This is an optimization exercise on Yosys and OpenROAD, whose aim is small area and few clock cycles per item, not a production implementation. Only simulation tests tie the RTL to the original design; equivalence was not proved. Some runs may be left out. An edit can pass the tests and still lose a function that they never use.

Run 1, where the registers sit:
The bar under the picture is 200 um long. Other sequential cells in the stronger gray, the rest of the logic in the fainter gray.
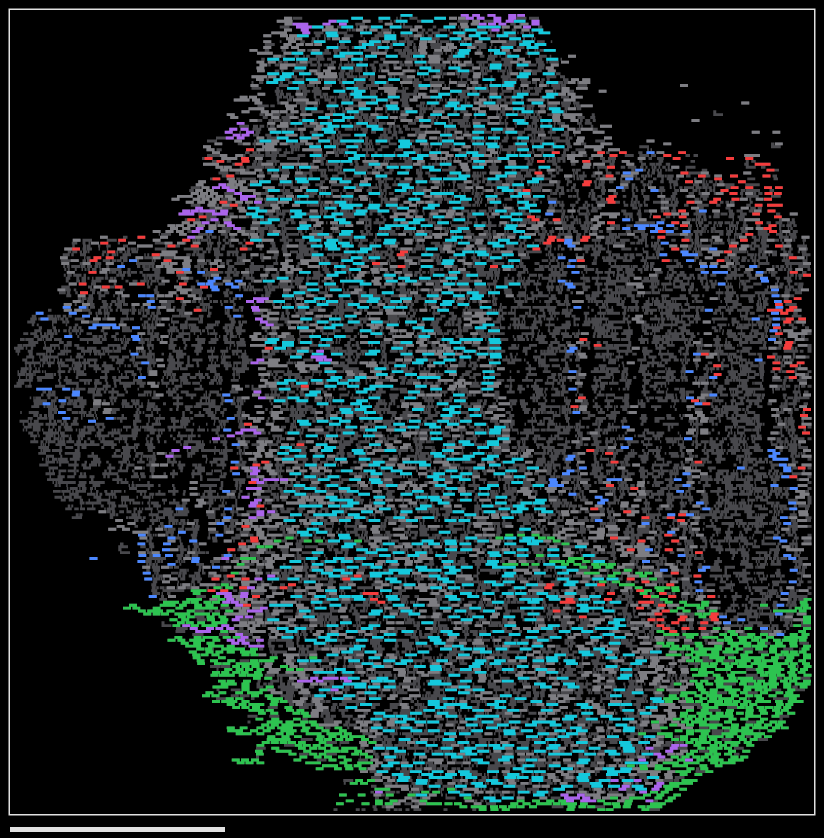
Run 1, supply voltage drop heat map:
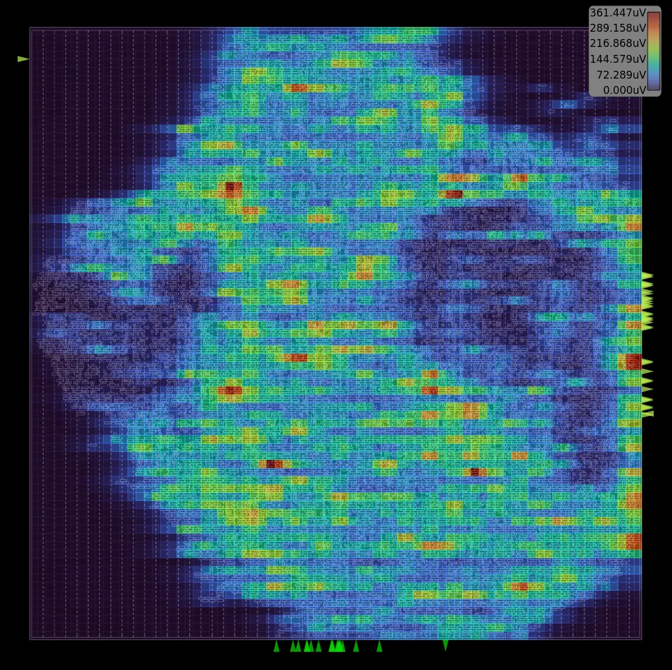
Run 1, port wiring:
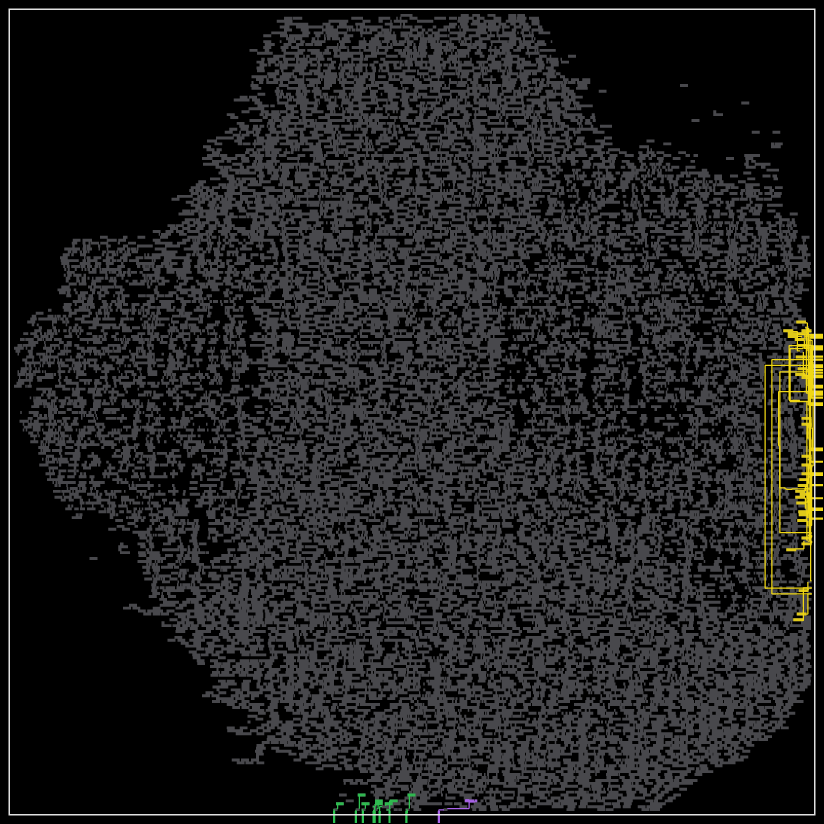
[run.sh]
#!/bin/bash
# synth_recipe.tcl (not shown) runs the flow's synth.tcl, then flattens the netlist and writes it again
# the make line also repeats each setting of config.mk as NAME=value (left out here)
make -C /OpenROAD-flow-scripts/flow DESIGN_CONFIG=/design/flow/config.mk WORK_HOME=/design/flow/orfs CLKGATE_MAP_FILE= SYNTH_SCRIPT=/design/flow/synth_recipe.tcl finish
[config.mk]
export PLATFORM = sky130hd
export DESIGN_NAME = DCSformer
export DESIGN_NICKNAME = DCSformer
export VERILOG_FILES = /design/flow/design.v
export SDC_FILE = /design/flow/constraint.sdc
export NUM_CORES = 4
export LEC_CHECK = 0
export CAP_MARGIN = 20
export CORE_MARGIN = 2
export CORE_UTILIZATION = 40
export SLEW_MARGIN = 20
[constraint.sdc]
create_clock -name core_clock -period 6.0 [get_ports {clk}]
set_input_delay 1.2000 -clock core_clock [delete_from_list [all_inputs] [get_ports {clk}]]
set_output_delay 1.2000 -clock core_clock [all_outputs]
set_load 0.01 [all_outputs]
[design.v]
module DCSformer(
	clk,
	rst_n,
	i_valid,
	w_valid,
	i_data,
	w_data,
	w_ready,
	o_valid,
	o_data
);
input               clk, rst_n, i_valid, w_valid;
input         [7:0] i_data, w_data;
output logic        w_ready, o_valid;
output logic [31:0] o_data;
parameter S_OUT = 1'b0, S_OP = 1'b1;
logic [19:0] pipe_vec_0, pipe_vec_0_comb;
logic [19:0] pipe_vec_1, pipe_vec_1_comb;
logic [19:0] pipe_vec_2, pipe_vec_2_comb;
logic [19:0] pipe_vec_3, pipe_vec_3_comb;
logic [19:0] pipe_vec_4, pipe_vec_4_comb;
logic [19:0] pipe_vec_5, pipe_vec_5_comb;
logic [19:0] pipe_vec_6, pipe_vec_6_comb;
logic [19:0] pipe_vec_7, pipe_vec_7_comb;
logic [6:0][19:0] pipe_reg_0, pipe_reg_comb_0;
logic [7:0][19:0] pipe_reg_1, pipe_reg_comb_1;
logic [8:0][19:0] pipe_reg_2, pipe_reg_comb_2;
logic [0:0][19:0] pipe_reg_4, pipe_reg_comb_4;
logic [0:0][19:0] pipe_reg_6, pipe_reg_comb_6;
logic [7:0][19:0] matrix_out_0, matrix_out_comb_0;
logic [7:1][19:0] matrix_out_1, matrix_out_comb_1;
logic [7:2][19:0] matrix_out_2, matrix_out_comb_2;
logic [7:3][19:0] matrix_out_3, matrix_out_comb_3;
logic [7:4][19:0] matrix_out_4, matrix_out_comb_4;
logic [7:5][19:0] matrix_out_5, matrix_out_comb_5;
logic [7:6][19:0] matrix_out_6, matrix_out_comb_6;
logic [7:7][19:0] matrix_out_7, matrix_out_comb_7;
logic [7:0][7:0][19:0] matrix_out, matrix_out_comb; 
logic [ 4:0] pipe_cnt,   pipe_cnt_comb ;
logic [7:0][31:0] vec_rat_comb;
logic        out_flag , out_flag_comb;
logic        i_valid_reg_0, i_valid_reg_1, i_valid_reg_2, i_valid_reg_3;
logic        w_valid_reg_0, w_valid_reg_1, w_valid_reg_2, w_valid_reg_3, w_valid_reg_4;
logic [ 7:0] w_data_reg_0,  w_data_reg_1,  w_data_reg_2;
logic [7:0][19:0] vec_in_A_comb, vec_in_A;
logic [7:0][7:0] vec_in_B_comb, vec_in_B;
logic [7:0][27:0] vec_out_1_comb, vec_out_1;
logic [7:0][31:0] vec_out_2_comb, vec_out_2;
logic [31:0] o_data_comb;
logic [7:0][31:0] vec_o_comb, vec_o;
logic [7:0][22:0] vec_sum_comb, vec_sum;
logic [7:0][21:0] vec_sum_comb_1, vec_sum_1;
logic [7:0][22:0] vec_sum_comb_2, vec_sum_2;
logic [7:0][19:0] vec_avg_comb, vec_avg, vec_avg_temp, vec_avg_reg;
logic [7:0][15:0][8:0] matrix_I_comb, matrix_I;
logic [7:0][7:0][19:0] matrix_IIT_comb, matrix_IIT;
logic [8:0] cnt, cnt_comb;
logic       cnt_flag, cnt_flag_comb;
logic       w_ready_reg_0, w_ready_reg_1, w_ready_reg_2, w_ready_reg_3;
logic       o_valid_comb;
logic       state, next;
logic [3:0] o_cnt, o_cnt_comb;
always_comb begin : fsm_comb
	next = state;
	case(state)
		S_OP:  next = (cnt[3] && w_valid_reg_3) ? S_OUT : state;
		S_OUT: next = (o_cnt == 8) ? S_OP : state;
	endcase
	if(i_valid | w_valid) next = S_OP;
end
always_ff @(posedge clk) begin
	state <= next;
	o_cnt <= o_cnt_comb;
end
always_ff @(posedge clk) begin
	i_valid_reg_0 <= i_valid;
	i_valid_reg_1 <= i_valid_reg_0;
	i_valid_reg_2 <= i_valid_reg_1;
	i_valid_reg_3 <= i_valid_reg_2;
	w_valid_reg_0 <= w_valid;
	w_valid_reg_1 <= w_valid_reg_0;
	w_valid_reg_2 <= w_valid_reg_1;
	w_valid_reg_3 <= w_valid_reg_2;
	w_valid_reg_4 <= w_valid_reg_3;
	w_data_reg_0 <= w_data;
end
always_comb begin : input_matrix_comb
	matrix_IIT_comb = matrix_IIT;
	matrix_I_comb   = matrix_I;
	matrix_I_comb[0][0] = matrix_I[0][1];  	matrix_I_comb[0][1] = matrix_I[0][2];  	matrix_I_comb[0][2] = matrix_I[0][3];  	matrix_I_comb[0][3] = matrix_I[0][4];  	matrix_I_comb[0][4] = matrix_I[0][5];  	matrix_I_comb[0][5] = matrix_I[0][6];  	matrix_I_comb[0][6] = matrix_I[0][7];  	matrix_I_comb[0][7] = matrix_I[0][8];  	matrix_I_comb[0][8] = matrix_I[0][9];  	matrix_I_comb[0][9] = matrix_I[0][10];  	matrix_I_comb[0][10] = matrix_I[0][11];  	matrix_I_comb[0][11] = matrix_I[0][12];  	matrix_I_comb[0][12] = matrix_I[0][13];  	matrix_I_comb[0][13] = matrix_I[0][14];  	matrix_I_comb[0][14] = matrix_I[0][15];  	matrix_I_comb[0][15] = matrix_I[1][0];
	matrix_I_comb[1][0] = matrix_I[1][1];  	matrix_I_comb[1][1] = matrix_I[1][2];  	matrix_I_comb[1][2] = matrix_I[1][3];  	matrix_I_comb[1][3] = matrix_I[1][4];  	matrix_I_comb[1][4] = matrix_I[1][5];  	matrix_I_comb[1][5] = matrix_I[1][6];  	matrix_I_comb[1][6] = matrix_I[1][7];  	matrix_I_comb[1][7] = matrix_I[1][8];  	matrix_I_comb[1][8] = matrix_I[1][9];  	matrix_I_comb[1][9] = matrix_I[1][10];  	matrix_I_comb[1][10] = matrix_I[1][11];  	matrix_I_comb[1][11] = matrix_I[1][12];  	matrix_I_comb[1][12] = matrix_I[1][13];  	matrix_I_comb[1][13] = matrix_I[1][14];  	matrix_I_comb[1][14] = matrix_I[1][15];  	matrix_I_comb[1][15] = matrix_I[2][0];
	matrix_I_comb[2][0] = matrix_I[2][1];  	matrix_I_comb[2][1] = matrix_I[2][2];  	matrix_I_comb[2][2] = matrix_I[2][3];  	matrix_I_comb[2][3] = matrix_I[2][4];  	matrix_I_comb[2][4] = matrix_I[2][5];  	matrix_I_comb[2][5] = matrix_I[2][6];  	matrix_I_comb[2][6] = matrix_I[2][7];  	matrix_I_comb[2][7] = matrix_I[2][8];  	matrix_I_comb[2][8] = matrix_I[2][9];  	matrix_I_comb[2][9] = matrix_I[2][10];  	matrix_I_comb[2][10] = matrix_I[2][11];  	matrix_I_comb[2][11] = matrix_I[2][12];  	matrix_I_comb[2][12] = matrix_I[2][13];  	matrix_I_comb[2][13] = matrix_I[2][14];  	matrix_I_comb[2][14] = matrix_I[2][15];  	matrix_I_comb[2][15] = matrix_I[3][0];
	matrix_I_comb[3][0] = matrix_I[3][1];  	matrix_I_comb[3][1] = matrix_I[3][2];  	matrix_I_comb[3][2] = matrix_I[3][3];  	matrix_I_comb[3][3] = matrix_I[3][4];  	matrix_I_comb[3][4] = matrix_I[3][5];  	matrix_I_comb[3][5] = matrix_I[3][6];  	matrix_I_comb[3][6] = matrix_I[3][7];  	matrix_I_comb[3][7] = matrix_I[3][8];  	matrix_I_comb[3][8] = matrix_I[3][9];  	matrix_I_comb[3][9] = matrix_I[3][10];  	matrix_I_comb[3][10] = matrix_I[3][11];  	matrix_I_comb[3][11] = matrix_I[3][12];  	matrix_I_comb[3][12] = matrix_I[3][13];  	matrix_I_comb[3][13] = matrix_I[3][14];  	matrix_I_comb[3][14] = matrix_I[3][15];  	matrix_I_comb[3][15] = matrix_I[4][0];
	matrix_I_comb[4][0] = matrix_I[4][1];  	matrix_I_comb[4][1] = matrix_I[4][2];  	matrix_I_comb[4][2] = matrix_I[4][3];  	matrix_I_comb[4][3] = matrix_I[4][4];  	matrix_I_comb[4][4] = matrix_I[4][5];  	matrix_I_comb[4][5] = matrix_I[4][6];  	matrix_I_comb[4][6] = matrix_I[4][7];  	matrix_I_comb[4][7] = matrix_I[4][8];  	matrix_I_comb[4][8] = matrix_I[4][9];  	matrix_I_comb[4][9] = matrix_I[4][10];  	matrix_I_comb[4][10] = matrix_I[4][11];  	matrix_I_comb[4][11] = matrix_I[4][12];  	matrix_I_comb[4][12] = matrix_I[4][13];  	matrix_I_comb[4][13] = matrix_I[4][14];  	matrix_I_comb[4][14] = matrix_I[4][15];  	matrix_I_comb[4][15] = matrix_I[5][0];
	matrix_I_comb[5][0] = matrix_I[5][1];  	matrix_I_comb[5][1] = matrix_I[5][2];  	matrix_I_comb[5][2] = matrix_I[5][3];  	matrix_I_comb[5][3] = matrix_I[5][4];  	matrix_I_comb[5][4] = matrix_I[5][5];  	matrix_I_comb[5][5] = matrix_I[5][6];  	matrix_I_comb[5][6] = matrix_I[5][7];  	matrix_I_comb[5][7] = matrix_I[5][8];  	matrix_I_comb[5][8] = matrix_I[5][9];  	matrix_I_comb[5][9] = matrix_I[5][10];  	matrix_I_comb[5][10] = matrix_I[5][11];  	matrix_I_comb[5][11] = matrix_I[5][12];  	matrix_I_comb[5][12] = matrix_I[5][13];  	matrix_I_comb[5][13] = matrix_I[5][14];  	matrix_I_comb[5][14] = matrix_I[5][15];  	matrix_I_comb[5][15] = matrix_I[6][0];
	matrix_I_comb[6][0] = matrix_I[6][1];  	matrix_I_comb[6][1] = matrix_I[6][2];  	matrix_I_comb[6][2] = matrix_I[6][3];  	matrix_I_comb[6][3] = matrix_I[6][4];  	matrix_I_comb[6][4] = matrix_I[6][5];  	matrix_I_comb[6][5] = matrix_I[6][6];  	matrix_I_comb[6][6] = matrix_I[6][7];  	matrix_I_comb[6][7] = matrix_I[6][8];  	matrix_I_comb[6][8] = matrix_I[6][9];  	matrix_I_comb[6][9] = matrix_I[6][10];  	matrix_I_comb[6][10] = matrix_I[6][11];  	matrix_I_comb[6][11] = matrix_I[6][12];  	matrix_I_comb[6][12] = matrix_I[6][13];  	matrix_I_comb[6][13] = matrix_I[6][14];  	matrix_I_comb[6][14] = matrix_I[6][15];  	matrix_I_comb[6][15] = matrix_I[7][0];
	matrix_I_comb[7][0] = matrix_I[7][1];	matrix_I_comb[7][1] = matrix_I[7][2];  	matrix_I_comb[7][2] = matrix_I[7][3];  	matrix_I_comb[7][3] = matrix_I[7][4];  	matrix_I_comb[7][4] = matrix_I[7][5];  	matrix_I_comb[7][5] = matrix_I[7][6];  	matrix_I_comb[7][6] = matrix_I[7][7];  	matrix_I_comb[7][7] = matrix_I[7][8];  	matrix_I_comb[7][8] = matrix_I[7][9];  	matrix_I_comb[7][9] = matrix_I[7][10];  	matrix_I_comb[7][10] = matrix_I[7][11];  	matrix_I_comb[7][11] = matrix_I[7][12];  	matrix_I_comb[7][12] = matrix_I[7][13];  	matrix_I_comb[7][13] = matrix_I[7][14];  	matrix_I_comb[7][14] = matrix_I[7][15];  	matrix_I_comb[7][15] = i_data;
	if(w_valid_reg_0) begin
		matrix_IIT_comb[0][0] = matrix_IIT[0][1];	matrix_IIT_comb[0][1] = matrix_IIT[0][2];	matrix_IIT_comb[0][2] = matrix_IIT[0][3];	matrix_IIT_comb[0][3] = matrix_IIT[0][4];	matrix_IIT_comb[0][4] = matrix_IIT[0][5];	matrix_IIT_comb[0][5] = matrix_IIT[0][6];	matrix_IIT_comb[0][6] = matrix_IIT[0][7];	matrix_IIT_comb[0][7] = 0;
		matrix_IIT_comb[1][0] = matrix_IIT[1][1];	matrix_IIT_comb[1][1] = matrix_IIT[1][2];	matrix_IIT_comb[1][2] = matrix_IIT[1][3];	matrix_IIT_comb[1][3] = matrix_IIT[1][4];	matrix_IIT_comb[1][4] = matrix_IIT[1][5];	matrix_IIT_comb[1][5] = matrix_IIT[1][6];	matrix_IIT_comb[1][6] = matrix_IIT[1][7];	matrix_IIT_comb[1][7] = 0;
		matrix_IIT_comb[2][0] = matrix_IIT[2][1];	matrix_IIT_comb[2][1] = matrix_IIT[2][2];	matrix_IIT_comb[2][2] = matrix_IIT[2][3];	matrix_IIT_comb[2][3] = matrix_IIT[2][4];	matrix_IIT_comb[2][4] = matrix_IIT[2][5];	matrix_IIT_comb[2][5] = matrix_IIT[2][6];	matrix_IIT_comb[2][6] = matrix_IIT[2][7];	matrix_IIT_comb[2][7] = 0;
		matrix_IIT_comb[3][0] = matrix_IIT[3][1];	matrix_IIT_comb[3][1] = matrix_IIT[3][2];	matrix_IIT_comb[3][2] = matrix_IIT[3][3];	matrix_IIT_comb[3][3] = matrix_IIT[3][4];	matrix_IIT_comb[3][4] = matrix_IIT[3][5];	matrix_IIT_comb[3][5] = matrix_IIT[3][6];	matrix_IIT_comb[3][6] = matrix_IIT[3][7];	matrix_IIT_comb[3][7] = 0;
		matrix_IIT_comb[4][0] = matrix_IIT[4][1];	matrix_IIT_comb[4][1] = matrix_IIT[4][2];	matrix_IIT_comb[4][2] = matrix_IIT[4][3];	matrix_IIT_comb[4][3] = matrix_IIT[4][4];	matrix_IIT_comb[4][4] = matrix_IIT[4][5];	matrix_IIT_comb[4][5] = matrix_IIT[4][6];	matrix_IIT_comb[4][6] = matrix_IIT[4][7];	matrix_IIT_comb[4][7] = 0;
		matrix_IIT_comb[5][0] = matrix_IIT[5][1];	matrix_IIT_comb[5][1] = matrix_IIT[5][2];	matrix_IIT_comb[5][2] = matrix_IIT[5][3];	matrix_IIT_comb[5][3] = matrix_IIT[5][4];	matrix_IIT_comb[5][4] = matrix_IIT[5][5];	matrix_IIT_comb[5][5] = matrix_IIT[5][6];	matrix_IIT_comb[5][6] = matrix_IIT[5][7];	matrix_IIT_comb[5][7] = 0;
		matrix_IIT_comb[6][0] = matrix_IIT[6][1];	matrix_IIT_comb[6][1] = matrix_IIT[6][2];	matrix_IIT_comb[6][2] = matrix_IIT[6][3];	matrix_IIT_comb[6][3] = matrix_IIT[6][4];	matrix_IIT_comb[6][4] = matrix_IIT[6][5];	matrix_IIT_comb[6][5] = matrix_IIT[6][6];	matrix_IIT_comb[6][6] = matrix_IIT[6][7];	matrix_IIT_comb[6][7] = 0;
		matrix_IIT_comb[7][0] = matrix_IIT[7][1];	matrix_IIT_comb[7][1] = matrix_IIT[7][2];	matrix_IIT_comb[7][2] = matrix_IIT[7][3];	matrix_IIT_comb[7][3] = matrix_IIT[7][4];	matrix_IIT_comb[7][4] = matrix_IIT[7][5];	matrix_IIT_comb[7][5] = matrix_IIT[7][6];	matrix_IIT_comb[7][6] = matrix_IIT[7][7];	matrix_IIT_comb[7][7] = 0;
	end
	if(out_flag) begin
		matrix_IIT_comb[0][0] = matrix_out_0[0];	matrix_IIT_comb[0][1] = matrix_out_0[1];	matrix_IIT_comb[0][2] = matrix_out_0[2];	matrix_IIT_comb[0][3] = matrix_out_0[3];	matrix_IIT_comb[0][4] = matrix_out_0[4];	matrix_IIT_comb[0][5] = matrix_out_0[5];	matrix_IIT_comb[0][6] = matrix_out_0[6];	matrix_IIT_comb[0][7] = matrix_out_0[7];
		matrix_IIT_comb[1][0] = matrix_out_0[1];	matrix_IIT_comb[1][1] = matrix_out_1[1];	matrix_IIT_comb[1][2] = matrix_out_1[2];	matrix_IIT_comb[1][3] = matrix_out_1[3];	matrix_IIT_comb[1][4] = matrix_out_1[4];	matrix_IIT_comb[1][5] = matrix_out_1[5];	matrix_IIT_comb[1][6] = matrix_out_1[6];	matrix_IIT_comb[1][7] = matrix_out_1[7];
		matrix_IIT_comb[2][0] = matrix_out_0[2];	matrix_IIT_comb[2][1] = matrix_out_1[2];	matrix_IIT_comb[2][2] = matrix_out_2[2];	matrix_IIT_comb[2][3] = matrix_out_2[3];	matrix_IIT_comb[2][4] = matrix_out_2[4];	matrix_IIT_comb[2][5] = matrix_out_2[5];	matrix_IIT_comb[2][6] = matrix_out_2[6];	matrix_IIT_comb[2][7] = matrix_out_2[7];
		matrix_IIT_comb[3][0] = matrix_out_0[3];	matrix_IIT_comb[3][1] = matrix_out_1[3];	matrix_IIT_comb[3][2] = matrix_out_2[3];	matrix_IIT_comb[3][3] = matrix_out_3[3];	matrix_IIT_comb[3][4] = matrix_out_3[4];	matrix_IIT_comb[3][5] = matrix_out_3[5];	matrix_IIT_comb[3][6] = matrix_out_3[6];	matrix_IIT_comb[3][7] = matrix_out_3[7];
		matrix_IIT_comb[4][0] = matrix_out_0[4];	matrix_IIT_comb[4][1] = matrix_out_1[4];	matrix_IIT_comb[4][2] = matrix_out_2[4];	matrix_IIT_comb[4][3] = matrix_out_3[4];	matrix_IIT_comb[4][4] = matrix_out_4[4];	matrix_IIT_comb[4][5] = matrix_out_4[5];	matrix_IIT_comb[4][6] = matrix_out_4[6];	matrix_IIT_comb[4][7] = matrix_out_4[7];
		matrix_IIT_comb[5][0] = matrix_out_0[5];	matrix_IIT_comb[5][1] = matrix_out_1[5];	matrix_IIT_comb[5][2] = matrix_out_2[5];	matrix_IIT_comb[5][3] = matrix_out_3[5];	matrix_IIT_comb[5][4] = matrix_out_4[5];	matrix_IIT_comb[5][5] = matrix_out_5[5];	matrix_IIT_comb[5][6] = matrix_out_5[6];	matrix_IIT_comb[5][7] = matrix_out_5[7];
		matrix_IIT_comb[6][0] = matrix_out_0[6];	matrix_IIT_comb[6][1] = matrix_out_1[6];	matrix_IIT_comb[6][2] = matrix_out_2[6];	matrix_IIT_comb[6][3] = matrix_out_3[6];	matrix_IIT_comb[6][4] = matrix_out_4[6];	matrix_IIT_comb[6][5] = matrix_out_5[6];	matrix_IIT_comb[6][6] = matrix_out_6[6];	matrix_IIT_comb[6][7] = matrix_out_6[7];
		matrix_IIT_comb[7][0] = matrix_out_0[7];	matrix_IIT_comb[7][1] = matrix_out_1[7];	matrix_IIT_comb[7][2] = matrix_out_2[7];	matrix_IIT_comb[7][3] = matrix_out_3[7];	matrix_IIT_comb[7][4] = matrix_out_4[7];	matrix_IIT_comb[7][5] = matrix_out_5[7];	matrix_IIT_comb[7][6] = matrix_out_6[7];	matrix_IIT_comb[7][7] = matrix_out_7[7];
	end
end
always_ff @(posedge clk) begin
	matrix_I <= matrix_I_comb;
end
always_comb begin : mult_mtx_init_comb
	vec_rat_comb[0] = (vec_avg[0] > matrix_IIT[0][0]) ? 0 : matrix_IIT[0][0];
	vec_rat_comb[1] = (vec_avg[1] > matrix_IIT[1][0]) ? 0 : matrix_IIT[1][0];
	vec_rat_comb[2] = (vec_avg[2] > matrix_IIT[2][0]) ? 0 : matrix_IIT[2][0];
	vec_rat_comb[3] = (vec_avg[3] > matrix_IIT[3][0]) ? 0 : matrix_IIT[3][0];
	vec_rat_comb[4] = (vec_avg[4] > matrix_IIT[4][0]) ? 0 : matrix_IIT[4][0];
	vec_rat_comb[5] = (vec_avg[5] > matrix_IIT[5][0]) ? 0 : matrix_IIT[5][0];
	vec_rat_comb[6] = (vec_avg[6] > matrix_IIT[6][0]) ? 0 : matrix_IIT[6][0];
	vec_rat_comb[7] = (vec_avg[7] > matrix_IIT[7][0]) ? 0 : matrix_IIT[7][0];
	if(i_valid_reg_0) begin
		vec_in_A_comb[0] = matrix_I[0][15];
		vec_in_A_comb[1] = matrix_I[1][15];
		vec_in_A_comb[2] = matrix_I[2][15];
		vec_in_A_comb[3] = matrix_I[3][15];
		vec_in_A_comb[4] = matrix_I[4][15];
		vec_in_A_comb[5] = matrix_I[5][15];
		vec_in_A_comb[6] = matrix_I[6][15];
		vec_in_A_comb[7] = matrix_I[7][15];
		vec_in_B_comb[0] = matrix_I[7][15];
		vec_in_B_comb[1] = matrix_I[7][15];
		vec_in_B_comb[2] = matrix_I[7][15];
		vec_in_B_comb[3] = matrix_I[7][15];
		vec_in_B_comb[4] = matrix_I[7][15];
		vec_in_B_comb[5] = matrix_I[7][15];
		vec_in_B_comb[6] = matrix_I[7][15];
		vec_in_B_comb[7] = matrix_I[7][15];
	end
	else if(w_valid_reg_0) begin
		vec_in_A_comb[0] = vec_rat_comb[0];
		vec_in_A_comb[1] = vec_rat_comb[1];
		vec_in_A_comb[2] = vec_rat_comb[2];
		vec_in_A_comb[3] = vec_rat_comb[3];
		vec_in_A_comb[4] = vec_rat_comb[4];
		vec_in_A_comb[5] = vec_rat_comb[5];
		vec_in_A_comb[6] = vec_rat_comb[6];
		vec_in_A_comb[7] = vec_rat_comb[7];
		vec_in_B_comb[0] = w_data_reg_0;
		vec_in_B_comb[1] = w_data_reg_0;
		vec_in_B_comb[2] = w_data_reg_0;
		vec_in_B_comb[3] = w_data_reg_0;
		vec_in_B_comb[4] = w_data_reg_0;
		vec_in_B_comb[5] = w_data_reg_0;
		vec_in_B_comb[6] = w_data_reg_0;
		vec_in_B_comb[7] = w_data_reg_0;
	end
	else begin
		vec_in_A_comb[0] = 0;
		vec_in_A_comb[1] = 0;
		vec_in_A_comb[2] = 0;
		vec_in_A_comb[3] = 0;
		vec_in_A_comb[4] = 0;
		vec_in_A_comb[5] = 0;
		vec_in_A_comb[6] = 0;
		vec_in_A_comb[7] = 0;
		vec_in_B_comb[0] = 0;
		vec_in_B_comb[1] = 0;
		vec_in_B_comb[2] = 0;
		vec_in_B_comb[3] = 0;
		vec_in_B_comb[4] = 0;
		vec_in_B_comb[5] = 0;
		vec_in_B_comb[6] = 0;
		vec_in_B_comb[7] = 0;
	end
end
always_ff @(posedge clk) begin : vec_in_ff
	vec_in_A <= vec_in_A_comb;
	vec_in_B <= vec_in_B_comb;
end
assign vec_out_1_comb[0] = vec_in_A[0] * vec_in_B[0];
assign vec_out_1_comb[1] = vec_in_A[1] * vec_in_B[1];
assign vec_out_1_comb[2] = vec_in_A[2] * vec_in_B[2];
assign vec_out_1_comb[3] = vec_in_A[3] * vec_in_B[3];
assign vec_out_1_comb[4] = vec_in_A[4] * vec_in_B[4];
assign vec_out_1_comb[5] = vec_in_A[5] * vec_in_B[5];
assign vec_out_1_comb[6] = vec_in_A[6] * vec_in_B[6];
assign vec_out_1_comb[7] = vec_in_A[7] * vec_in_B[7];
always_comb begin : vec_add_comb
	cnt_comb = (i_valid_reg_3 | w_valid_reg_2) ? cnt + 1 : 0;
	cnt_flag_comb = (cnt_comb[3:0] == 0);
	vec_out_2_comb[0] = (cnt_flag_comb) ? vec_out_1[0] : vec_out_2[0] + vec_out_1[0];
	vec_out_2_comb[1] = (cnt_flag_comb) ? vec_out_1[1] : vec_out_2[1] + vec_out_1[1];
	vec_out_2_comb[2] = (cnt_flag_comb) ? vec_out_1[2] : vec_out_2[2] + vec_out_1[2];
	vec_out_2_comb[3] = (cnt_flag_comb) ? vec_out_1[3] : vec_out_2[3] + vec_out_1[3];
	vec_out_2_comb[4] = (cnt_flag_comb) ? vec_out_1[4] : vec_out_2[4] + vec_out_1[4];
	vec_out_2_comb[5] = (cnt_flag_comb) ? vec_out_1[5] : vec_out_2[5] + vec_out_1[5];
	vec_out_2_comb[6] = (cnt_flag_comb) ? vec_out_1[6] : vec_out_2[6] + vec_out_1[6];
	vec_out_2_comb[7] = (cnt_flag_comb) ? vec_out_1[7] : vec_out_2[7] + vec_out_1[7];
	pipe_vec_0_comb = vec_out_2[0];
	pipe_vec_1_comb = vec_out_2[1]; 
	pipe_vec_2_comb = vec_out_2[2]; 
	pipe_vec_3_comb = vec_out_2[3]; 
	pipe_vec_4_comb = vec_out_2[4]; 
	pipe_vec_5_comb = vec_out_2[5]; 
	pipe_vec_6_comb = vec_out_2[6]; 
	pipe_vec_7_comb = vec_out_2[7]; 
end
always_comb begin : matrix_insert_comb
	out_flag_comb = {~cnt_flag, cnt[7:4]} == 8;
	matrix_out_comb_0 = matrix_out_0; 
	matrix_out_comb_1 = matrix_out_1; 
	matrix_out_comb_2 = matrix_out_2; 
	matrix_out_comb_3 = matrix_out_3; 
	matrix_out_comb_4 = matrix_out_4; 
	matrix_out_comb_5 = matrix_out_5; 
	matrix_out_comb_6 = matrix_out_6; 
	matrix_out_comb_7 = matrix_out_7; 
	pipe_reg_comb_0[0] = matrix_out_0[0];		pipe_reg_comb_0[1] = pipe_reg_0[0];	pipe_reg_comb_0[2] = pipe_reg_0[1];	pipe_reg_comb_0[3] = pipe_reg_0[2]; 	pipe_reg_comb_0[4] = pipe_reg_0[3];	pipe_reg_comb_0[5] = pipe_reg_0[4]; pipe_reg_comb_0[6] = pipe_reg_0[5];  
	pipe_reg_comb_1[0] = matrix_out_0[1];		pipe_reg_comb_1[1] = pipe_reg_1[0];	pipe_reg_comb_1[2] = pipe_reg_1[1];	pipe_reg_comb_1[3] = pipe_reg_1[2]; 	pipe_reg_comb_1[4] = pipe_reg_1[3];	pipe_reg_comb_1[5] = pipe_reg_1[4];	pipe_reg_comb_1[6] = pipe_reg_1[5]; pipe_reg_comb_1[7] = pipe_reg_1[6];  
	pipe_reg_comb_2[0] = matrix_out_0[2];		pipe_reg_comb_2[1] = pipe_reg_2[0];	pipe_reg_comb_2[2] = pipe_reg_2[1];	pipe_reg_comb_2[3] = pipe_reg_2[2]; 	pipe_reg_comb_2[4] = pipe_reg_2[3];	pipe_reg_comb_2[5] = pipe_reg_2[4];	pipe_reg_comb_2[6] = pipe_reg_2[5];	pipe_reg_comb_2[7] = pipe_reg_2[6]; pipe_reg_comb_2[8] = pipe_reg_2[7];  
	pipe_reg_comb_4[0] = matrix_out_0[4];		
	pipe_reg_comb_6[0] = matrix_out_0[6];		
	matrix_out_comb_0[0] = matrix_out_1[1];	matrix_out_comb_1[1] = matrix_out_2[2];	matrix_out_comb_2[2] = matrix_out_3[3];	matrix_out_comb_3[3] = matrix_out_4[4];	matrix_out_comb_4[4] = matrix_out_5[5];	matrix_out_comb_5[5] = matrix_out_6[6];	matrix_out_comb_6[6] = matrix_out_7[7];	matrix_out_comb_7[7] = pipe_reg_0[6];
	matrix_out_comb_0[1] = matrix_out_1[2];	matrix_out_comb_1[2] = matrix_out_2[3];	matrix_out_comb_2[3] = matrix_out_3[4];	matrix_out_comb_3[4] = matrix_out_4[5];	matrix_out_comb_4[5] = matrix_out_5[6];	matrix_out_comb_5[6] = matrix_out_6[7];	matrix_out_comb_6[7] = pipe_reg_1[7];
	matrix_out_comb_0[2] = matrix_out_1[3];	matrix_out_comb_1[3] = matrix_out_2[4];	matrix_out_comb_2[4] = matrix_out_3[5];	matrix_out_comb_3[5] = matrix_out_4[6];	matrix_out_comb_4[6] = matrix_out_5[7]; matrix_out_comb_5[7] = pipe_reg_2[8];
	matrix_out_comb_0[3] = matrix_out_1[4];	matrix_out_comb_1[4] = matrix_out_2[5];	matrix_out_comb_2[5] = matrix_out_3[6];	matrix_out_comb_3[6] = matrix_out_4[7];	matrix_out_comb_4[7] = matrix_out_0[3];
	matrix_out_comb_0[4] = matrix_out_1[5];	matrix_out_comb_1[5] = matrix_out_2[6];	matrix_out_comb_2[6] = matrix_out_3[7];	matrix_out_comb_3[7] = pipe_reg_4[0];
	matrix_out_comb_0[5] = matrix_out_1[6];	matrix_out_comb_1[6] = matrix_out_2[7];	matrix_out_comb_2[7] = matrix_out_0[5];
	matrix_out_comb_0[6] = matrix_out_1[7]; matrix_out_comb_1[7] = pipe_reg_6[0];
	if(cnt_flag) begin
		matrix_out_comb_0[7] = pipe_vec_0;
		matrix_out_comb_1[7] = pipe_vec_1;
		matrix_out_comb_2[7] = pipe_vec_2;
		matrix_out_comb_3[7] = pipe_vec_3;
		matrix_out_comb_4[7] = pipe_vec_4;
		matrix_out_comb_5[7] = pipe_vec_5;
		matrix_out_comb_6[7] = pipe_vec_6;
		matrix_out_comb_7[7] = pipe_vec_7;
	end
end
always_ff @(posedge clk) begin : vec_out_ff
	vec_out_1 <= vec_out_1_comb;
	vec_out_2 <= vec_out_2_comb;
end
always_ff @(posedge clk) begin : cnt_ff
	cnt <= cnt_comb;
	cnt_flag <= cnt_flag_comb;
	out_flag <= out_flag_comb;
end
always_ff @(posedge clk) begin : pipe_ff
	pipe_vec_0 <= pipe_vec_0_comb;
	pipe_vec_1 <= pipe_vec_1_comb;
	pipe_vec_2 <= pipe_vec_2_comb;
	pipe_vec_3 <= pipe_vec_3_comb;
	pipe_vec_4 <= pipe_vec_4_comb;
	pipe_vec_5 <= pipe_vec_5_comb;
	pipe_vec_6 <= pipe_vec_6_comb;
	pipe_vec_7 <= pipe_vec_7_comb;
	pipe_reg_0 <= pipe_reg_comb_0;
	pipe_reg_1 <= pipe_reg_comb_1;
	pipe_reg_2 <= pipe_reg_comb_2;
	pipe_reg_4 <= pipe_reg_comb_4;
	pipe_reg_6 <= pipe_reg_comb_6;
end
always_ff @(posedge clk) begin : matrix_out_ff
	matrix_IIT <= matrix_IIT_comb;
	matrix_out_0 <= matrix_out_comb_0; 
	matrix_out_1 <= matrix_out_comb_1; 
	matrix_out_2 <= matrix_out_comb_2; 
	matrix_out_3 <= matrix_out_comb_3; 
	matrix_out_4 <= matrix_out_comb_4; 
	matrix_out_5 <= matrix_out_comb_5; 
	matrix_out_6 <= matrix_out_comb_6; 
	matrix_out_7 <= matrix_out_comb_7; 
end
always_comb begin
	vec_sum_comb_1[0] = matrix_IIT[0][0] + matrix_IIT[0][1] + matrix_IIT[0][2] + matrix_IIT[0][3];
	vec_sum_comb_1[1] = matrix_IIT[1][0] + matrix_IIT[1][1] + matrix_IIT[1][2] + matrix_IIT[1][3];
	vec_sum_comb_1[2] = matrix_IIT[2][0] + matrix_IIT[2][1] + matrix_IIT[2][2] + matrix_IIT[2][3];
	vec_sum_comb_1[3] = matrix_IIT[3][0] + matrix_IIT[3][1] + matrix_IIT[3][2] + matrix_IIT[3][3];
	vec_sum_comb_1[4] = matrix_IIT[4][0] + matrix_IIT[4][1] + matrix_IIT[4][2] + matrix_IIT[4][3];
	vec_sum_comb_1[5] = matrix_IIT[5][0] + matrix_IIT[5][1] + matrix_IIT[5][2] + matrix_IIT[5][3];
	vec_sum_comb_1[6] = matrix_IIT[6][0] + matrix_IIT[6][1] + matrix_IIT[6][2] + matrix_IIT[6][3];
	vec_sum_comb_1[7] = matrix_IIT[7][0] + matrix_IIT[7][1] + matrix_IIT[7][2] + matrix_IIT[7][3];
	vec_sum_comb_2[0] = vec_sum_1[0] + matrix_IIT[0][4] + matrix_IIT[0][5] + matrix_IIT[0][6] + matrix_IIT[0][7];
	vec_sum_comb_2[1] = vec_sum_1[1] + matrix_IIT[1][4] + matrix_IIT[1][5] + matrix_IIT[1][6] + matrix_IIT[1][7];
	vec_sum_comb_2[2] = vec_sum_1[2] + matrix_IIT[2][4] + matrix_IIT[2][5] + matrix_IIT[2][6] + matrix_IIT[2][7];
	vec_sum_comb_2[3] = vec_sum_1[3] + matrix_IIT[3][4] + matrix_IIT[3][5] + matrix_IIT[3][6] + matrix_IIT[3][7];
	vec_sum_comb_2[4] = vec_sum_1[4] + matrix_IIT[4][4] + matrix_IIT[4][5] + matrix_IIT[4][6] + matrix_IIT[4][7];
	vec_sum_comb_2[5] = vec_sum_1[5] + matrix_IIT[5][4] + matrix_IIT[5][5] + matrix_IIT[5][6] + matrix_IIT[5][7];
	vec_sum_comb_2[6] = vec_sum_1[6] + matrix_IIT[6][4] + matrix_IIT[6][5] + matrix_IIT[6][6] + matrix_IIT[6][7];
	vec_sum_comb_2[7] = vec_sum_1[7] + matrix_IIT[7][4] + matrix_IIT[7][5] + matrix_IIT[7][6] + matrix_IIT[7][7];
	vec_avg_temp[0] = vec_sum_2[0] >> 3;
	vec_avg_temp[1] = vec_sum_2[1] >> 3;
	vec_avg_temp[2] = vec_sum_2[2] >> 3;
	vec_avg_temp[3] = vec_sum_2[3] >> 3;
	vec_avg_temp[4] = vec_sum_2[4] >> 3;
	vec_avg_temp[5] = vec_sum_2[5] >> 3;
	vec_avg_temp[6] = vec_sum_2[6] >> 3;
	vec_avg_temp[7] = vec_sum_2[7] >> 3;
	vec_avg_comb[0] = (w_ready_reg_2) ? vec_avg_temp[0] : vec_avg[0];
	vec_avg_comb[1] = (w_ready_reg_2) ? vec_avg_temp[1] : vec_avg[1];
	vec_avg_comb[2] = (w_ready_reg_2) ? vec_avg_temp[2] : vec_avg[2];
	vec_avg_comb[3] = (w_ready_reg_2) ? vec_avg_temp[3] : vec_avg[3];
	vec_avg_comb[4] = (w_ready_reg_2) ? vec_avg_temp[4] : vec_avg[4];
	vec_avg_comb[5] = (w_ready_reg_2) ? vec_avg_temp[5] : vec_avg[5];
	vec_avg_comb[6] = (w_ready_reg_2) ? vec_avg_temp[6] : vec_avg[6];
	vec_avg_comb[7] = (w_ready_reg_2) ? vec_avg_temp[7] : vec_avg[7];
end
always_ff @(posedge clk) begin
	vec_sum_1 <= vec_sum_comb_1;
	vec_sum_2 <= vec_sum_comb_2;
	vec_avg <= vec_avg_comb;
end
always_ff @(posedge clk) begin
	w_ready_reg_0 <= out_flag;
	w_ready_reg_1 <= w_ready_reg_0;
	w_ready_reg_2 <= w_ready_reg_1;
end
always_ff @(posedge clk, negedge rst_n) begin
	if(~rst_n) w_ready <= 0;
	else       w_ready <= w_ready_reg_2;
end
always_comb begin
	o_valid_comb = 0;
	o_cnt_comb   = 0;
	o_data_comb  = 0;
	vec_o_comb[0] = vec_out_2[0];
	vec_o_comb[1] = vec_out_2[1];
	vec_o_comb[2] = vec_out_2[2];
	vec_o_comb[3] = vec_out_2[3];
	vec_o_comb[4] = vec_out_2[4];
	vec_o_comb[5] = vec_out_2[5];
	vec_o_comb[6] = vec_out_2[6];
	vec_o_comb[7] = vec_out_2[7];
	if(state == S_OUT) begin
		vec_o_comb[0] = vec_o[1];
		vec_o_comb[1] = vec_o[2];
		vec_o_comb[2] = vec_o[3];
		vec_o_comb[3] = vec_o[4];
		vec_o_comb[4] = vec_o[5];
		vec_o_comb[5] = vec_o[6];
		vec_o_comb[6] = vec_o[7];
		vec_o_comb[7] = 1;
		o_cnt_comb    = o_cnt + 1;
		o_valid_comb = ~(o_cnt == 8);
		o_data_comb  =  (o_cnt == 8) ? 0 : vec_o[0];
	end
end
always_ff @(posedge clk) begin
	vec_o[0] <= vec_o_comb[0];
	vec_o[1] <= vec_o_comb[1];
	vec_o[2] <= vec_o_comb[2];
	vec_o[3] <= vec_o_comb[3];
	vec_o[4] <= vec_o_comb[4];
	vec_o[5] <= vec_o_comb[5];
	vec_o[6] <= vec_o_comb[6];
	vec_o[7] <= vec_o_comb[7];
end 
always_ff @(posedge clk, negedge rst_n) begin
	if(~rst_n) begin
		o_valid <= 0;
		o_data  <= 0;
	end
	else begin
		o_valid <= o_valid_comb;
		o_data  <= o_data_comb;
	end
end
endmodule
==> results.ini, run 1 <==
[outcome]
outcome=timing/DRC/antenna clean

[detailed_routing]
wl_met2_um=301000
avgRoutedWirePerCell_um=25.0
drt-total-wl_um=661000
drt_iter0_drc=13221
vias=134150
wl_met3_um=47200

[worst_setup_path]
worstRegToRegCells=17
worstPathRequired_ps=6910
crit_cells=17
cpLargestDelayFamily=adder cells

[timing]
setup_viol=0
period_minus_slack_ps=5790

[layout]
clkbuf_count=768
regMostFlops=matrix_IIT
layout_commonest_cell=dfxtp_1
top_regs=matrix_IIT x1280, matrix_I x904
numSequentialCells=5052
multiInputGateArea_um2=96600
fill_cells=49955
multi_input_area_share=0.385
seq_area_um2=116000
antenna_cells=68

[place]
dp_hpwl_um=518000
dp_slack_ps=67.5

[synth]
synth_top_area_cell=dfxtp_1
synth_edf_count=1460
ys_seq_elements=5052
ys.flop_type=dfxtp_1
synthesis.area_um2=222000
synthMuxAreaShare=0.0331
synthCells=18276

[clocking]
postCtsSetupBuffers=0
ctsHtreeMaxLevel=6
clock_sinks=5052
clk_pin_slew_ps=60

[global_routing]
use_met2=0.372
grt.met3_usage=0.0369
antenna_found_initial=119

[die]
initial_utilization=0.402
dieWidth_um=749
tapCellCount=7287
io_pins=54

Testbench counts for the RTL of run 1, summed over its fixed seeds: cycles 30,328, items 192.
Notes on 'where the registers sit' above:
Key: vec_o = red [placed flops 256]; matrix_IIT = cyan [placed flops 1280]; vec_out_1 = blue [placed flops 224]; pipe_reg_2 = purple [placed flops 180]; matrix_I = green [placed flops 904, where a horizontal strip, bottom]
Another 2208 sequential cells are not colored.

Notes on 'supply voltage drop heat map' above:

Notes on 'port wiring' above:
Key: i_data = green [direction input, end cells 8, buffers 8, wire 107 um]; i_valid = purple [direction input, end cells 2, buffers 1, wire 46.9 um]; o_data = yellow [direction output, end cells 32, buffers 32, wire 2840 um]

--- run 2 (changed files replaced; the others as in run 1) ---
==> design.v <==
module DCSformer(
	clk,
	rst_n,
	i_valid,
	w_valid,
	i_data,
	w_data,
	w_ready,
	o_valid,
	o_data
);
input               clk, rst_n, i_valid, w_valid;
input         [7:0] i_data, w_data;
output logic        w_ready, o_valid;
output logic [31:0] o_data;
logic [6:0] icnt;    
logic       evt;     
logic       act;     
logic [4:0] ost;     
always_ff @(posedge clk, negedge rst_n) begin
	if (!rst_n) begin
		icnt    <= '0;
		evt     <= 1'b0;
		w_ready <= 1'b0;
		act     <= 1'b0;
		ost     <= '0;
		o_valid <= 1'b0;
	end else begin
		if (i_valid) icnt <= icnt + 7'd1;
		evt     <= i_valid && (icnt[3:0] == 4'd15);
		w_ready <= evt && (icnt == 7'd0);
		if (act) begin
			ost <= ost + 5'd1;
			if (ost == 5'd24) act <= 1'b0;
		end else if (w_valid) begin
			act <= 1'b1;
			ost <= '0;
		end
		o_valid <= act && (ost >= 5'd16) && (ost <= 5'd23);
	end
end
logic [111:0][7:0] xc;
always_ff @(posedge clk) begin
	xc[0] <= i_valid ? i_data : (w_valid ? w_data : xc[7]);
	for (int d = 1; d < 112; d++) xc[d] <= xc[d-1];
end
wire [7:0] bop = i_valid ? i_data : xc[0];
logic [7:0][19:0] r0, r1, r2, r3;
logic [3:0][19:0] r4;
logic [7:0][30:0] acc;
wire ren = evt | act;
always_ff @(posedge clk) begin
	if (ren) begin
		for (int k = 0; k < 7; k++) begin
			r0[k] <= r0[k+1];
			r1[k] <= r1[k+1];
			r2[k] <= r2[k+1];
			r3[k] <= r3[k+1];
		end
		for (int k = 0; k < 3; k++) r4[k] <= r4[k+1];
		r0[7] <= act ? r0[0] : acc[7][19:0];
		r1[7] <= act ? r1[0] : acc[0][19:0];
		r2[7] <= act ? r2[0] : acc[1][19:0];
		r3[7] <= act ? r3[0] : acc[2][19:0];
		r4[3] <= act ? r4[0] : acc[3][19:0];
		r1[0] <= act ? r1[1] : acc[6][19:0];
		r2[1] <= act ? r2[2] : acc[5][19:0];
		r3[2] <= act ? r3[3] : acc[4][19:0];
	end
end
logic [7:0][19:0] tapv;
assign tapv[7] = r0[0];
assign tapv[6] = r1[0];
assign tapv[5] = r2[0];
assign tapv[4] = r3[0];
assign tapv[0] = r1[1];
assign tapv[1] = r2[2];
assign tapv[2] = r3[3];
assign tapv[3] = r4[0];
wire [22:0] rsum = tapv[0] + tapv[1] + tapv[2] + tapv[3]
                 + tapv[4] + tapv[5] + tapv[6] + tapv[7];
wire [19:0] avg = rsum[22:3];
logic [7:0] cmp;
always_comb for (int j = 0; j < 8; j++) cmp[j] = (tapv[j] >= avg);
logic [7:0][7:0] mdl;
always_ff @(posedge clk) begin
	for (int j = 0; j < 8; j++) begin
		mdl[j][0] <= cmp[j];
		for (int k = 1; k < 8; k++) mdl[j][k] <= mdl[j][k-1];
	end
end
logic [7:0] msk;
always_comb begin
	for (int j = 0; j < 7; j++) msk[6-j] = mdl[j][j];
	msk[7] = mdl[7][7];
end
wire hi6 = act && (ost >= 5'd1) && (ost <= 5'd8);
wire lo6 = act && (ost >= 5'd9) && (ost <= 5'd16);
logic [6:0] hsr, lsr;
always_ff @(posedge clk) begin
	hsr <= {hsr[5:0], hi6};
	lsr <= {lsr[5:0], lo6};
end
logic [7:0] hi, lo;
always_comb begin
	hi[6] = hi6;  lo[6] = lo6;
	for (int j = 0; j < 6; j++) begin
		hi[j] = hsr[5-j];
		lo[j] = lsr[5-j];
	end
	hi[7] = hsr[6];  lo[7] = lsr[6];
end
wire clr = (icnt[3:0] == 4'd0);
logic [7:0][7:0]  xtap;
logic [7:0][9:0]  aop;
logic [7:0][17:0] prod;
logic [7:0][30:0] opnd;
always_comb begin
	for (int j = 0; j < 7; j++) xtap[j] = xc[16*(j+1)-1];
	xtap[7] = i_data;
	for (int j = 0; j < 8; j++) begin
		if (i_valid)
			aop[j] = {2'b00, xtap[j]};
		else if ((hi[j] | lo[j]) & msk[j])
			aop[j] = hi[j] ? tapv[j][19:10] : tapv[j][9:0];
		else
			aop[j] = '0;
		prod[j] = aop[j] * bop;
	end
	for (int j = 0; j < 8; j++) begin
		if (i_valid)
			opnd[j] = clr ? 31'd0 : acc[j];
		else if (j == 6)
			opnd[j] = hi6 ? 31'd0 : {acc[7][20:0], 10'd0};
		else
			opnd[j] = acc[(j+1)%8];
	end
end
always_ff @(posedge clk) begin
	for (int j = 0; j < 8; j++) acc[j] <= opnd[j] + {13'd0, prod[j]};
end
assign o_data = o_valid ? {1'b0, acc[7]} : 32'd0;
endmodule
==> run 2 against run 1 <==
  * The layout now fails its checks (negative setup slack)
  * Critical path type unchanged
  * Setup slack got worse by 410 ps
  * Highest routed layer unchanged
  * Clock skew fell by 16 ps
  * Maximum frequency fell by 6.6%
==> results.ini, run 2 <==
[outcome]
outcome=complete, but fails checks
violatedChecks=negative setup slack

[clocking]
postCtsSetupBuffers=29  ; +29
clk_pin_slew_ps=60  ; about the same
clock_sinks=1930  ; -62%
ctsHtreeMaxLevel=4  ; -2

[timing]
period_minus_slack_ps=6200  ; +410 ps
fin_ws_ps=-201
setup_viol=11  ; +11

[synth]
synthesis.area_um2=87000  ; -61%
ys.flop_type=dfxtp_1
synthMuxAreaShare=0.0250  ; -0.00809
ys_seq_elements=1930  ; -62%
synth_edf_count=720  ; -51%

[layout]
clkbuf_count=263  ; -66%
fill_cells=19137  ; -62%
regMostFlops=xc
multi_input_area_share=0.360  ; -0.0252
top_regs=xc x896, acc x248
seq_area_um2=45900  ; -60%
antenna_cells=11  ; -84%

[detailed_routing]
vias=57422  ; -57%
wl_met3_um=20400  ; -57%
avgRoutedWirePerCell_um=23.8  ; -4.8%
drt-total-wl_um=269000  ; -59%
wl_met2_um=120000  ; -60%

[worst_setup_path]
cpLargestDelayFamily=adder cells
crit_cells=21  ; +4
worstPathRequired_ps=6750  ; -160 ps
worstRegToRegCells=21  ; +4

[global_routing]
antenna_found_initial=33  ; -72%
grt.met3_usage=0.0396  ; +0.00264

[die]
initial_utilization=0.402  ; about the same
tapCellCount=2854  ; -61%
dieWidth_um=470  ; -37%

[place]
dp_hpwl_um=208000  ; -60%

Testbench counts for the RTL of run 2, summed over its fixed seeds: cycles 29,752, items 192.
Run 2, cell area per tile:
24 x 24 tiles, from white (low) to dark blue (high), 0 to 100% covered.
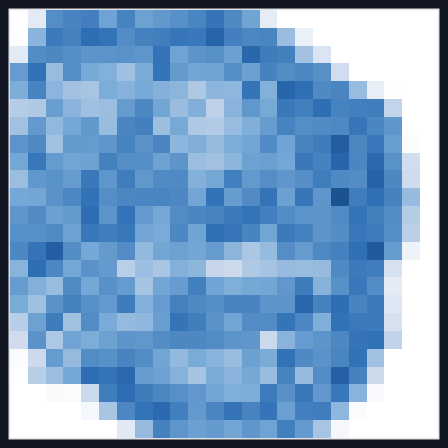
The emptiest ninth of the die: north-east. The mean over all tiles is 47%. The fullest tile reaches 87%. 15% of the tiles are nearly empty.

Run 2, port wiring:
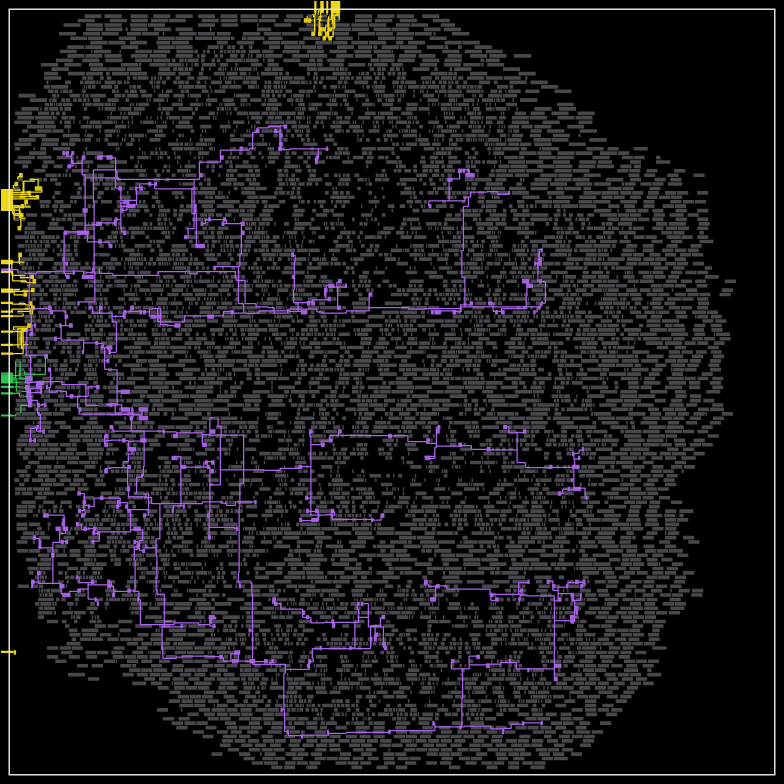
Key: o_data = yellow [direction output, end cells 32, buffers 31, wire 600 um]; i_data = green [direction input, end cells 8, buffers 8, wire 131 um]; i_valid = purple [direction input, end cells 357, buffers 30, wire 5250 um]
Port Buffer Count: 52
io pins: 54

==> run 3: too many edits to list; what changed since run 2 <==
design.v: 143 -> 4165 lines; modules unchanged: 0
  DCSformer: edited, 143 -> 4165 lines
--- a/config.mk
+++ b/config.mk
@@ -6,6 +6,6 @@
 export NUM_CORES = 4
 export LEC_CHECK = 0
-export CAP_MARGIN = 20
+export CAP_MARGIN = 0
 export CORE_MARGIN = 2
-export CORE_UTILIZATION = 40
-export SLEW_MARGIN = 20
+export CORE_UTILIZATION = 55
+export SLEW_MARGIN = 0
==> run 3 against run 2 <==
  * Now clean on timing, DRC and antenna
  * Die area decreased by 29%
  * Synthesized cell count fell by 3.8%
  * Largest cell class unchanged
==> results.ini, run 3 <==
[die]
dieWidth_um=396  ; -16%
initial_utilization=0.555  ; +0.153
io_pins=54  ; unchanged
tapCellCount=2030  ; -29%

[layout]
fill_cells=11969  ; -37%
top_regs=xc x904, acc x248
clkbuf_count=272  ; +3.4%
regMostFlops=xc
antenna_cells=4  ; -7
seq_area_um2=46700  ; +1.8%

[worst_setup_path]
crit_cells=21  ; unchanged
worstRegToRegCells=21  ; unchanged
cpLargestDelayFamily=adder cells
worstPathRequired_ps=6740  ; about the same

[synth]
synthesis.area_um2=84500  ; -2.9%
synth_edf_count=720  ; unchanged
synthMuxAreaShare=0.00972  ; -0.0153

[timing]
fin_worst_skew_ps=75.5
fin_ws_ps=153  ; +355 ps
setup_viol=0  ; -11
period_minus_slack_ps=5850  ; -355 ps

[clocking]
clk_pin_slew_ps=70  ; about the same
ctsHtreeMaxLevel=4  ; unchanged
clock_sinks=1969  ; +2.0%
clockBufferDepth=3
postCtsSetupBuffers=2  ; -93%

[global_routing]
grt_pass1_wl_um=362000
grt.met3_usage=0.0699  ; +0.0303
antenna_found_initial=15  ; -55%

[outcome]
outcome=timing/DRC/antenna clean

[detailed_routing]
wl_met3_um=23600  ; +16%

[place]
dp_hpwl_um=196000  ; -5.5%
io_buffers=52  ; unchanged
place_congestion=1.00

Testbench counts for the RTL of run 3, summed over its fixed seeds: cycles 29,944, items 192.
Run 3, port wiring:
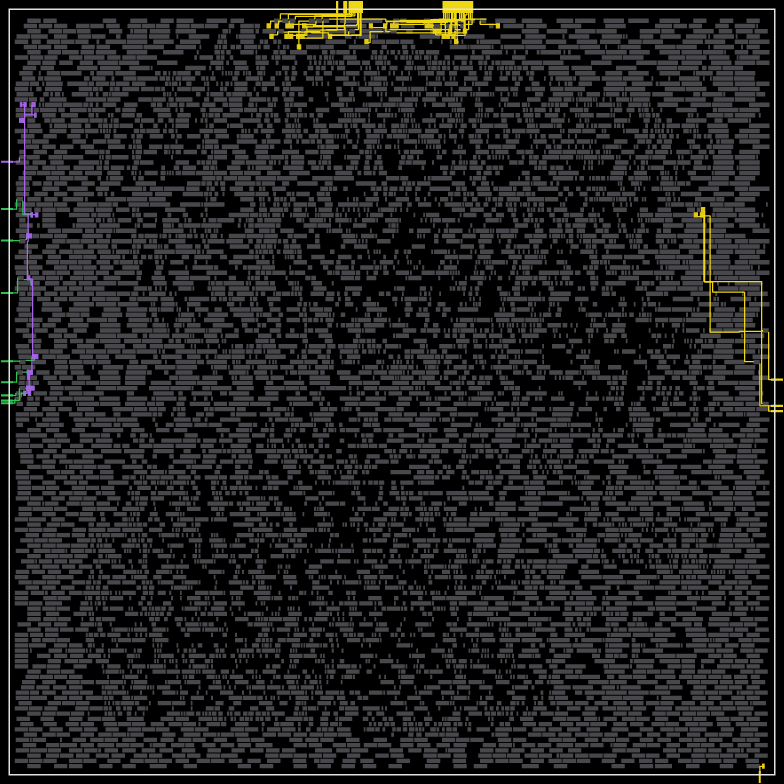
Key: i_data = green [direction input, end cells 8, buffers 8, wire 95.0 um]; i_valid = purple [direction input, end cells 21, buffers 1, wire 189 um]; o_data = yellow [direction output, end cells 32, buffers 31, wire 1320 um]

Run 3, wires after detailed routing:
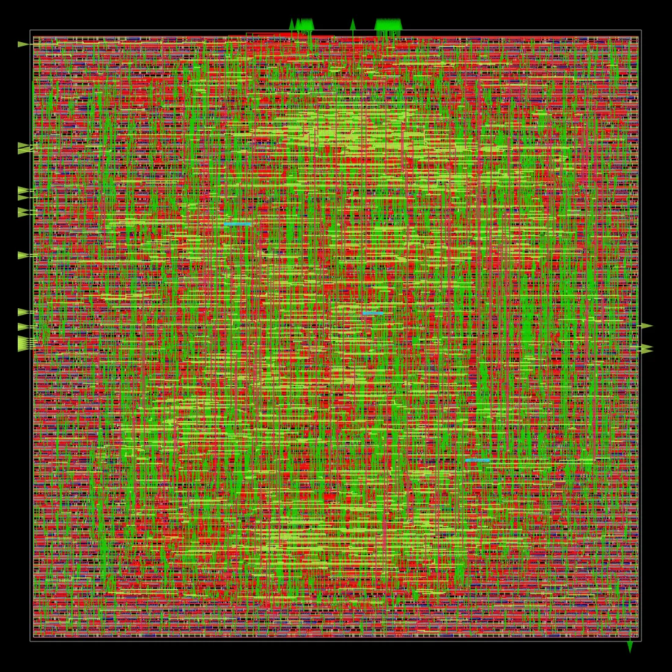
Metal-1 WL: 109000 um
drt total wl: 251000 um
via count: 52.8k
Avg WL per Cell: 26.3 um
top routing layer used: met5

--- run 4: outline of the changes from run 3 ---
design.v: 4165 -> 7039 lines; modules unchanged: 0
  DCSformer: edited, 4165 -> 7039 lines
--- a/config.mk
+++ b/config.mk
@@ -9,3 +9,5 @@
 export CORE_MARGIN = 2
 export CORE_UTILIZATION = 55
+export CTS_CLUSTER_DIAMETER = 80
+export CTS_CLUSTER_SIZE = 24
 export SLEW_MARGIN = 0
==> run 4 against run 3 <==
  * Still clean on timing, DRC and antenna
  * Synthesized cell count shrank 6.3%
  * Die area shrank 1.5%
  * Setup slack gained 5.6 ps
  * Sequential cell count is the same
  * Core utilization shrank 2.1 points
  * Wire length shrank 5.8%
  * Worst hold slack gained 25 ps
  * Largest cell class unchanged
  * Highest routed layer unchanged
==> results.ini, run 4 <==
[synth]
yosysSeqAreaShare=0.562
synth_edf_count=720  ; unchanged
synthMuxAreaShare=0.0105  ; +0.000809
synthesis.area_um2=83200  ; -1.5%
yosys-top-cells-count=1228 x dfxtp_1, 933 x inv_1, 720 x edfxtp_1
yosys.area_share.simple=0.0724

[layout]
regMostFlops=xc
layout_commonest_cell=dfxtp_1
multiInputGateArea_um2=32500
antenna_cells=2  ; -2
seq_area_um2=46700  ; about the same
syn_to_final_growth_pct=11.2
top_regs=xc x904, acc x248
clkbuf_count=158  ; -42%
fill_cells=12005  ; +0.30%
numSequentialCells=1969

[worst_setup_path]
cpLargestDelayFamily=adder cells
worstRegToRegCells=22  ; +4.8%
worstPathRequired_ps=6670  ; -70 ps

[global_routing]
antenna_found_initial=13  ; -2
gr-max-usage-layer=met1
grt_pass1_wl_um=337000  ; -7.1%
grt.met3_usage=0.0714  ; +0.00144
use_met2=0.454

[timing]
setup_viol=0  ; unchanged
period_minus_slack_ps=5840  ; -5.63 ps
post-route-period-util=0.974
fin_worst_skew_ps=51.7  ; -23.8 ps
holdWs_ps=314
fin_ws_ps=159  ; +5.63 ps
slew_headroom=0.166

[detailed_routing]
vias=48563  ; -8.1%
wirelength_met1_um=105000  ; -3.8%
maxUsedRoutingLayer=met5

[clocking]
postCtsSetupBuffers=4  ; +2
clock_sinks=1969  ; unchanged
cts_buffers=111
cts_tree=done
clockBufferDepth=3  ; unchanged
clk_pin_slew_ps=100  ; +30 ps
ctsHtreeMaxLevel=3  ; -1

[place]
place_congestion=1.01  ; +0.29%
io_buffers=52  ; unchanged

[die]
initial_utilization=0.555  ; about the same
dieWidth_um=393  ; -0.74%
io_pins=54  ; unchanged
tapCellCount=2016  ; -0.69%

[outcome]
outcome=timing/DRC/antenna clean

[hold_path]
min_path_cells=0

Testbench counts for the RTL of run 4, summed over its fixed seeds: cycles 29,944, items 192.
Run 4, wires after detailed routing:
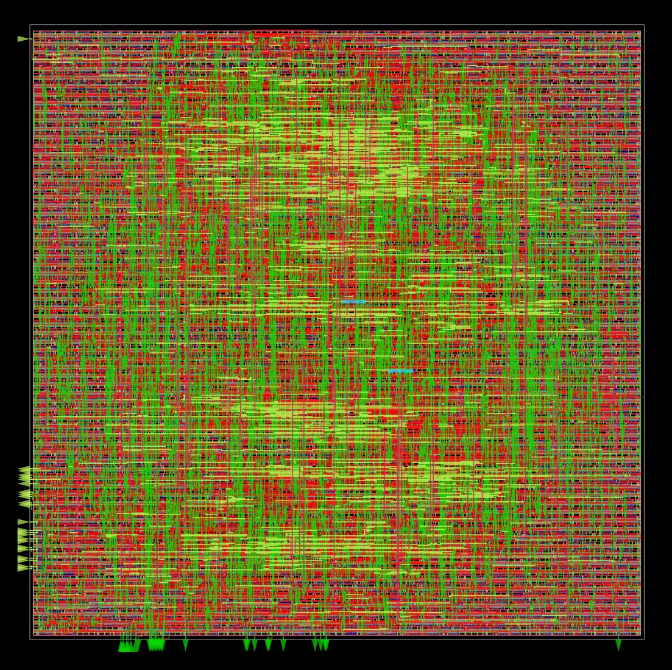
Avg WL per Cell: 26.6 um
drt total wl: 237000 um
met3 wire len: 22100 um
GRT Total Usage: 0.310

Run 4, supply voltage drop heat map:
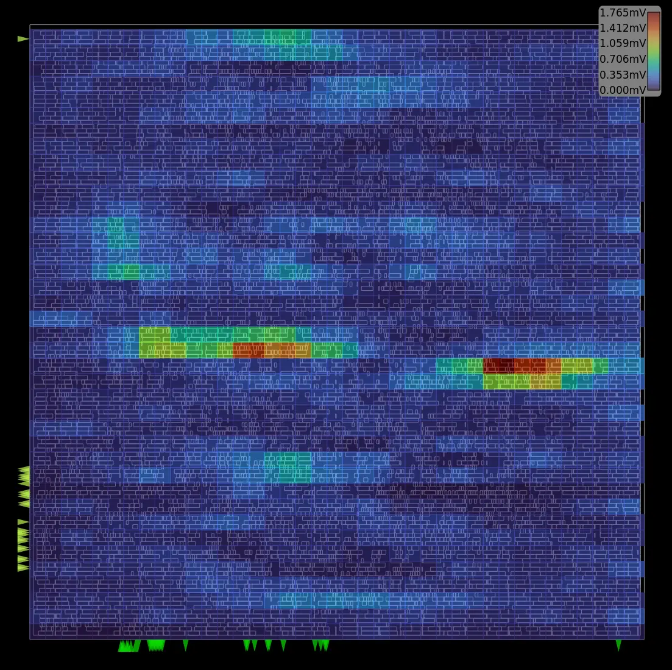

==> inputs of run 5 (changes only) <==
--- a/config.mk
+++ b/config.mk
@@ -9,5 +9,3 @@
 export CORE_MARGIN = 2
 export CORE_UTILIZATION = 55
-export CTS_CLUSTER_DIAMETER = 80
-export CTS_CLUSTER_SIZE = 24
 export SLEW_MARGIN = 0
==> run 5 against run 4 <==
  * Still clean
  * Critical path depth decreased by 1
  * Maximum frequency decreased by 0.40%
  * Die area unchanged
  * Via count increased by 0.97%
  * Setup slack got worse by 24 ps
  * Worst hold slack got worse by 42 ps
  * Sequential share of layout area decreased by 1.4 points
  * Critical endpoint is now acc[15]
  * Largest cell class unchanged
==> results.ini, run 5 <==
[die]
io_pins=54  ; unchanged
tapCellCount=2016  ; unchanged

[synth]
synthesis.area_um2=83200  ; unchanged

[clocking]
clk_pin_slew_ps=60  ; -40 ps
clock_sinks=1969  ; unchanged
cts_buffers=189  ; +70%
clockBufferDepth=3  ; unchanged
ctsHtreeMaxLevel=4  ; +1
cts_tree=done

[detailed_routing]
drt-total-wl_um=238000  ; +0.83%
wl_met3_um=22100  ; +0.25%

[layout]
regMostFlops=xc
multiInputGateArea_um2=32500  ; -0.17%
seq_area_um2=46700  ; unchanged
numSequentialCells=1969  ; unchanged
clkbuf_count=247  ; +56%
fill_cells=11691  ; -2.6%

[global_routing]
grt_pass1_wl_um=341000  ; +1.2%

[timing]
post-route-period-util=0.977  ; +0.00393
slew_headroom=0.205  ; +0.0390
holdWs_ps=272  ; -41.5 ps
period_minus_slack_ps=5860  ; +23.6 ps

[outcome]
outcome=timing/DRC/antenna clean

Run 5, cell area per tile:
39 x 39 tiles, from white (low) to dark blue (high), 0 to 100% covered.
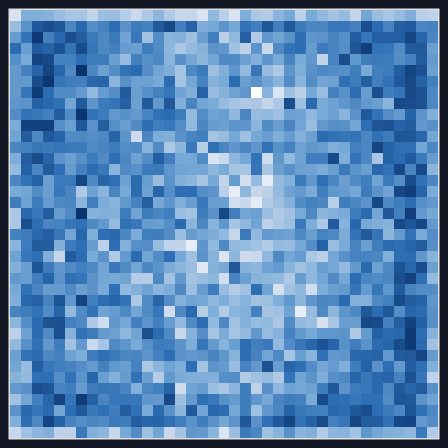
The fullest tile reaches 99%. 19% of the tiles are over 75% full. The mean over all tiles is 60%. 0.10% of the tiles are nearly empty.
Core Util, Final: 0.634
initial core utilization: 0.555

Run 5, port wiring:
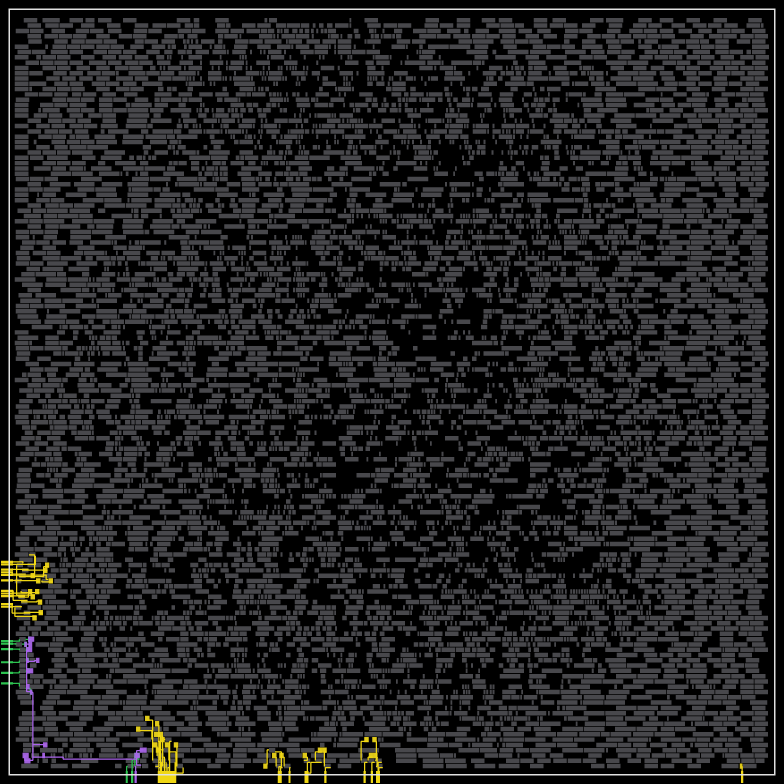
Key: o_data = yellow [direction output, end cells 32, buffers 31, wire 618 um]; i_data = green [direction input, end cells 8, buffers 8, wire 58.3 um]; i_valid = purple [direction input, end cells 21, buffers 1, wire 166 um]

==> inputs of run 6 (changes only) <==
--- a/config.mk
+++ b/config.mk
@@ -9,3 +9,5 @@
 export CORE_MARGIN = 2
 export CORE_UTILIZATION = 55
+export CTS_CLUSTER_DIAMETER = 70
+export CTS_CLUSTER_SIZE = 32
 export SLEW_MARGIN = 0
==> run 6 against run 5 <==
  * Clock skew is 3.9 ps lower
  * Register-to-register slack hardly changed
  * Sequential cell count stayed put
  * First-iteration DRC count is 0.75% lower
  * Wire length is 1.1% lower
  * Setup slack better by 2.4 ps
  * Critical path depth stayed put
  * Highest routed layer unchanged
==> results.ini, run 6 <==
[outcome]
outcome=timing/DRC/antenna clean

[clocking]
clockBufferDepth=3  ; unchanged
clock-root-buffer=clkbuf_16
clk_pin_slew_ps=110  ; +50 ps
cts_tree=done
ctsHtreeMaxLevel=3  ; -1
clock_sinks=1969  ; unchanged
cts_buffers=109  ; -42%
ctsResizeCount=7

[die]
initial_utilization=0.555  ; unchanged
io_pins=54  ; unchanged
fp.coreArea_um2=150000
tapCellCount=2016  ; unchanged

[detailed_routing]
vias=48698
wl_met3_um=22000  ; -0.50%
drt-total-wl_um=236000  ; -1.1%
drt_iter0_drc=5129

[timing]
slew_headroom=0.190  ; -0.0156
period_minus_slack_ps=5860  ; -2.44 ps
holdWs_ps=313  ; +40.5 ps
post-route-period-util=0.977  ; about the same
fmax_ghz=0.171
fin_ws_ps=138

[layout]
final_core_util=0.621  ; -0.0130
fill_cells=11929  ; +2.0%
numSequentialCells=1969  ; unchanged
clkbuf_count=123  ; -50%
seq_area_um2=46700  ; unchanged
multiInputGateArea_um2=32600  ; +0.26%
regMostFlops=xc

[synth]
ys.flop_type=dfxtp_1
ys_async_sr_fraction=0.0107
synthCells=6480
synthesis.area_um2=83200  ; unchanged

[worst_setup_path]
reg2reg_slack_ps=140
cpMaxStageDelayCell=dfrtp_4
cpLargestDelayFamily=adder cells

[place]
dp_cells=8673
dp_slack_ps=-55.6

[global_routing]
grt_pass1_wl_um=336000  ; -1.4%

Run 6, supply voltage drop heat map:
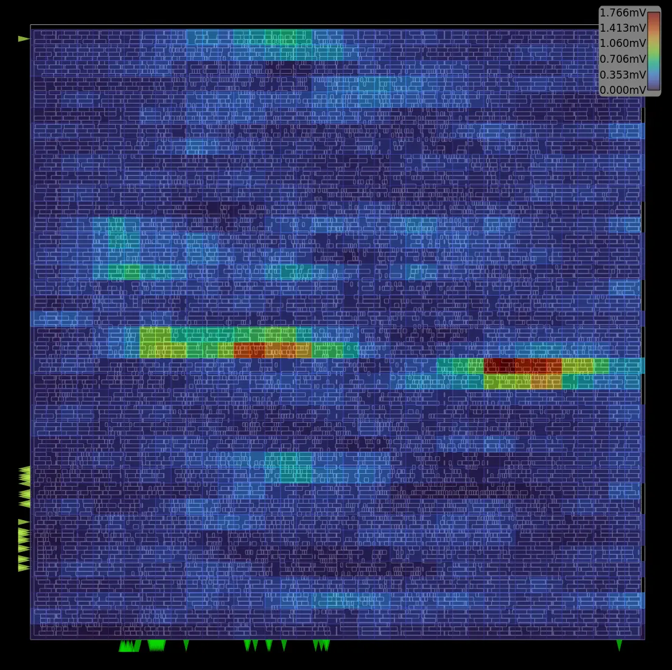

Run 6, port wiring:
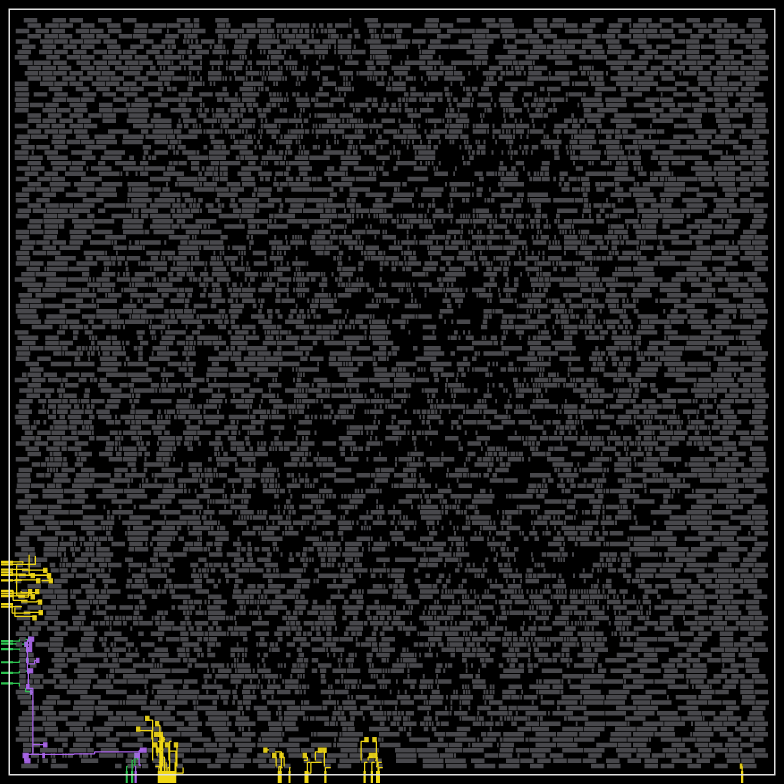
Key: i_valid = purple [direction input, end cells 21, buffers 1, wire 166 um]; i_data = green [direction input, end cells 8, buffers 8, wire 58.3 um]; o_data = yellow [direction output, end cells 32, buffers 31, wire 610 um]

==> inputs of run 7 (changes only) <==
--- a/design.v
+++ b/design.v
@@ -58,9 +58,11 @@
 end
 logic [112:0][7:0] xc;
+logic [7:0]        bop;     
+wire [7:0] xc0_n = i_valid ? i_data : (w_valid ? w_data : xc[7]);
 always_ff @(posedge clk) begin
-	xc[0] <= i_valid ? i_data : (w_valid ? w_data : xc[7]);
+	xc[0] <= xc0_n;
 	for (int d = 1; d < 113; d++) xc[d] <= xc[d-1];
+	bop <= act_n ? xc[0] : xc0_n;
 end
-wire [7:0] bop = actm[0] ? xc[1] : xc[0];
 logic [7:0][19:0] r0, r1, r2, r3;
 logic [3:0][19:0] r4;
==> flow/run.sh (new file) <==
#!/bin/bash
# Own flow: the standard synthesis, then flow/bubble.py removes inverters
# around full adders in the synthesized netlist (a full adder is self-dual, so
# it can be implemented in complemented form), then the standard layout
# from that netlist. Each step logs to its own file in this folder.
set -euo pipefail
R=orfs/results/${FLOW_PLATFORM}/DCSformer/base
bash standard.sh synth > synth.log 2>&1
cp "$R/1_2_yosys.v" "$R/1_2_yosys.std.v"
python3 flow/bubble.py "$R/1_2_yosys.std.v" "$R/1_2_yosys.v" > bubble.log 2>&1
rm -f "$R/1_synth.odb" "$R/1_synth.sdc"
bash standard.sh > layout.log 2>&1
==> flow/bubble.py (new file) <==
#!/usr/bin/env python3
"""Removes inverters around full adders in a gate-level netlist.

A full adder is self-dual: FA(~a,~b,~c) = (~cout, ~sum). The synthesis leaves
many inverters between full adders (its carry-save trees come out with mixed
polarities). This script picks, for each full adder, whether to implement its
complement (inputs and outputs inverted) so that as few inverters as possible
remain, then rewrites the netlist. Registers and all other cells are kept.

usage: bubble.py in.v out.v
"""
import re, sys, random
from collections import defaultdict

src = re.sub(r'\(\*.*?\*\)', '', open(sys.argv[1]).read())
m = re.search(r'\bmodule\s+(\S+)\s*\(', src)
body_start = src.index(';', m.end()) + 1
end = src.rindex('endmodule')

CELL = re.compile(r'\s*(sky130_fd_sc_hd__\w+)\s+(\S+)\s*\((.*?)\);', re.S)
PIN = re.compile(r'\.(\w+)\(\s*((?:\\\S+\s)|[^()\s]+)\s*\)')
OUTP = {'X', 'Y', 'SUM', 'COUT', 'Q', 'Q_N', 'HI', 'LO'}

# split body into cell instances and other text (declarations)
pieces = []   # ('txt', text) or ('cell', [typ, name, {pin: net}])
pos = body_start
text = src[body_start:end]
for cm in re.finditer(r'\n\s*(sky130_fd_sc_hd__\w+)\s+(\S+)\s*\((.*?)\);', text, re.S):
    pass
cells = {}
order = []
other = []
last = 0
for cm in re.finditer(r'(?m)^\s*(sky130_fd_sc_hd__\w+)\s+(\S+)\s*\((.*?)\);', text, re.S):
    other.append(text[last:cm.start()])
    typ, name, pb = cm.group(1), cm.group(2), cm.group(3)
    pins = {}
    for p, n in PIN.findall(pb):
        pins[p] = n.strip() if not n.startswith('\\') else n.rstrip()
    cells[name] = [typ, pins]
    order.append(name)
    last = cm.end()
other.append(text[last:])
decl_text = "".join(other)

# ports
hdr = src[:body_start]
ports = set()
for dm in re.finditer(r'(?m)^\s*(input|output)\s+(\[[^\]]+\]\s*)?([^;]+);', decl_text):
    for nm in dm.group(3).split(','):
        ports.add(nm.strip())
def is_port(net):
    b = net.split('[')[0].strip()
    return b in ports

def short(t):
    return t.split('__')[1]
def is_inv(n): return short(cells[n][0]).startswith('inv_')
def is_fa(n): return short(cells[n][0]).startswith('fa_')

def build():
    drv, loads = {}, defaultdict(list)
    for n, (t, pins) in cells.items():
        for p, net in pins.items():
            if p in OUTP: drv[net] = (n, p)
            else: loads[net].append((n, p))
    return drv, loads
drv, loads = build()
n_inv0 = sum(1 for n in cells if is_inv(n))

# ---------------------------------------------------------------- model
fas = [n for n in cells if is_fa(n)]
def base(net):
    d = drv.get(net)
    if d and is_inv(d[0]) and not is_port(net):
        return cells[d[0]][1]['A'], 1
    return net, 0
cons = defaultdict(list)
portfixed = set()
for n, (t, pins) in cells.items():
    if is_inv(n):
        # inverter driving a port: its input needs the inverted value, fixed
        y = pins['Y']
        if is_port(y):
            portfixed.add(pins['A'])
        continue
    for p, net in pins.items():
        if p in OUTP: continue
        b, par = base(net)
        cons[b].append((n, par))
# nets directly observed by ports (non-inverted)
for net in list(drv):
    if is_port(net):
        cons[net].append((None, 0))
for a in portfixed:
    cons[a].append((None, 1))
x = {f: 0 for f in fas}
def dcell(net):
    d = drv.get(net); return d[0] if d else None
def cost(b):
    f = dcell(b); xf = x.get(f, 0)
    need1 = False
    for (g, par) in cons[b]:
        if par ^ xf ^ x.get(g, 0): need1 = True; break
    return 1 if need1 else 0
touch = defaultdict(set)
for b in cons:
    f = dcell(b)
    if f in x: touch[f].add(b)
    for (g, par) in cons[b]:
        if g in x: touch[g].add(b)
for f in fas:
    for p in ('SUM', 'COUT'):
        net = cells[f][1].get(p)
        if net is not None: touch[f].add(net)
total = lambda: sum(cost(b) for b in cons)
best = total(); bestx = dict(x)
random.seed(1)
for restart in range(6):
    if restart:
        x = dict(bestx)
        for f in random.sample(fas, len(fas) // 10): x[f] ^= 1
    improved = True
    while improved:
        improved = False
        order_f = list(fas); random.shuffle(order_f)
        for f in order_f:
            before = sum(cost(b) for b in touch[f])
            x[f] ^= 1
            after = sum(cost(b) for b in touch[f])
            if after < before: improved = True
            elif after > before: x[f] ^= 1
            # ties: keep flipped with prob 1/2 to wander
            elif random.random() < 0.5: x[f] ^= 1
    t = total()
    if t < best: best, bestx = t, dict(x)
x = bestx
print(f"inverters: {n_inv0} before, model {best}", file=sys.stderr)

# ---------------------------------------------------------------- rewrite
newn = [0]
new_wires = []
def fresh():
    newn[0] += 1
    w = f"bub_{newn[0]}"
    new_wires.append(w)
    return w
newc = [0]
def add_inv(a, y):
    newc[0] += 1
    nm = f"bub_inv_{newc[0]}"
    cells[nm] = ['sky130_fd_sc_hd__inv_1', {'A': a, 'Y': y}]
    order.append(nm)
    return nm
inv_of = {}
for n in list(cells):
    if is_inv(n): inv_of.setdefault(cells[n][1]['A'], cells[n][1]['Y'])
def complement(net):
    d = drv.get(net)
    if d and is_inv(d[0]): return cells[d[0]][1]['A']
    if net in inv_of: return inv_of[net]
    w = fresh(); add_inv(net, w); inv_of[net] = w
    return w
flips = [f for f in fas if x[f]]
for f in flips:
    pins = cells[f][1]
    for p in ('A', 'B', 'CIN'):
        pins[p] = complement(pins[p])
for f in flips:
    pins = cells[f][1]
    for p in ('SUM', 'COUT'):
        o = pins[p]; w = fresh(); pins[p] = w
        add_inv(w, o)
# cleanup: double inverters and dead inverters
changed = True
while changed:
    changed = False
    drv, loads = build()
    for n in list(cells):
        if n not in cells or not is_inv(n): continue
        a, y = cells[n][1]['A'], cells[n][1]['Y']
        d = drv.get(a)
        if d and is_inv(d[0]) and not is_port(y):
            src_net = cells[d[0]][1]['A']
            for (g, p) in loads[y]:
                cells[g][1][p] = src_net
            del cells[n]; changed = True
    drv, loads = build()
    for n in list(cells):
        if is_inv(n) and not loads[cells[n][1]['Y']] and not is_port(cells[n][1]['Y']):
            del cells[n]; changed = True
n_inv1 = sum(1 for n in cells if is_inv(n))
print(f"inverters after rewrite: {n_inv1}, full adders flipped: {len(flips)}", file=sys.stderr)

out = [hdr]
out.append("".join(other[:1]))
for w in new_wires:
    out.append(f"  wire {w};\n")
for n in order:
    if n not in cells: continue
    t, pins = cells[n]
    pl = ",\n".join(f"    .{p}({v}{' ' if v.startswith(chr(92)) and not v.endswith(' ') else ''})" for p, v in pins.items())
    out.append(f"  {t} {n} (\n{pl}\n  );\n")
out.append("".join(other[1:]))
out.append(src[end:])
open(sys.argv[2], 'w').write("".join(out))
==> standard.sh (new file) <==
#!/bin/bash
# synth_recipe.tcl (not shown) runs the flow's synth.tcl, then flattens the netlist and writes it again
# the make line also repeats each setting of config.mk as NAME=value (left out here)
make -C /OpenROAD-flow-scripts/flow DESIGN_CONFIG=/design/flow/config.mk WORK_HOME=/design/flow/orfs CLKGATE_MAP_FILE= SYNTH_SCRIPT=/design/flow/synth_recipe.tcl "${@:-finish}"
--- a/config.mk
+++ b/config.mk
@@ -8,6 +8,6 @@
 export CAP_MARGIN = 0
 export CORE_MARGIN = 2
-export CORE_UTILIZATION = 55
-export CTS_CLUSTER_DIAMETER = 70
-export CTS_CLUSTER_SIZE = 32
+export CORE_UTILIZATION = 62
+export CTS_CLUSTER_DIAMETER = 80
+export CTS_CLUSTER_SIZE = 24
 export SLEW_MARGIN = 0
removed: run.sh
==> run 7 against run 6 <==
  * Non-clock buffer count fell by 103
  * Global-route usage fell by 0.14 points
  * Synthesized cell count fell by 8.0%
  * Register-to-register slack got worse by 30 ps
  * Clock skew fell by 20 ps
  * Wire length fell by 13%
  * Worst hold slack got worse by 13 ps
  * Critical endpoint is now acc[151]
==> results.ini, run 7 <==
[synth]
synthesis.area_um2=81900  ; -1.5%

[clocking]
clk_pin_slew_ps=100  ; about the same
clock-root-buffer=clkbuf_16
clockBufferDepth=3  ; unchanged
cts_tree=done
clock_sinks=1977  ; +0.41%
cts_buffers=104  ; -4.6%
ctsHtreeMaxLevel=3  ; unchanged

[layout]
seq_area_um2=46900  ; +0.38%
fill_cells=9386  ; -21%
regMostFlops=xc
numSequentialCells=1977  ; +0.41%
nNetsFinal=7312
dominant-cell-class=registers
multiInputGateArea_um2=32400  ; -0.48%
clkbuf_count=144  ; +17%
n_all_inverters=573

[timing]
fin_ws_ps=112  ; -26.1 ps
slew_headroom=0.353  ; +0.164
period_minus_slack_ps=5890  ; +26.1 ps
fmax_ghz=0.170  ; -0.44%
post-route-period-util=0.981  ; +0.00436
holdWs_ps=299  ; -13.4 ps

[worst_setup_path]
critPathLaunch=r3[156]
cpMaxStageDelayCell=edfxtp_1
max_stage_delay_ps=600
cpLargestDelayFamily=adder cells

[die]
tapCellCount=1755  ; -13%
io_pins=54  ; unchanged

[detailed_routing]
drt_iter0_drc=4537  ; -12%
vias=45106  ; -7.4%
wl_met3_um=18200  ; -17%
drt-total-wl_um=205000  ; -13%

[place]
dp_slack_ps=94.8  ; +150 ps
dp_cells=7796  ; -10%

[outcome]
outcome=timing/DRC/antenna clean

[global_routing]
grt_max_degree=163
grt_pass1_wl_um=301000  ; -10%

Testbench counts for the RTL of run 7, summed over its fixed seeds: cycles 29,944, items 192.
Run 7, cell area per tile:
37 x 37 tiles, from white (low) to dark blue (high), 0 to 100% covered.
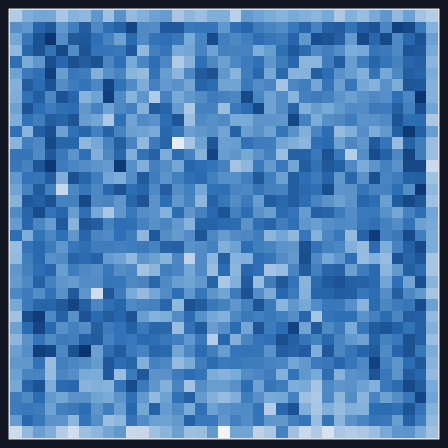
The mean over all tiles is 65%. The fullest tile reaches 98%. 26% of the tiles are over 75% full.
Core Util, Final: 0.681
Core Box Area: 131000 um2
initial core utilization: 0.624

Run 7, supply voltage drop heat map:
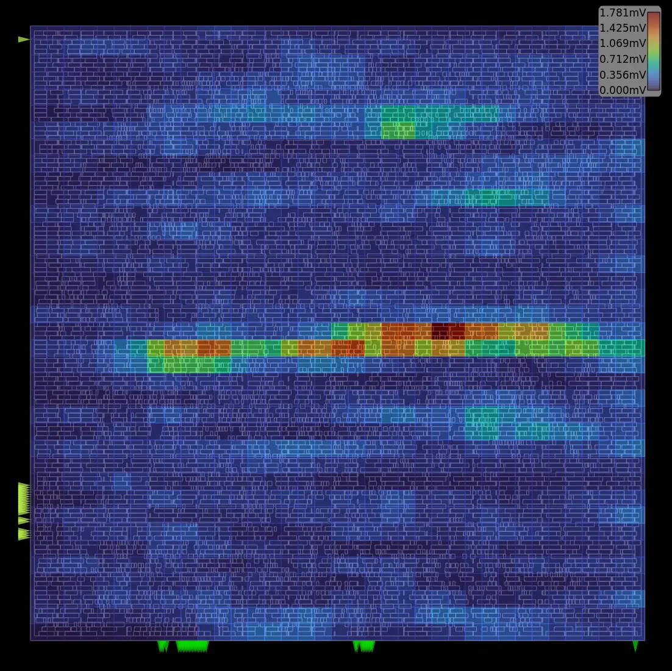

==> inputs of run 8 (changes only) <==
--- a/config.mk
+++ b/config.mk
@@ -8,5 +8,5 @@
 export CAP_MARGIN = 0
 export CORE_MARGIN = 2
-export CORE_UTILIZATION = 62
+export CORE_UTILIZATION = 55
 export CTS_CLUSTER_DIAMETER = 80
 export CTS_CLUSTER_SIZE = 24
==> run 8 against run 7 <==
  * Count of clock-buffer cells in the layout grew 3
  * Wire length grew 2.5%
  * Worst hold slack gained 12 ps
  * Critical path depth is the same
  * Final area grew 0.50%
  * Setup slack gained 82 ps
  * Still clean on timing, DRC and antenna
==> results.ini, run 8 <==
[timing]
fmax_ghz=0.172  ; +1.4%
holdWs_ps=311  ; +12.2 ps
period_minus_slack_ps=5810  ; -81.5 ps
slew_headroom=0.307  ; -0.0469
post-route-period-util=0.968  ; -0.0136
fin_ws_ps=193  ; +81.5 ps

[place]
place_congestion=0.949
dp_cells=7992  ; +2.5%
dp_slack_ps=130  ; +35.4 ps

[clocking]
cts_tree=done
clock_sinks=1977  ; unchanged
clk_pin_slew_ps=90  ; about the same
clock-root-buffer=clkbuf_16
cts_buffers=109  ; +4.8%
ctsHtreeMaxLevel=3  ; unchanged
clockBufferDepth=3  ; unchanged

[global_routing]
grt_max_degree=135  ; -17%
grt_pass1_wl_um=306000  ; +1.6%

[layout]
nNetsFinal=7326  ; +0.19%
clockNetworkAreaShare=0.0399
buffers=271
multiInputGateArea_um2=32300  ; -0.33%
numSequentialCells=1977  ; unchanged
drive_gt1_frac=0.0798
fill_cells=11770  ; +25%
n_all_inverters=573  ; unchanged
regMostFlops=xc
dominant-cell-class=registers
clkbuf_count=147  ; +2.1%
num-multi-input-gates=3243

[worst_setup_path]
critPathLaunch=actm[0]
max_stage_delay_ps=540  ; -60 ps
reg2reg_slack_ps=190
worstRegToRegCells=19
worstPathRequired_ps=6630
crit_buf_inv=3
cpLargestDelayFamily=adder cells
cpMaxStageDelayCell=dfrtp_4

[hold_path]
min_path_cells=0

[detailed_routing]
drt_iter0_drc=4548  ; +0.24%
vias=44928  ; -0.39%

[die]
dieWidth_um=390
tapCellCount=1930  ; +10%
io_pins=54  ; unchanged

[outcome]
outcome=timing/DRC/antenna clean

[synth]
synthesis.area_um2=81900  ; unchanged

Run 8, wires after detailed routing:
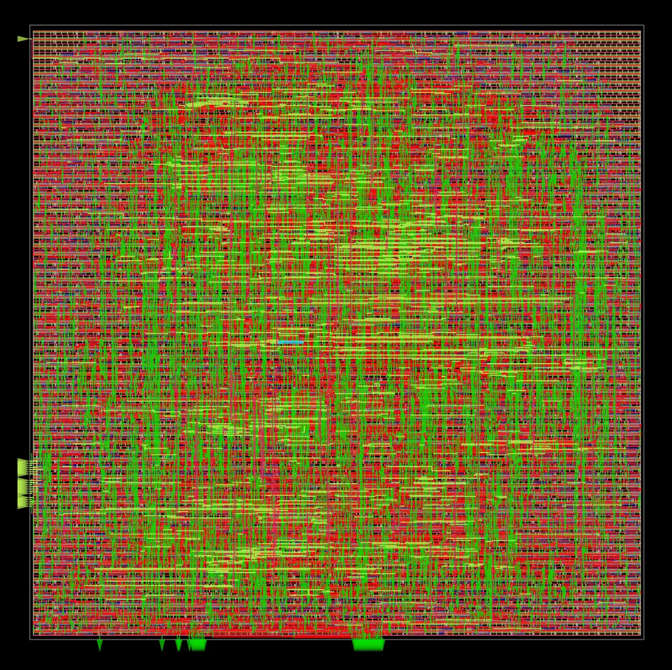
Met2 Routed Length: 92800 um
drt total wl: 210000 um
Metal-1 WL: 95400 um
met3 wire len: 16200 um

Run 8, cell area per tile:
39 x 39 tiles, from white (low) to dark blue (high), 0 to 100% covered.
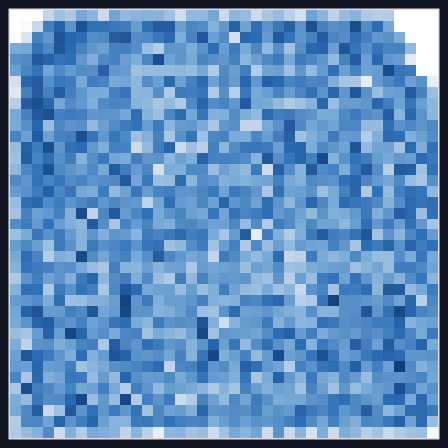
The mean over all tiles is 57%. The fullest tile reaches 94%. 1.4% of the tiles are nearly empty. 13% of the tiles are over 75% full.
Core Box Area: 148000 um2
Core Util, Final: 0.607
initial core utilization: 0.554

==> inputs of run 9 (changes only) <==
--- a/config.mk
+++ b/config.mk
@@ -8,5 +8,5 @@
 export CAP_MARGIN = 0
 export CORE_MARGIN = 2
-export CORE_UTILIZATION = 55
+export CORE_UTILIZATION = 58
 export CTS_CLUSTER_DIAMETER = 80
 export CTS_CLUSTER_SIZE = 24
==> run 9 against run 8 <==
  * Synthesized area unchanged
  * Non-clock buffer count up 13
  * Critical path type unchanged
  * Via count down 0.27%
  * Largest cell class unchanged
  * Count of clock-buffer cells in the layout down 2
  * Final area about the same
  * Highest routed layer unchanged
  * Critical path depth down 2
  * Global-route usage up 1.2 points
==> results.ini, run 9 <==
[place]
dp_cells=7951  ; -0.51%
place_congestion=0.934  ; -1.5%

[timing]
period_minus_slack_ps=5840  ; +29.0 ps
fin_ws_ps=164  ; -29.0 ps
fmax_ghz=0.171  ; -0.50%

[outcome]
outcome=timing/DRC/antenna clean

[clocking]
clock-root-buffer=clkbuf_16
cts_buffers=106  ; -2.8%
cts_tree=done
ctsHtreeMaxLevel=3  ; unchanged

[layout]
num-multi-input-gates=3243  ; unchanged
n_all_inverters=573  ; unchanged
drive_gt1_frac=0.0818  ; +0.00200
nNetsFinal=7336  ; +0.14%

[detailed_routing]
drt_iter0_drc=4198  ; -7.7%
wl_met3_um=18700  ; +16%

[synth]
synthesis.area_um2=81900  ; unchanged

[worst_setup_path]
reg2reg_slack_ps=160  ; -30 ps
max_stage_delay_ps=630  ; +90 ps

[global_routing]
grt_pass1_wl_um=303000  ; -0.85%
grt_max_degree=144  ; +6.7%

[die]
io_pins=54  ; unchanged
initial_utilization=0.586  ; +0.0315

[hold_path]
min_path_cells=0  ; unchanged

Run 9, wires after detailed routing:
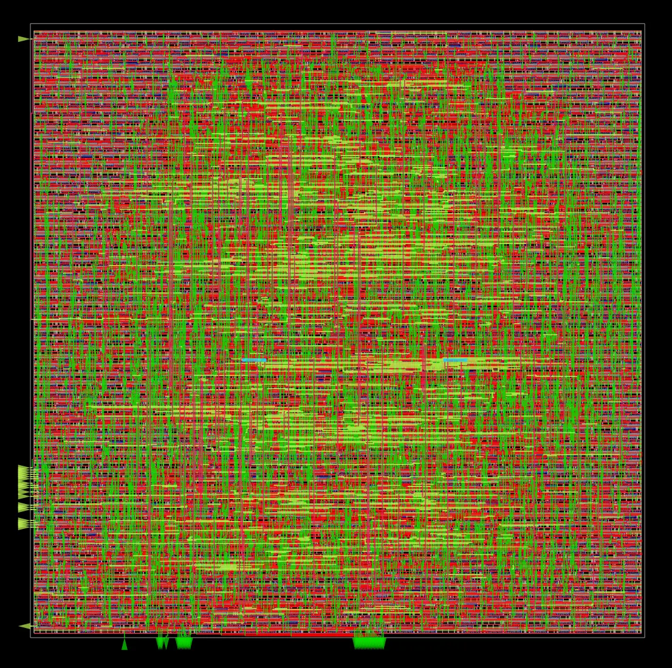
Met2 Routed Length: 90200 um
Metal-1 WL: 91300 um

Run 9, port wiring:
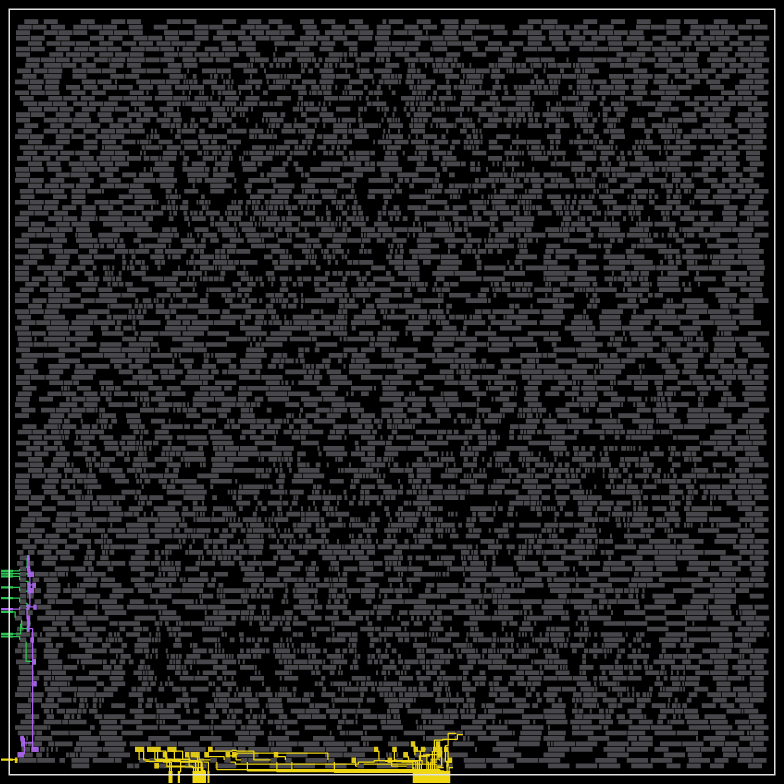
Key: i_valid = purple [direction input, end cells 21, buffers 1, wire 134 um]; o_data = yellow [direction output, end cells 32, buffers 31, wire 1170 um]; i_data = green [direction input, end cells 8, buffers 8, wire 83.0 um]

==> inputs of run 10 (changes only) <==
--- a/config.mk
+++ b/config.mk
@@ -8,6 +8,6 @@
 export CAP_MARGIN = 0
 export CORE_MARGIN = 2
-export CORE_UTILIZATION = 58
-export CTS_CLUSTER_DIAMETER = 80
-export CTS_CLUSTER_SIZE = 24
+export CORE_UTILIZATION = 55
+export CTS_CLUSTER_DIAMETER = 85
+export CTS_CLUSTER_SIZE = 28
 export SLEW_MARGIN = 0
==> run 10 against run 9 <==
  * Still clean
  * Core utilization shrank 3.8 points
  * Wire length grew 0.39%
  * Synthesized area is the same
  * Worst hold slack gained 19 ps
  * Clock skew grew 13 ps
  * Synthesized cell count is the same
  * Sequential share of layout area grew 0.29 points
  * First-iteration DRC count grew 4.0%
  * Critical path depth is the same
  * Maximum frequency grew 0.58%
  * Critical endpoint is now acc[120]
  * Largest cell class unchanged
==> results.ini, run 10 <==
[worst_setup_path]
max_stage_delay_ps=570  ; -60 ps
reg2reg_slack_ps=200  ; +30 ps

[global_routing]
grt_pass1_wl_um=305000  ; +0.60%
grt_max_degree=135  ; -6.3%

[layout]
nNetsFinal=7309  ; -0.37%
num-multi-input-gates=3243  ; unchanged
drive_gt1_frac=0.0754  ; -0.00643
n_all_inverters=573  ; unchanged

[clocking]
clock-root-buffer=clkbuf_16
cts_tree=done
cts_buffers=92  ; -13%

[place]
place_congestion=0.949  ; +1.5%

[timing]
fin_ws_ps=198  ; +33.8 ps
fmax_ghz=0.172  ; +0.58%
period_minus_slack_ps=5800  ; -33.8 ps

[hold_path]
min_path_cells=0  ; unchanged

[synth]
synthesis.area_um2=81900  ; unchanged

[outcome]
outcome=timing/DRC/antenna clean

[die]
io_pins=54  ; unchanged
initial_utilization=0.554  ; -0.0315

[detailed_routing]
drt_iter0_drc=4366  ; +4.0%
wirelength_met1_um=95300  ; +4.4%
wl_met2_um=91600  ; +1.5%
wl_met3_um=15900  ; -15%

Run 10, where the registers sit:
The bar under the picture is 100 um long. Other sequential cells in the stronger gray, the rest of the logic in the fainter gray.
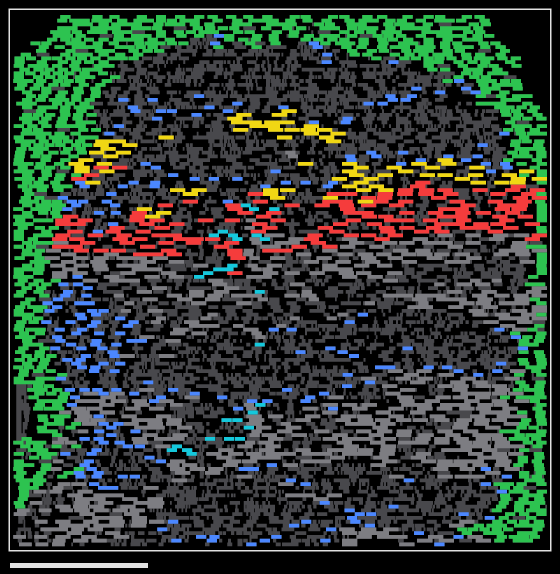
Key: r4 = yellow [placed flops 80]; acc = blue [placed flops 248, where spread over the die]; xc = green [placed flops 904, where spread over the die]; r3 = red [placed flops 160, where a horizontal strip, middle]; mdl = cyan [placed flops 28, where center]
Another 557 sequential cells are not colored.

Run 10, supply voltage drop heat map:
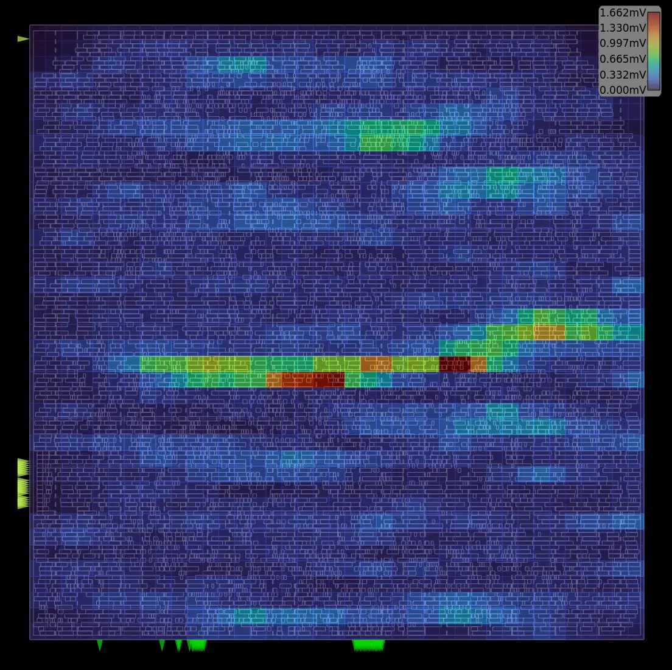


## Gallery

Where the registers sit.
The bar under the picture is 100 um long. Other sequential cells in the stronger gray, the rest of the logic in the fainter gray.
shot_01.png
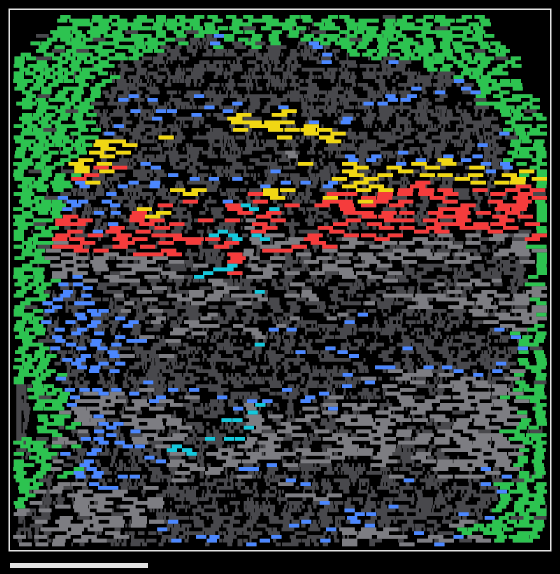
shot_02.png
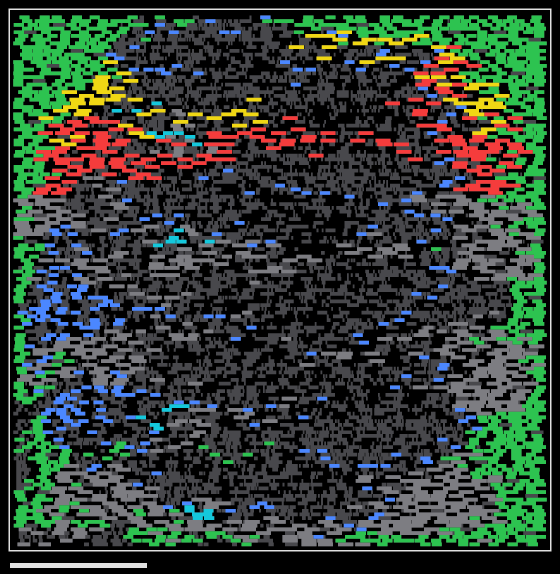
shot_03.png
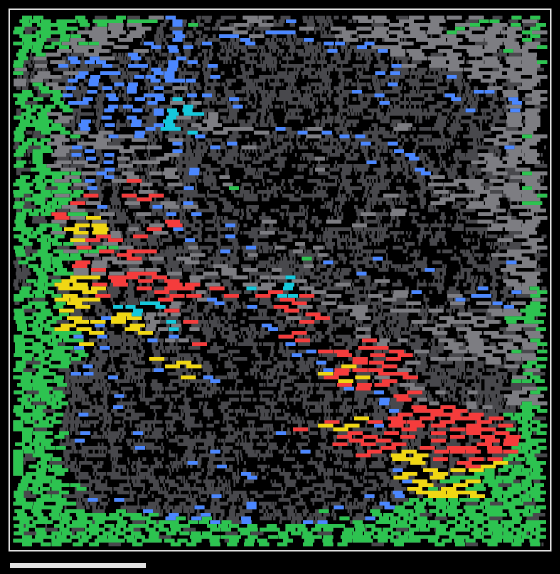
shot_04.png
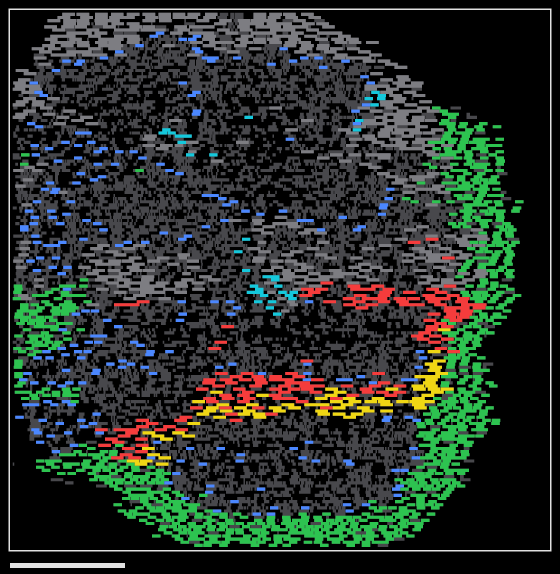
| picture | from |
|---|---|
| shot_04.png | run 2 |
| shot_02.png | run 4 |
| shot_01.png | run 8 |
| shot_03.png | run 3 |
The one with the most cells is shot_04.png.


## Gallery

Where the registers sit.
The bar under the picture is 100 um long. Other sequential cells in the stronger gray, the rest of the logic in the fainter gray.
(a)
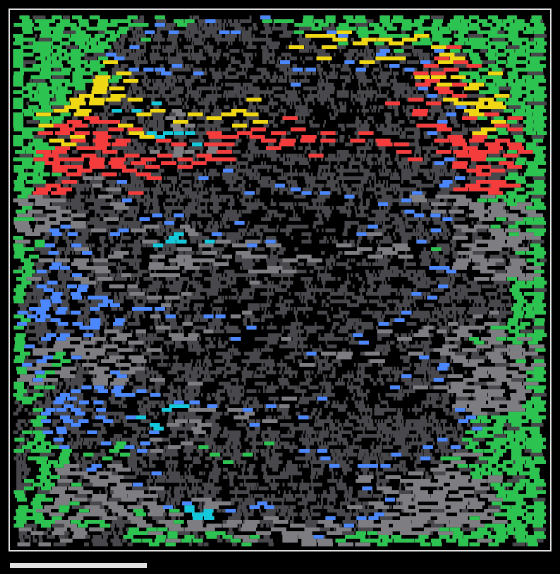
(b)
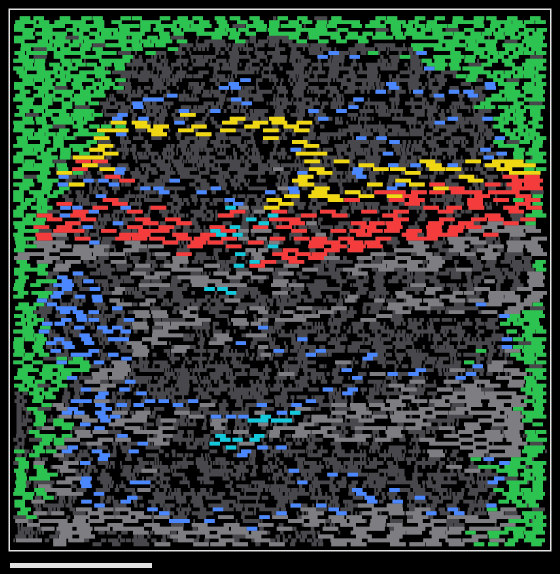
- run 5 = (a)
- run 9 = (b)

[afterwards: timing with drivers on the ports]
How much do the figures lean on ideal ports? The routed layouts below were timed once more, with nothing changed but the port constraints.
Step 1, drivers: a clkbuf_16 drives clk and a buf_2 each remaining input, both assumed.
Step 2 moves the port delays by t, midway between the first and last clock arrival at a register: inputs arrive t later, outputs are due t later. That takes back most of the time a late clock gives input paths.
Slacks: no drivers / after step 1 / after step 2; pairs: no drivers / after step 1.
| run | t (ns) | setup slack, ns | slew at the worst register clock pin (ns) | cell pins on the clock port's net |
|---|---|---|---|---|
| run 1 | 1.204 | 0.209 / 0.209 / 0.209 | 0.07 / 0.07 | 1 |
| run 2 | 0.952 | -0.201 / -0.201 / -0.833 | 0.07 / 0.07 | 1 |
| run 3 | 0.909 | 0.153 / 0.153 / 0.153 | 0.07 / 0.07 | 1 |
| run 4 | 0.862 | 0.159 / 0.159 / 0.159 | 0.10 / 0.10 | 1 |
| run 5 | 0.889 | 0.135 / 0.135 / 0.135 | 0.07 / 0.07 | 1 |
| run 6 | 0.845 | 0.138 / 0.138 / 0.138 | 0.11 / 0.11 | 1 |
| run 7 | 0.824 | 0.112 / 0.112 / 0.112 | 0.11 / 0.11 | 1 |
| run 8 | 0.827 | 0.193 / 0.193 / 0.193 | 0.11 / 0.11 | 1 |
| run 9 | 0.845 | 0.164 / 0.164 / 0.164 | 0.10 / 0.10 | 1 |
| run 10 | 0.837 | 0.198 / 0.198 / 0.198 | 0.12 / 0.12 | 1 |
The setup slack of run 2, which loses most, moves by 0.000 ns with the drivers and by -0.632 ns with both steps.
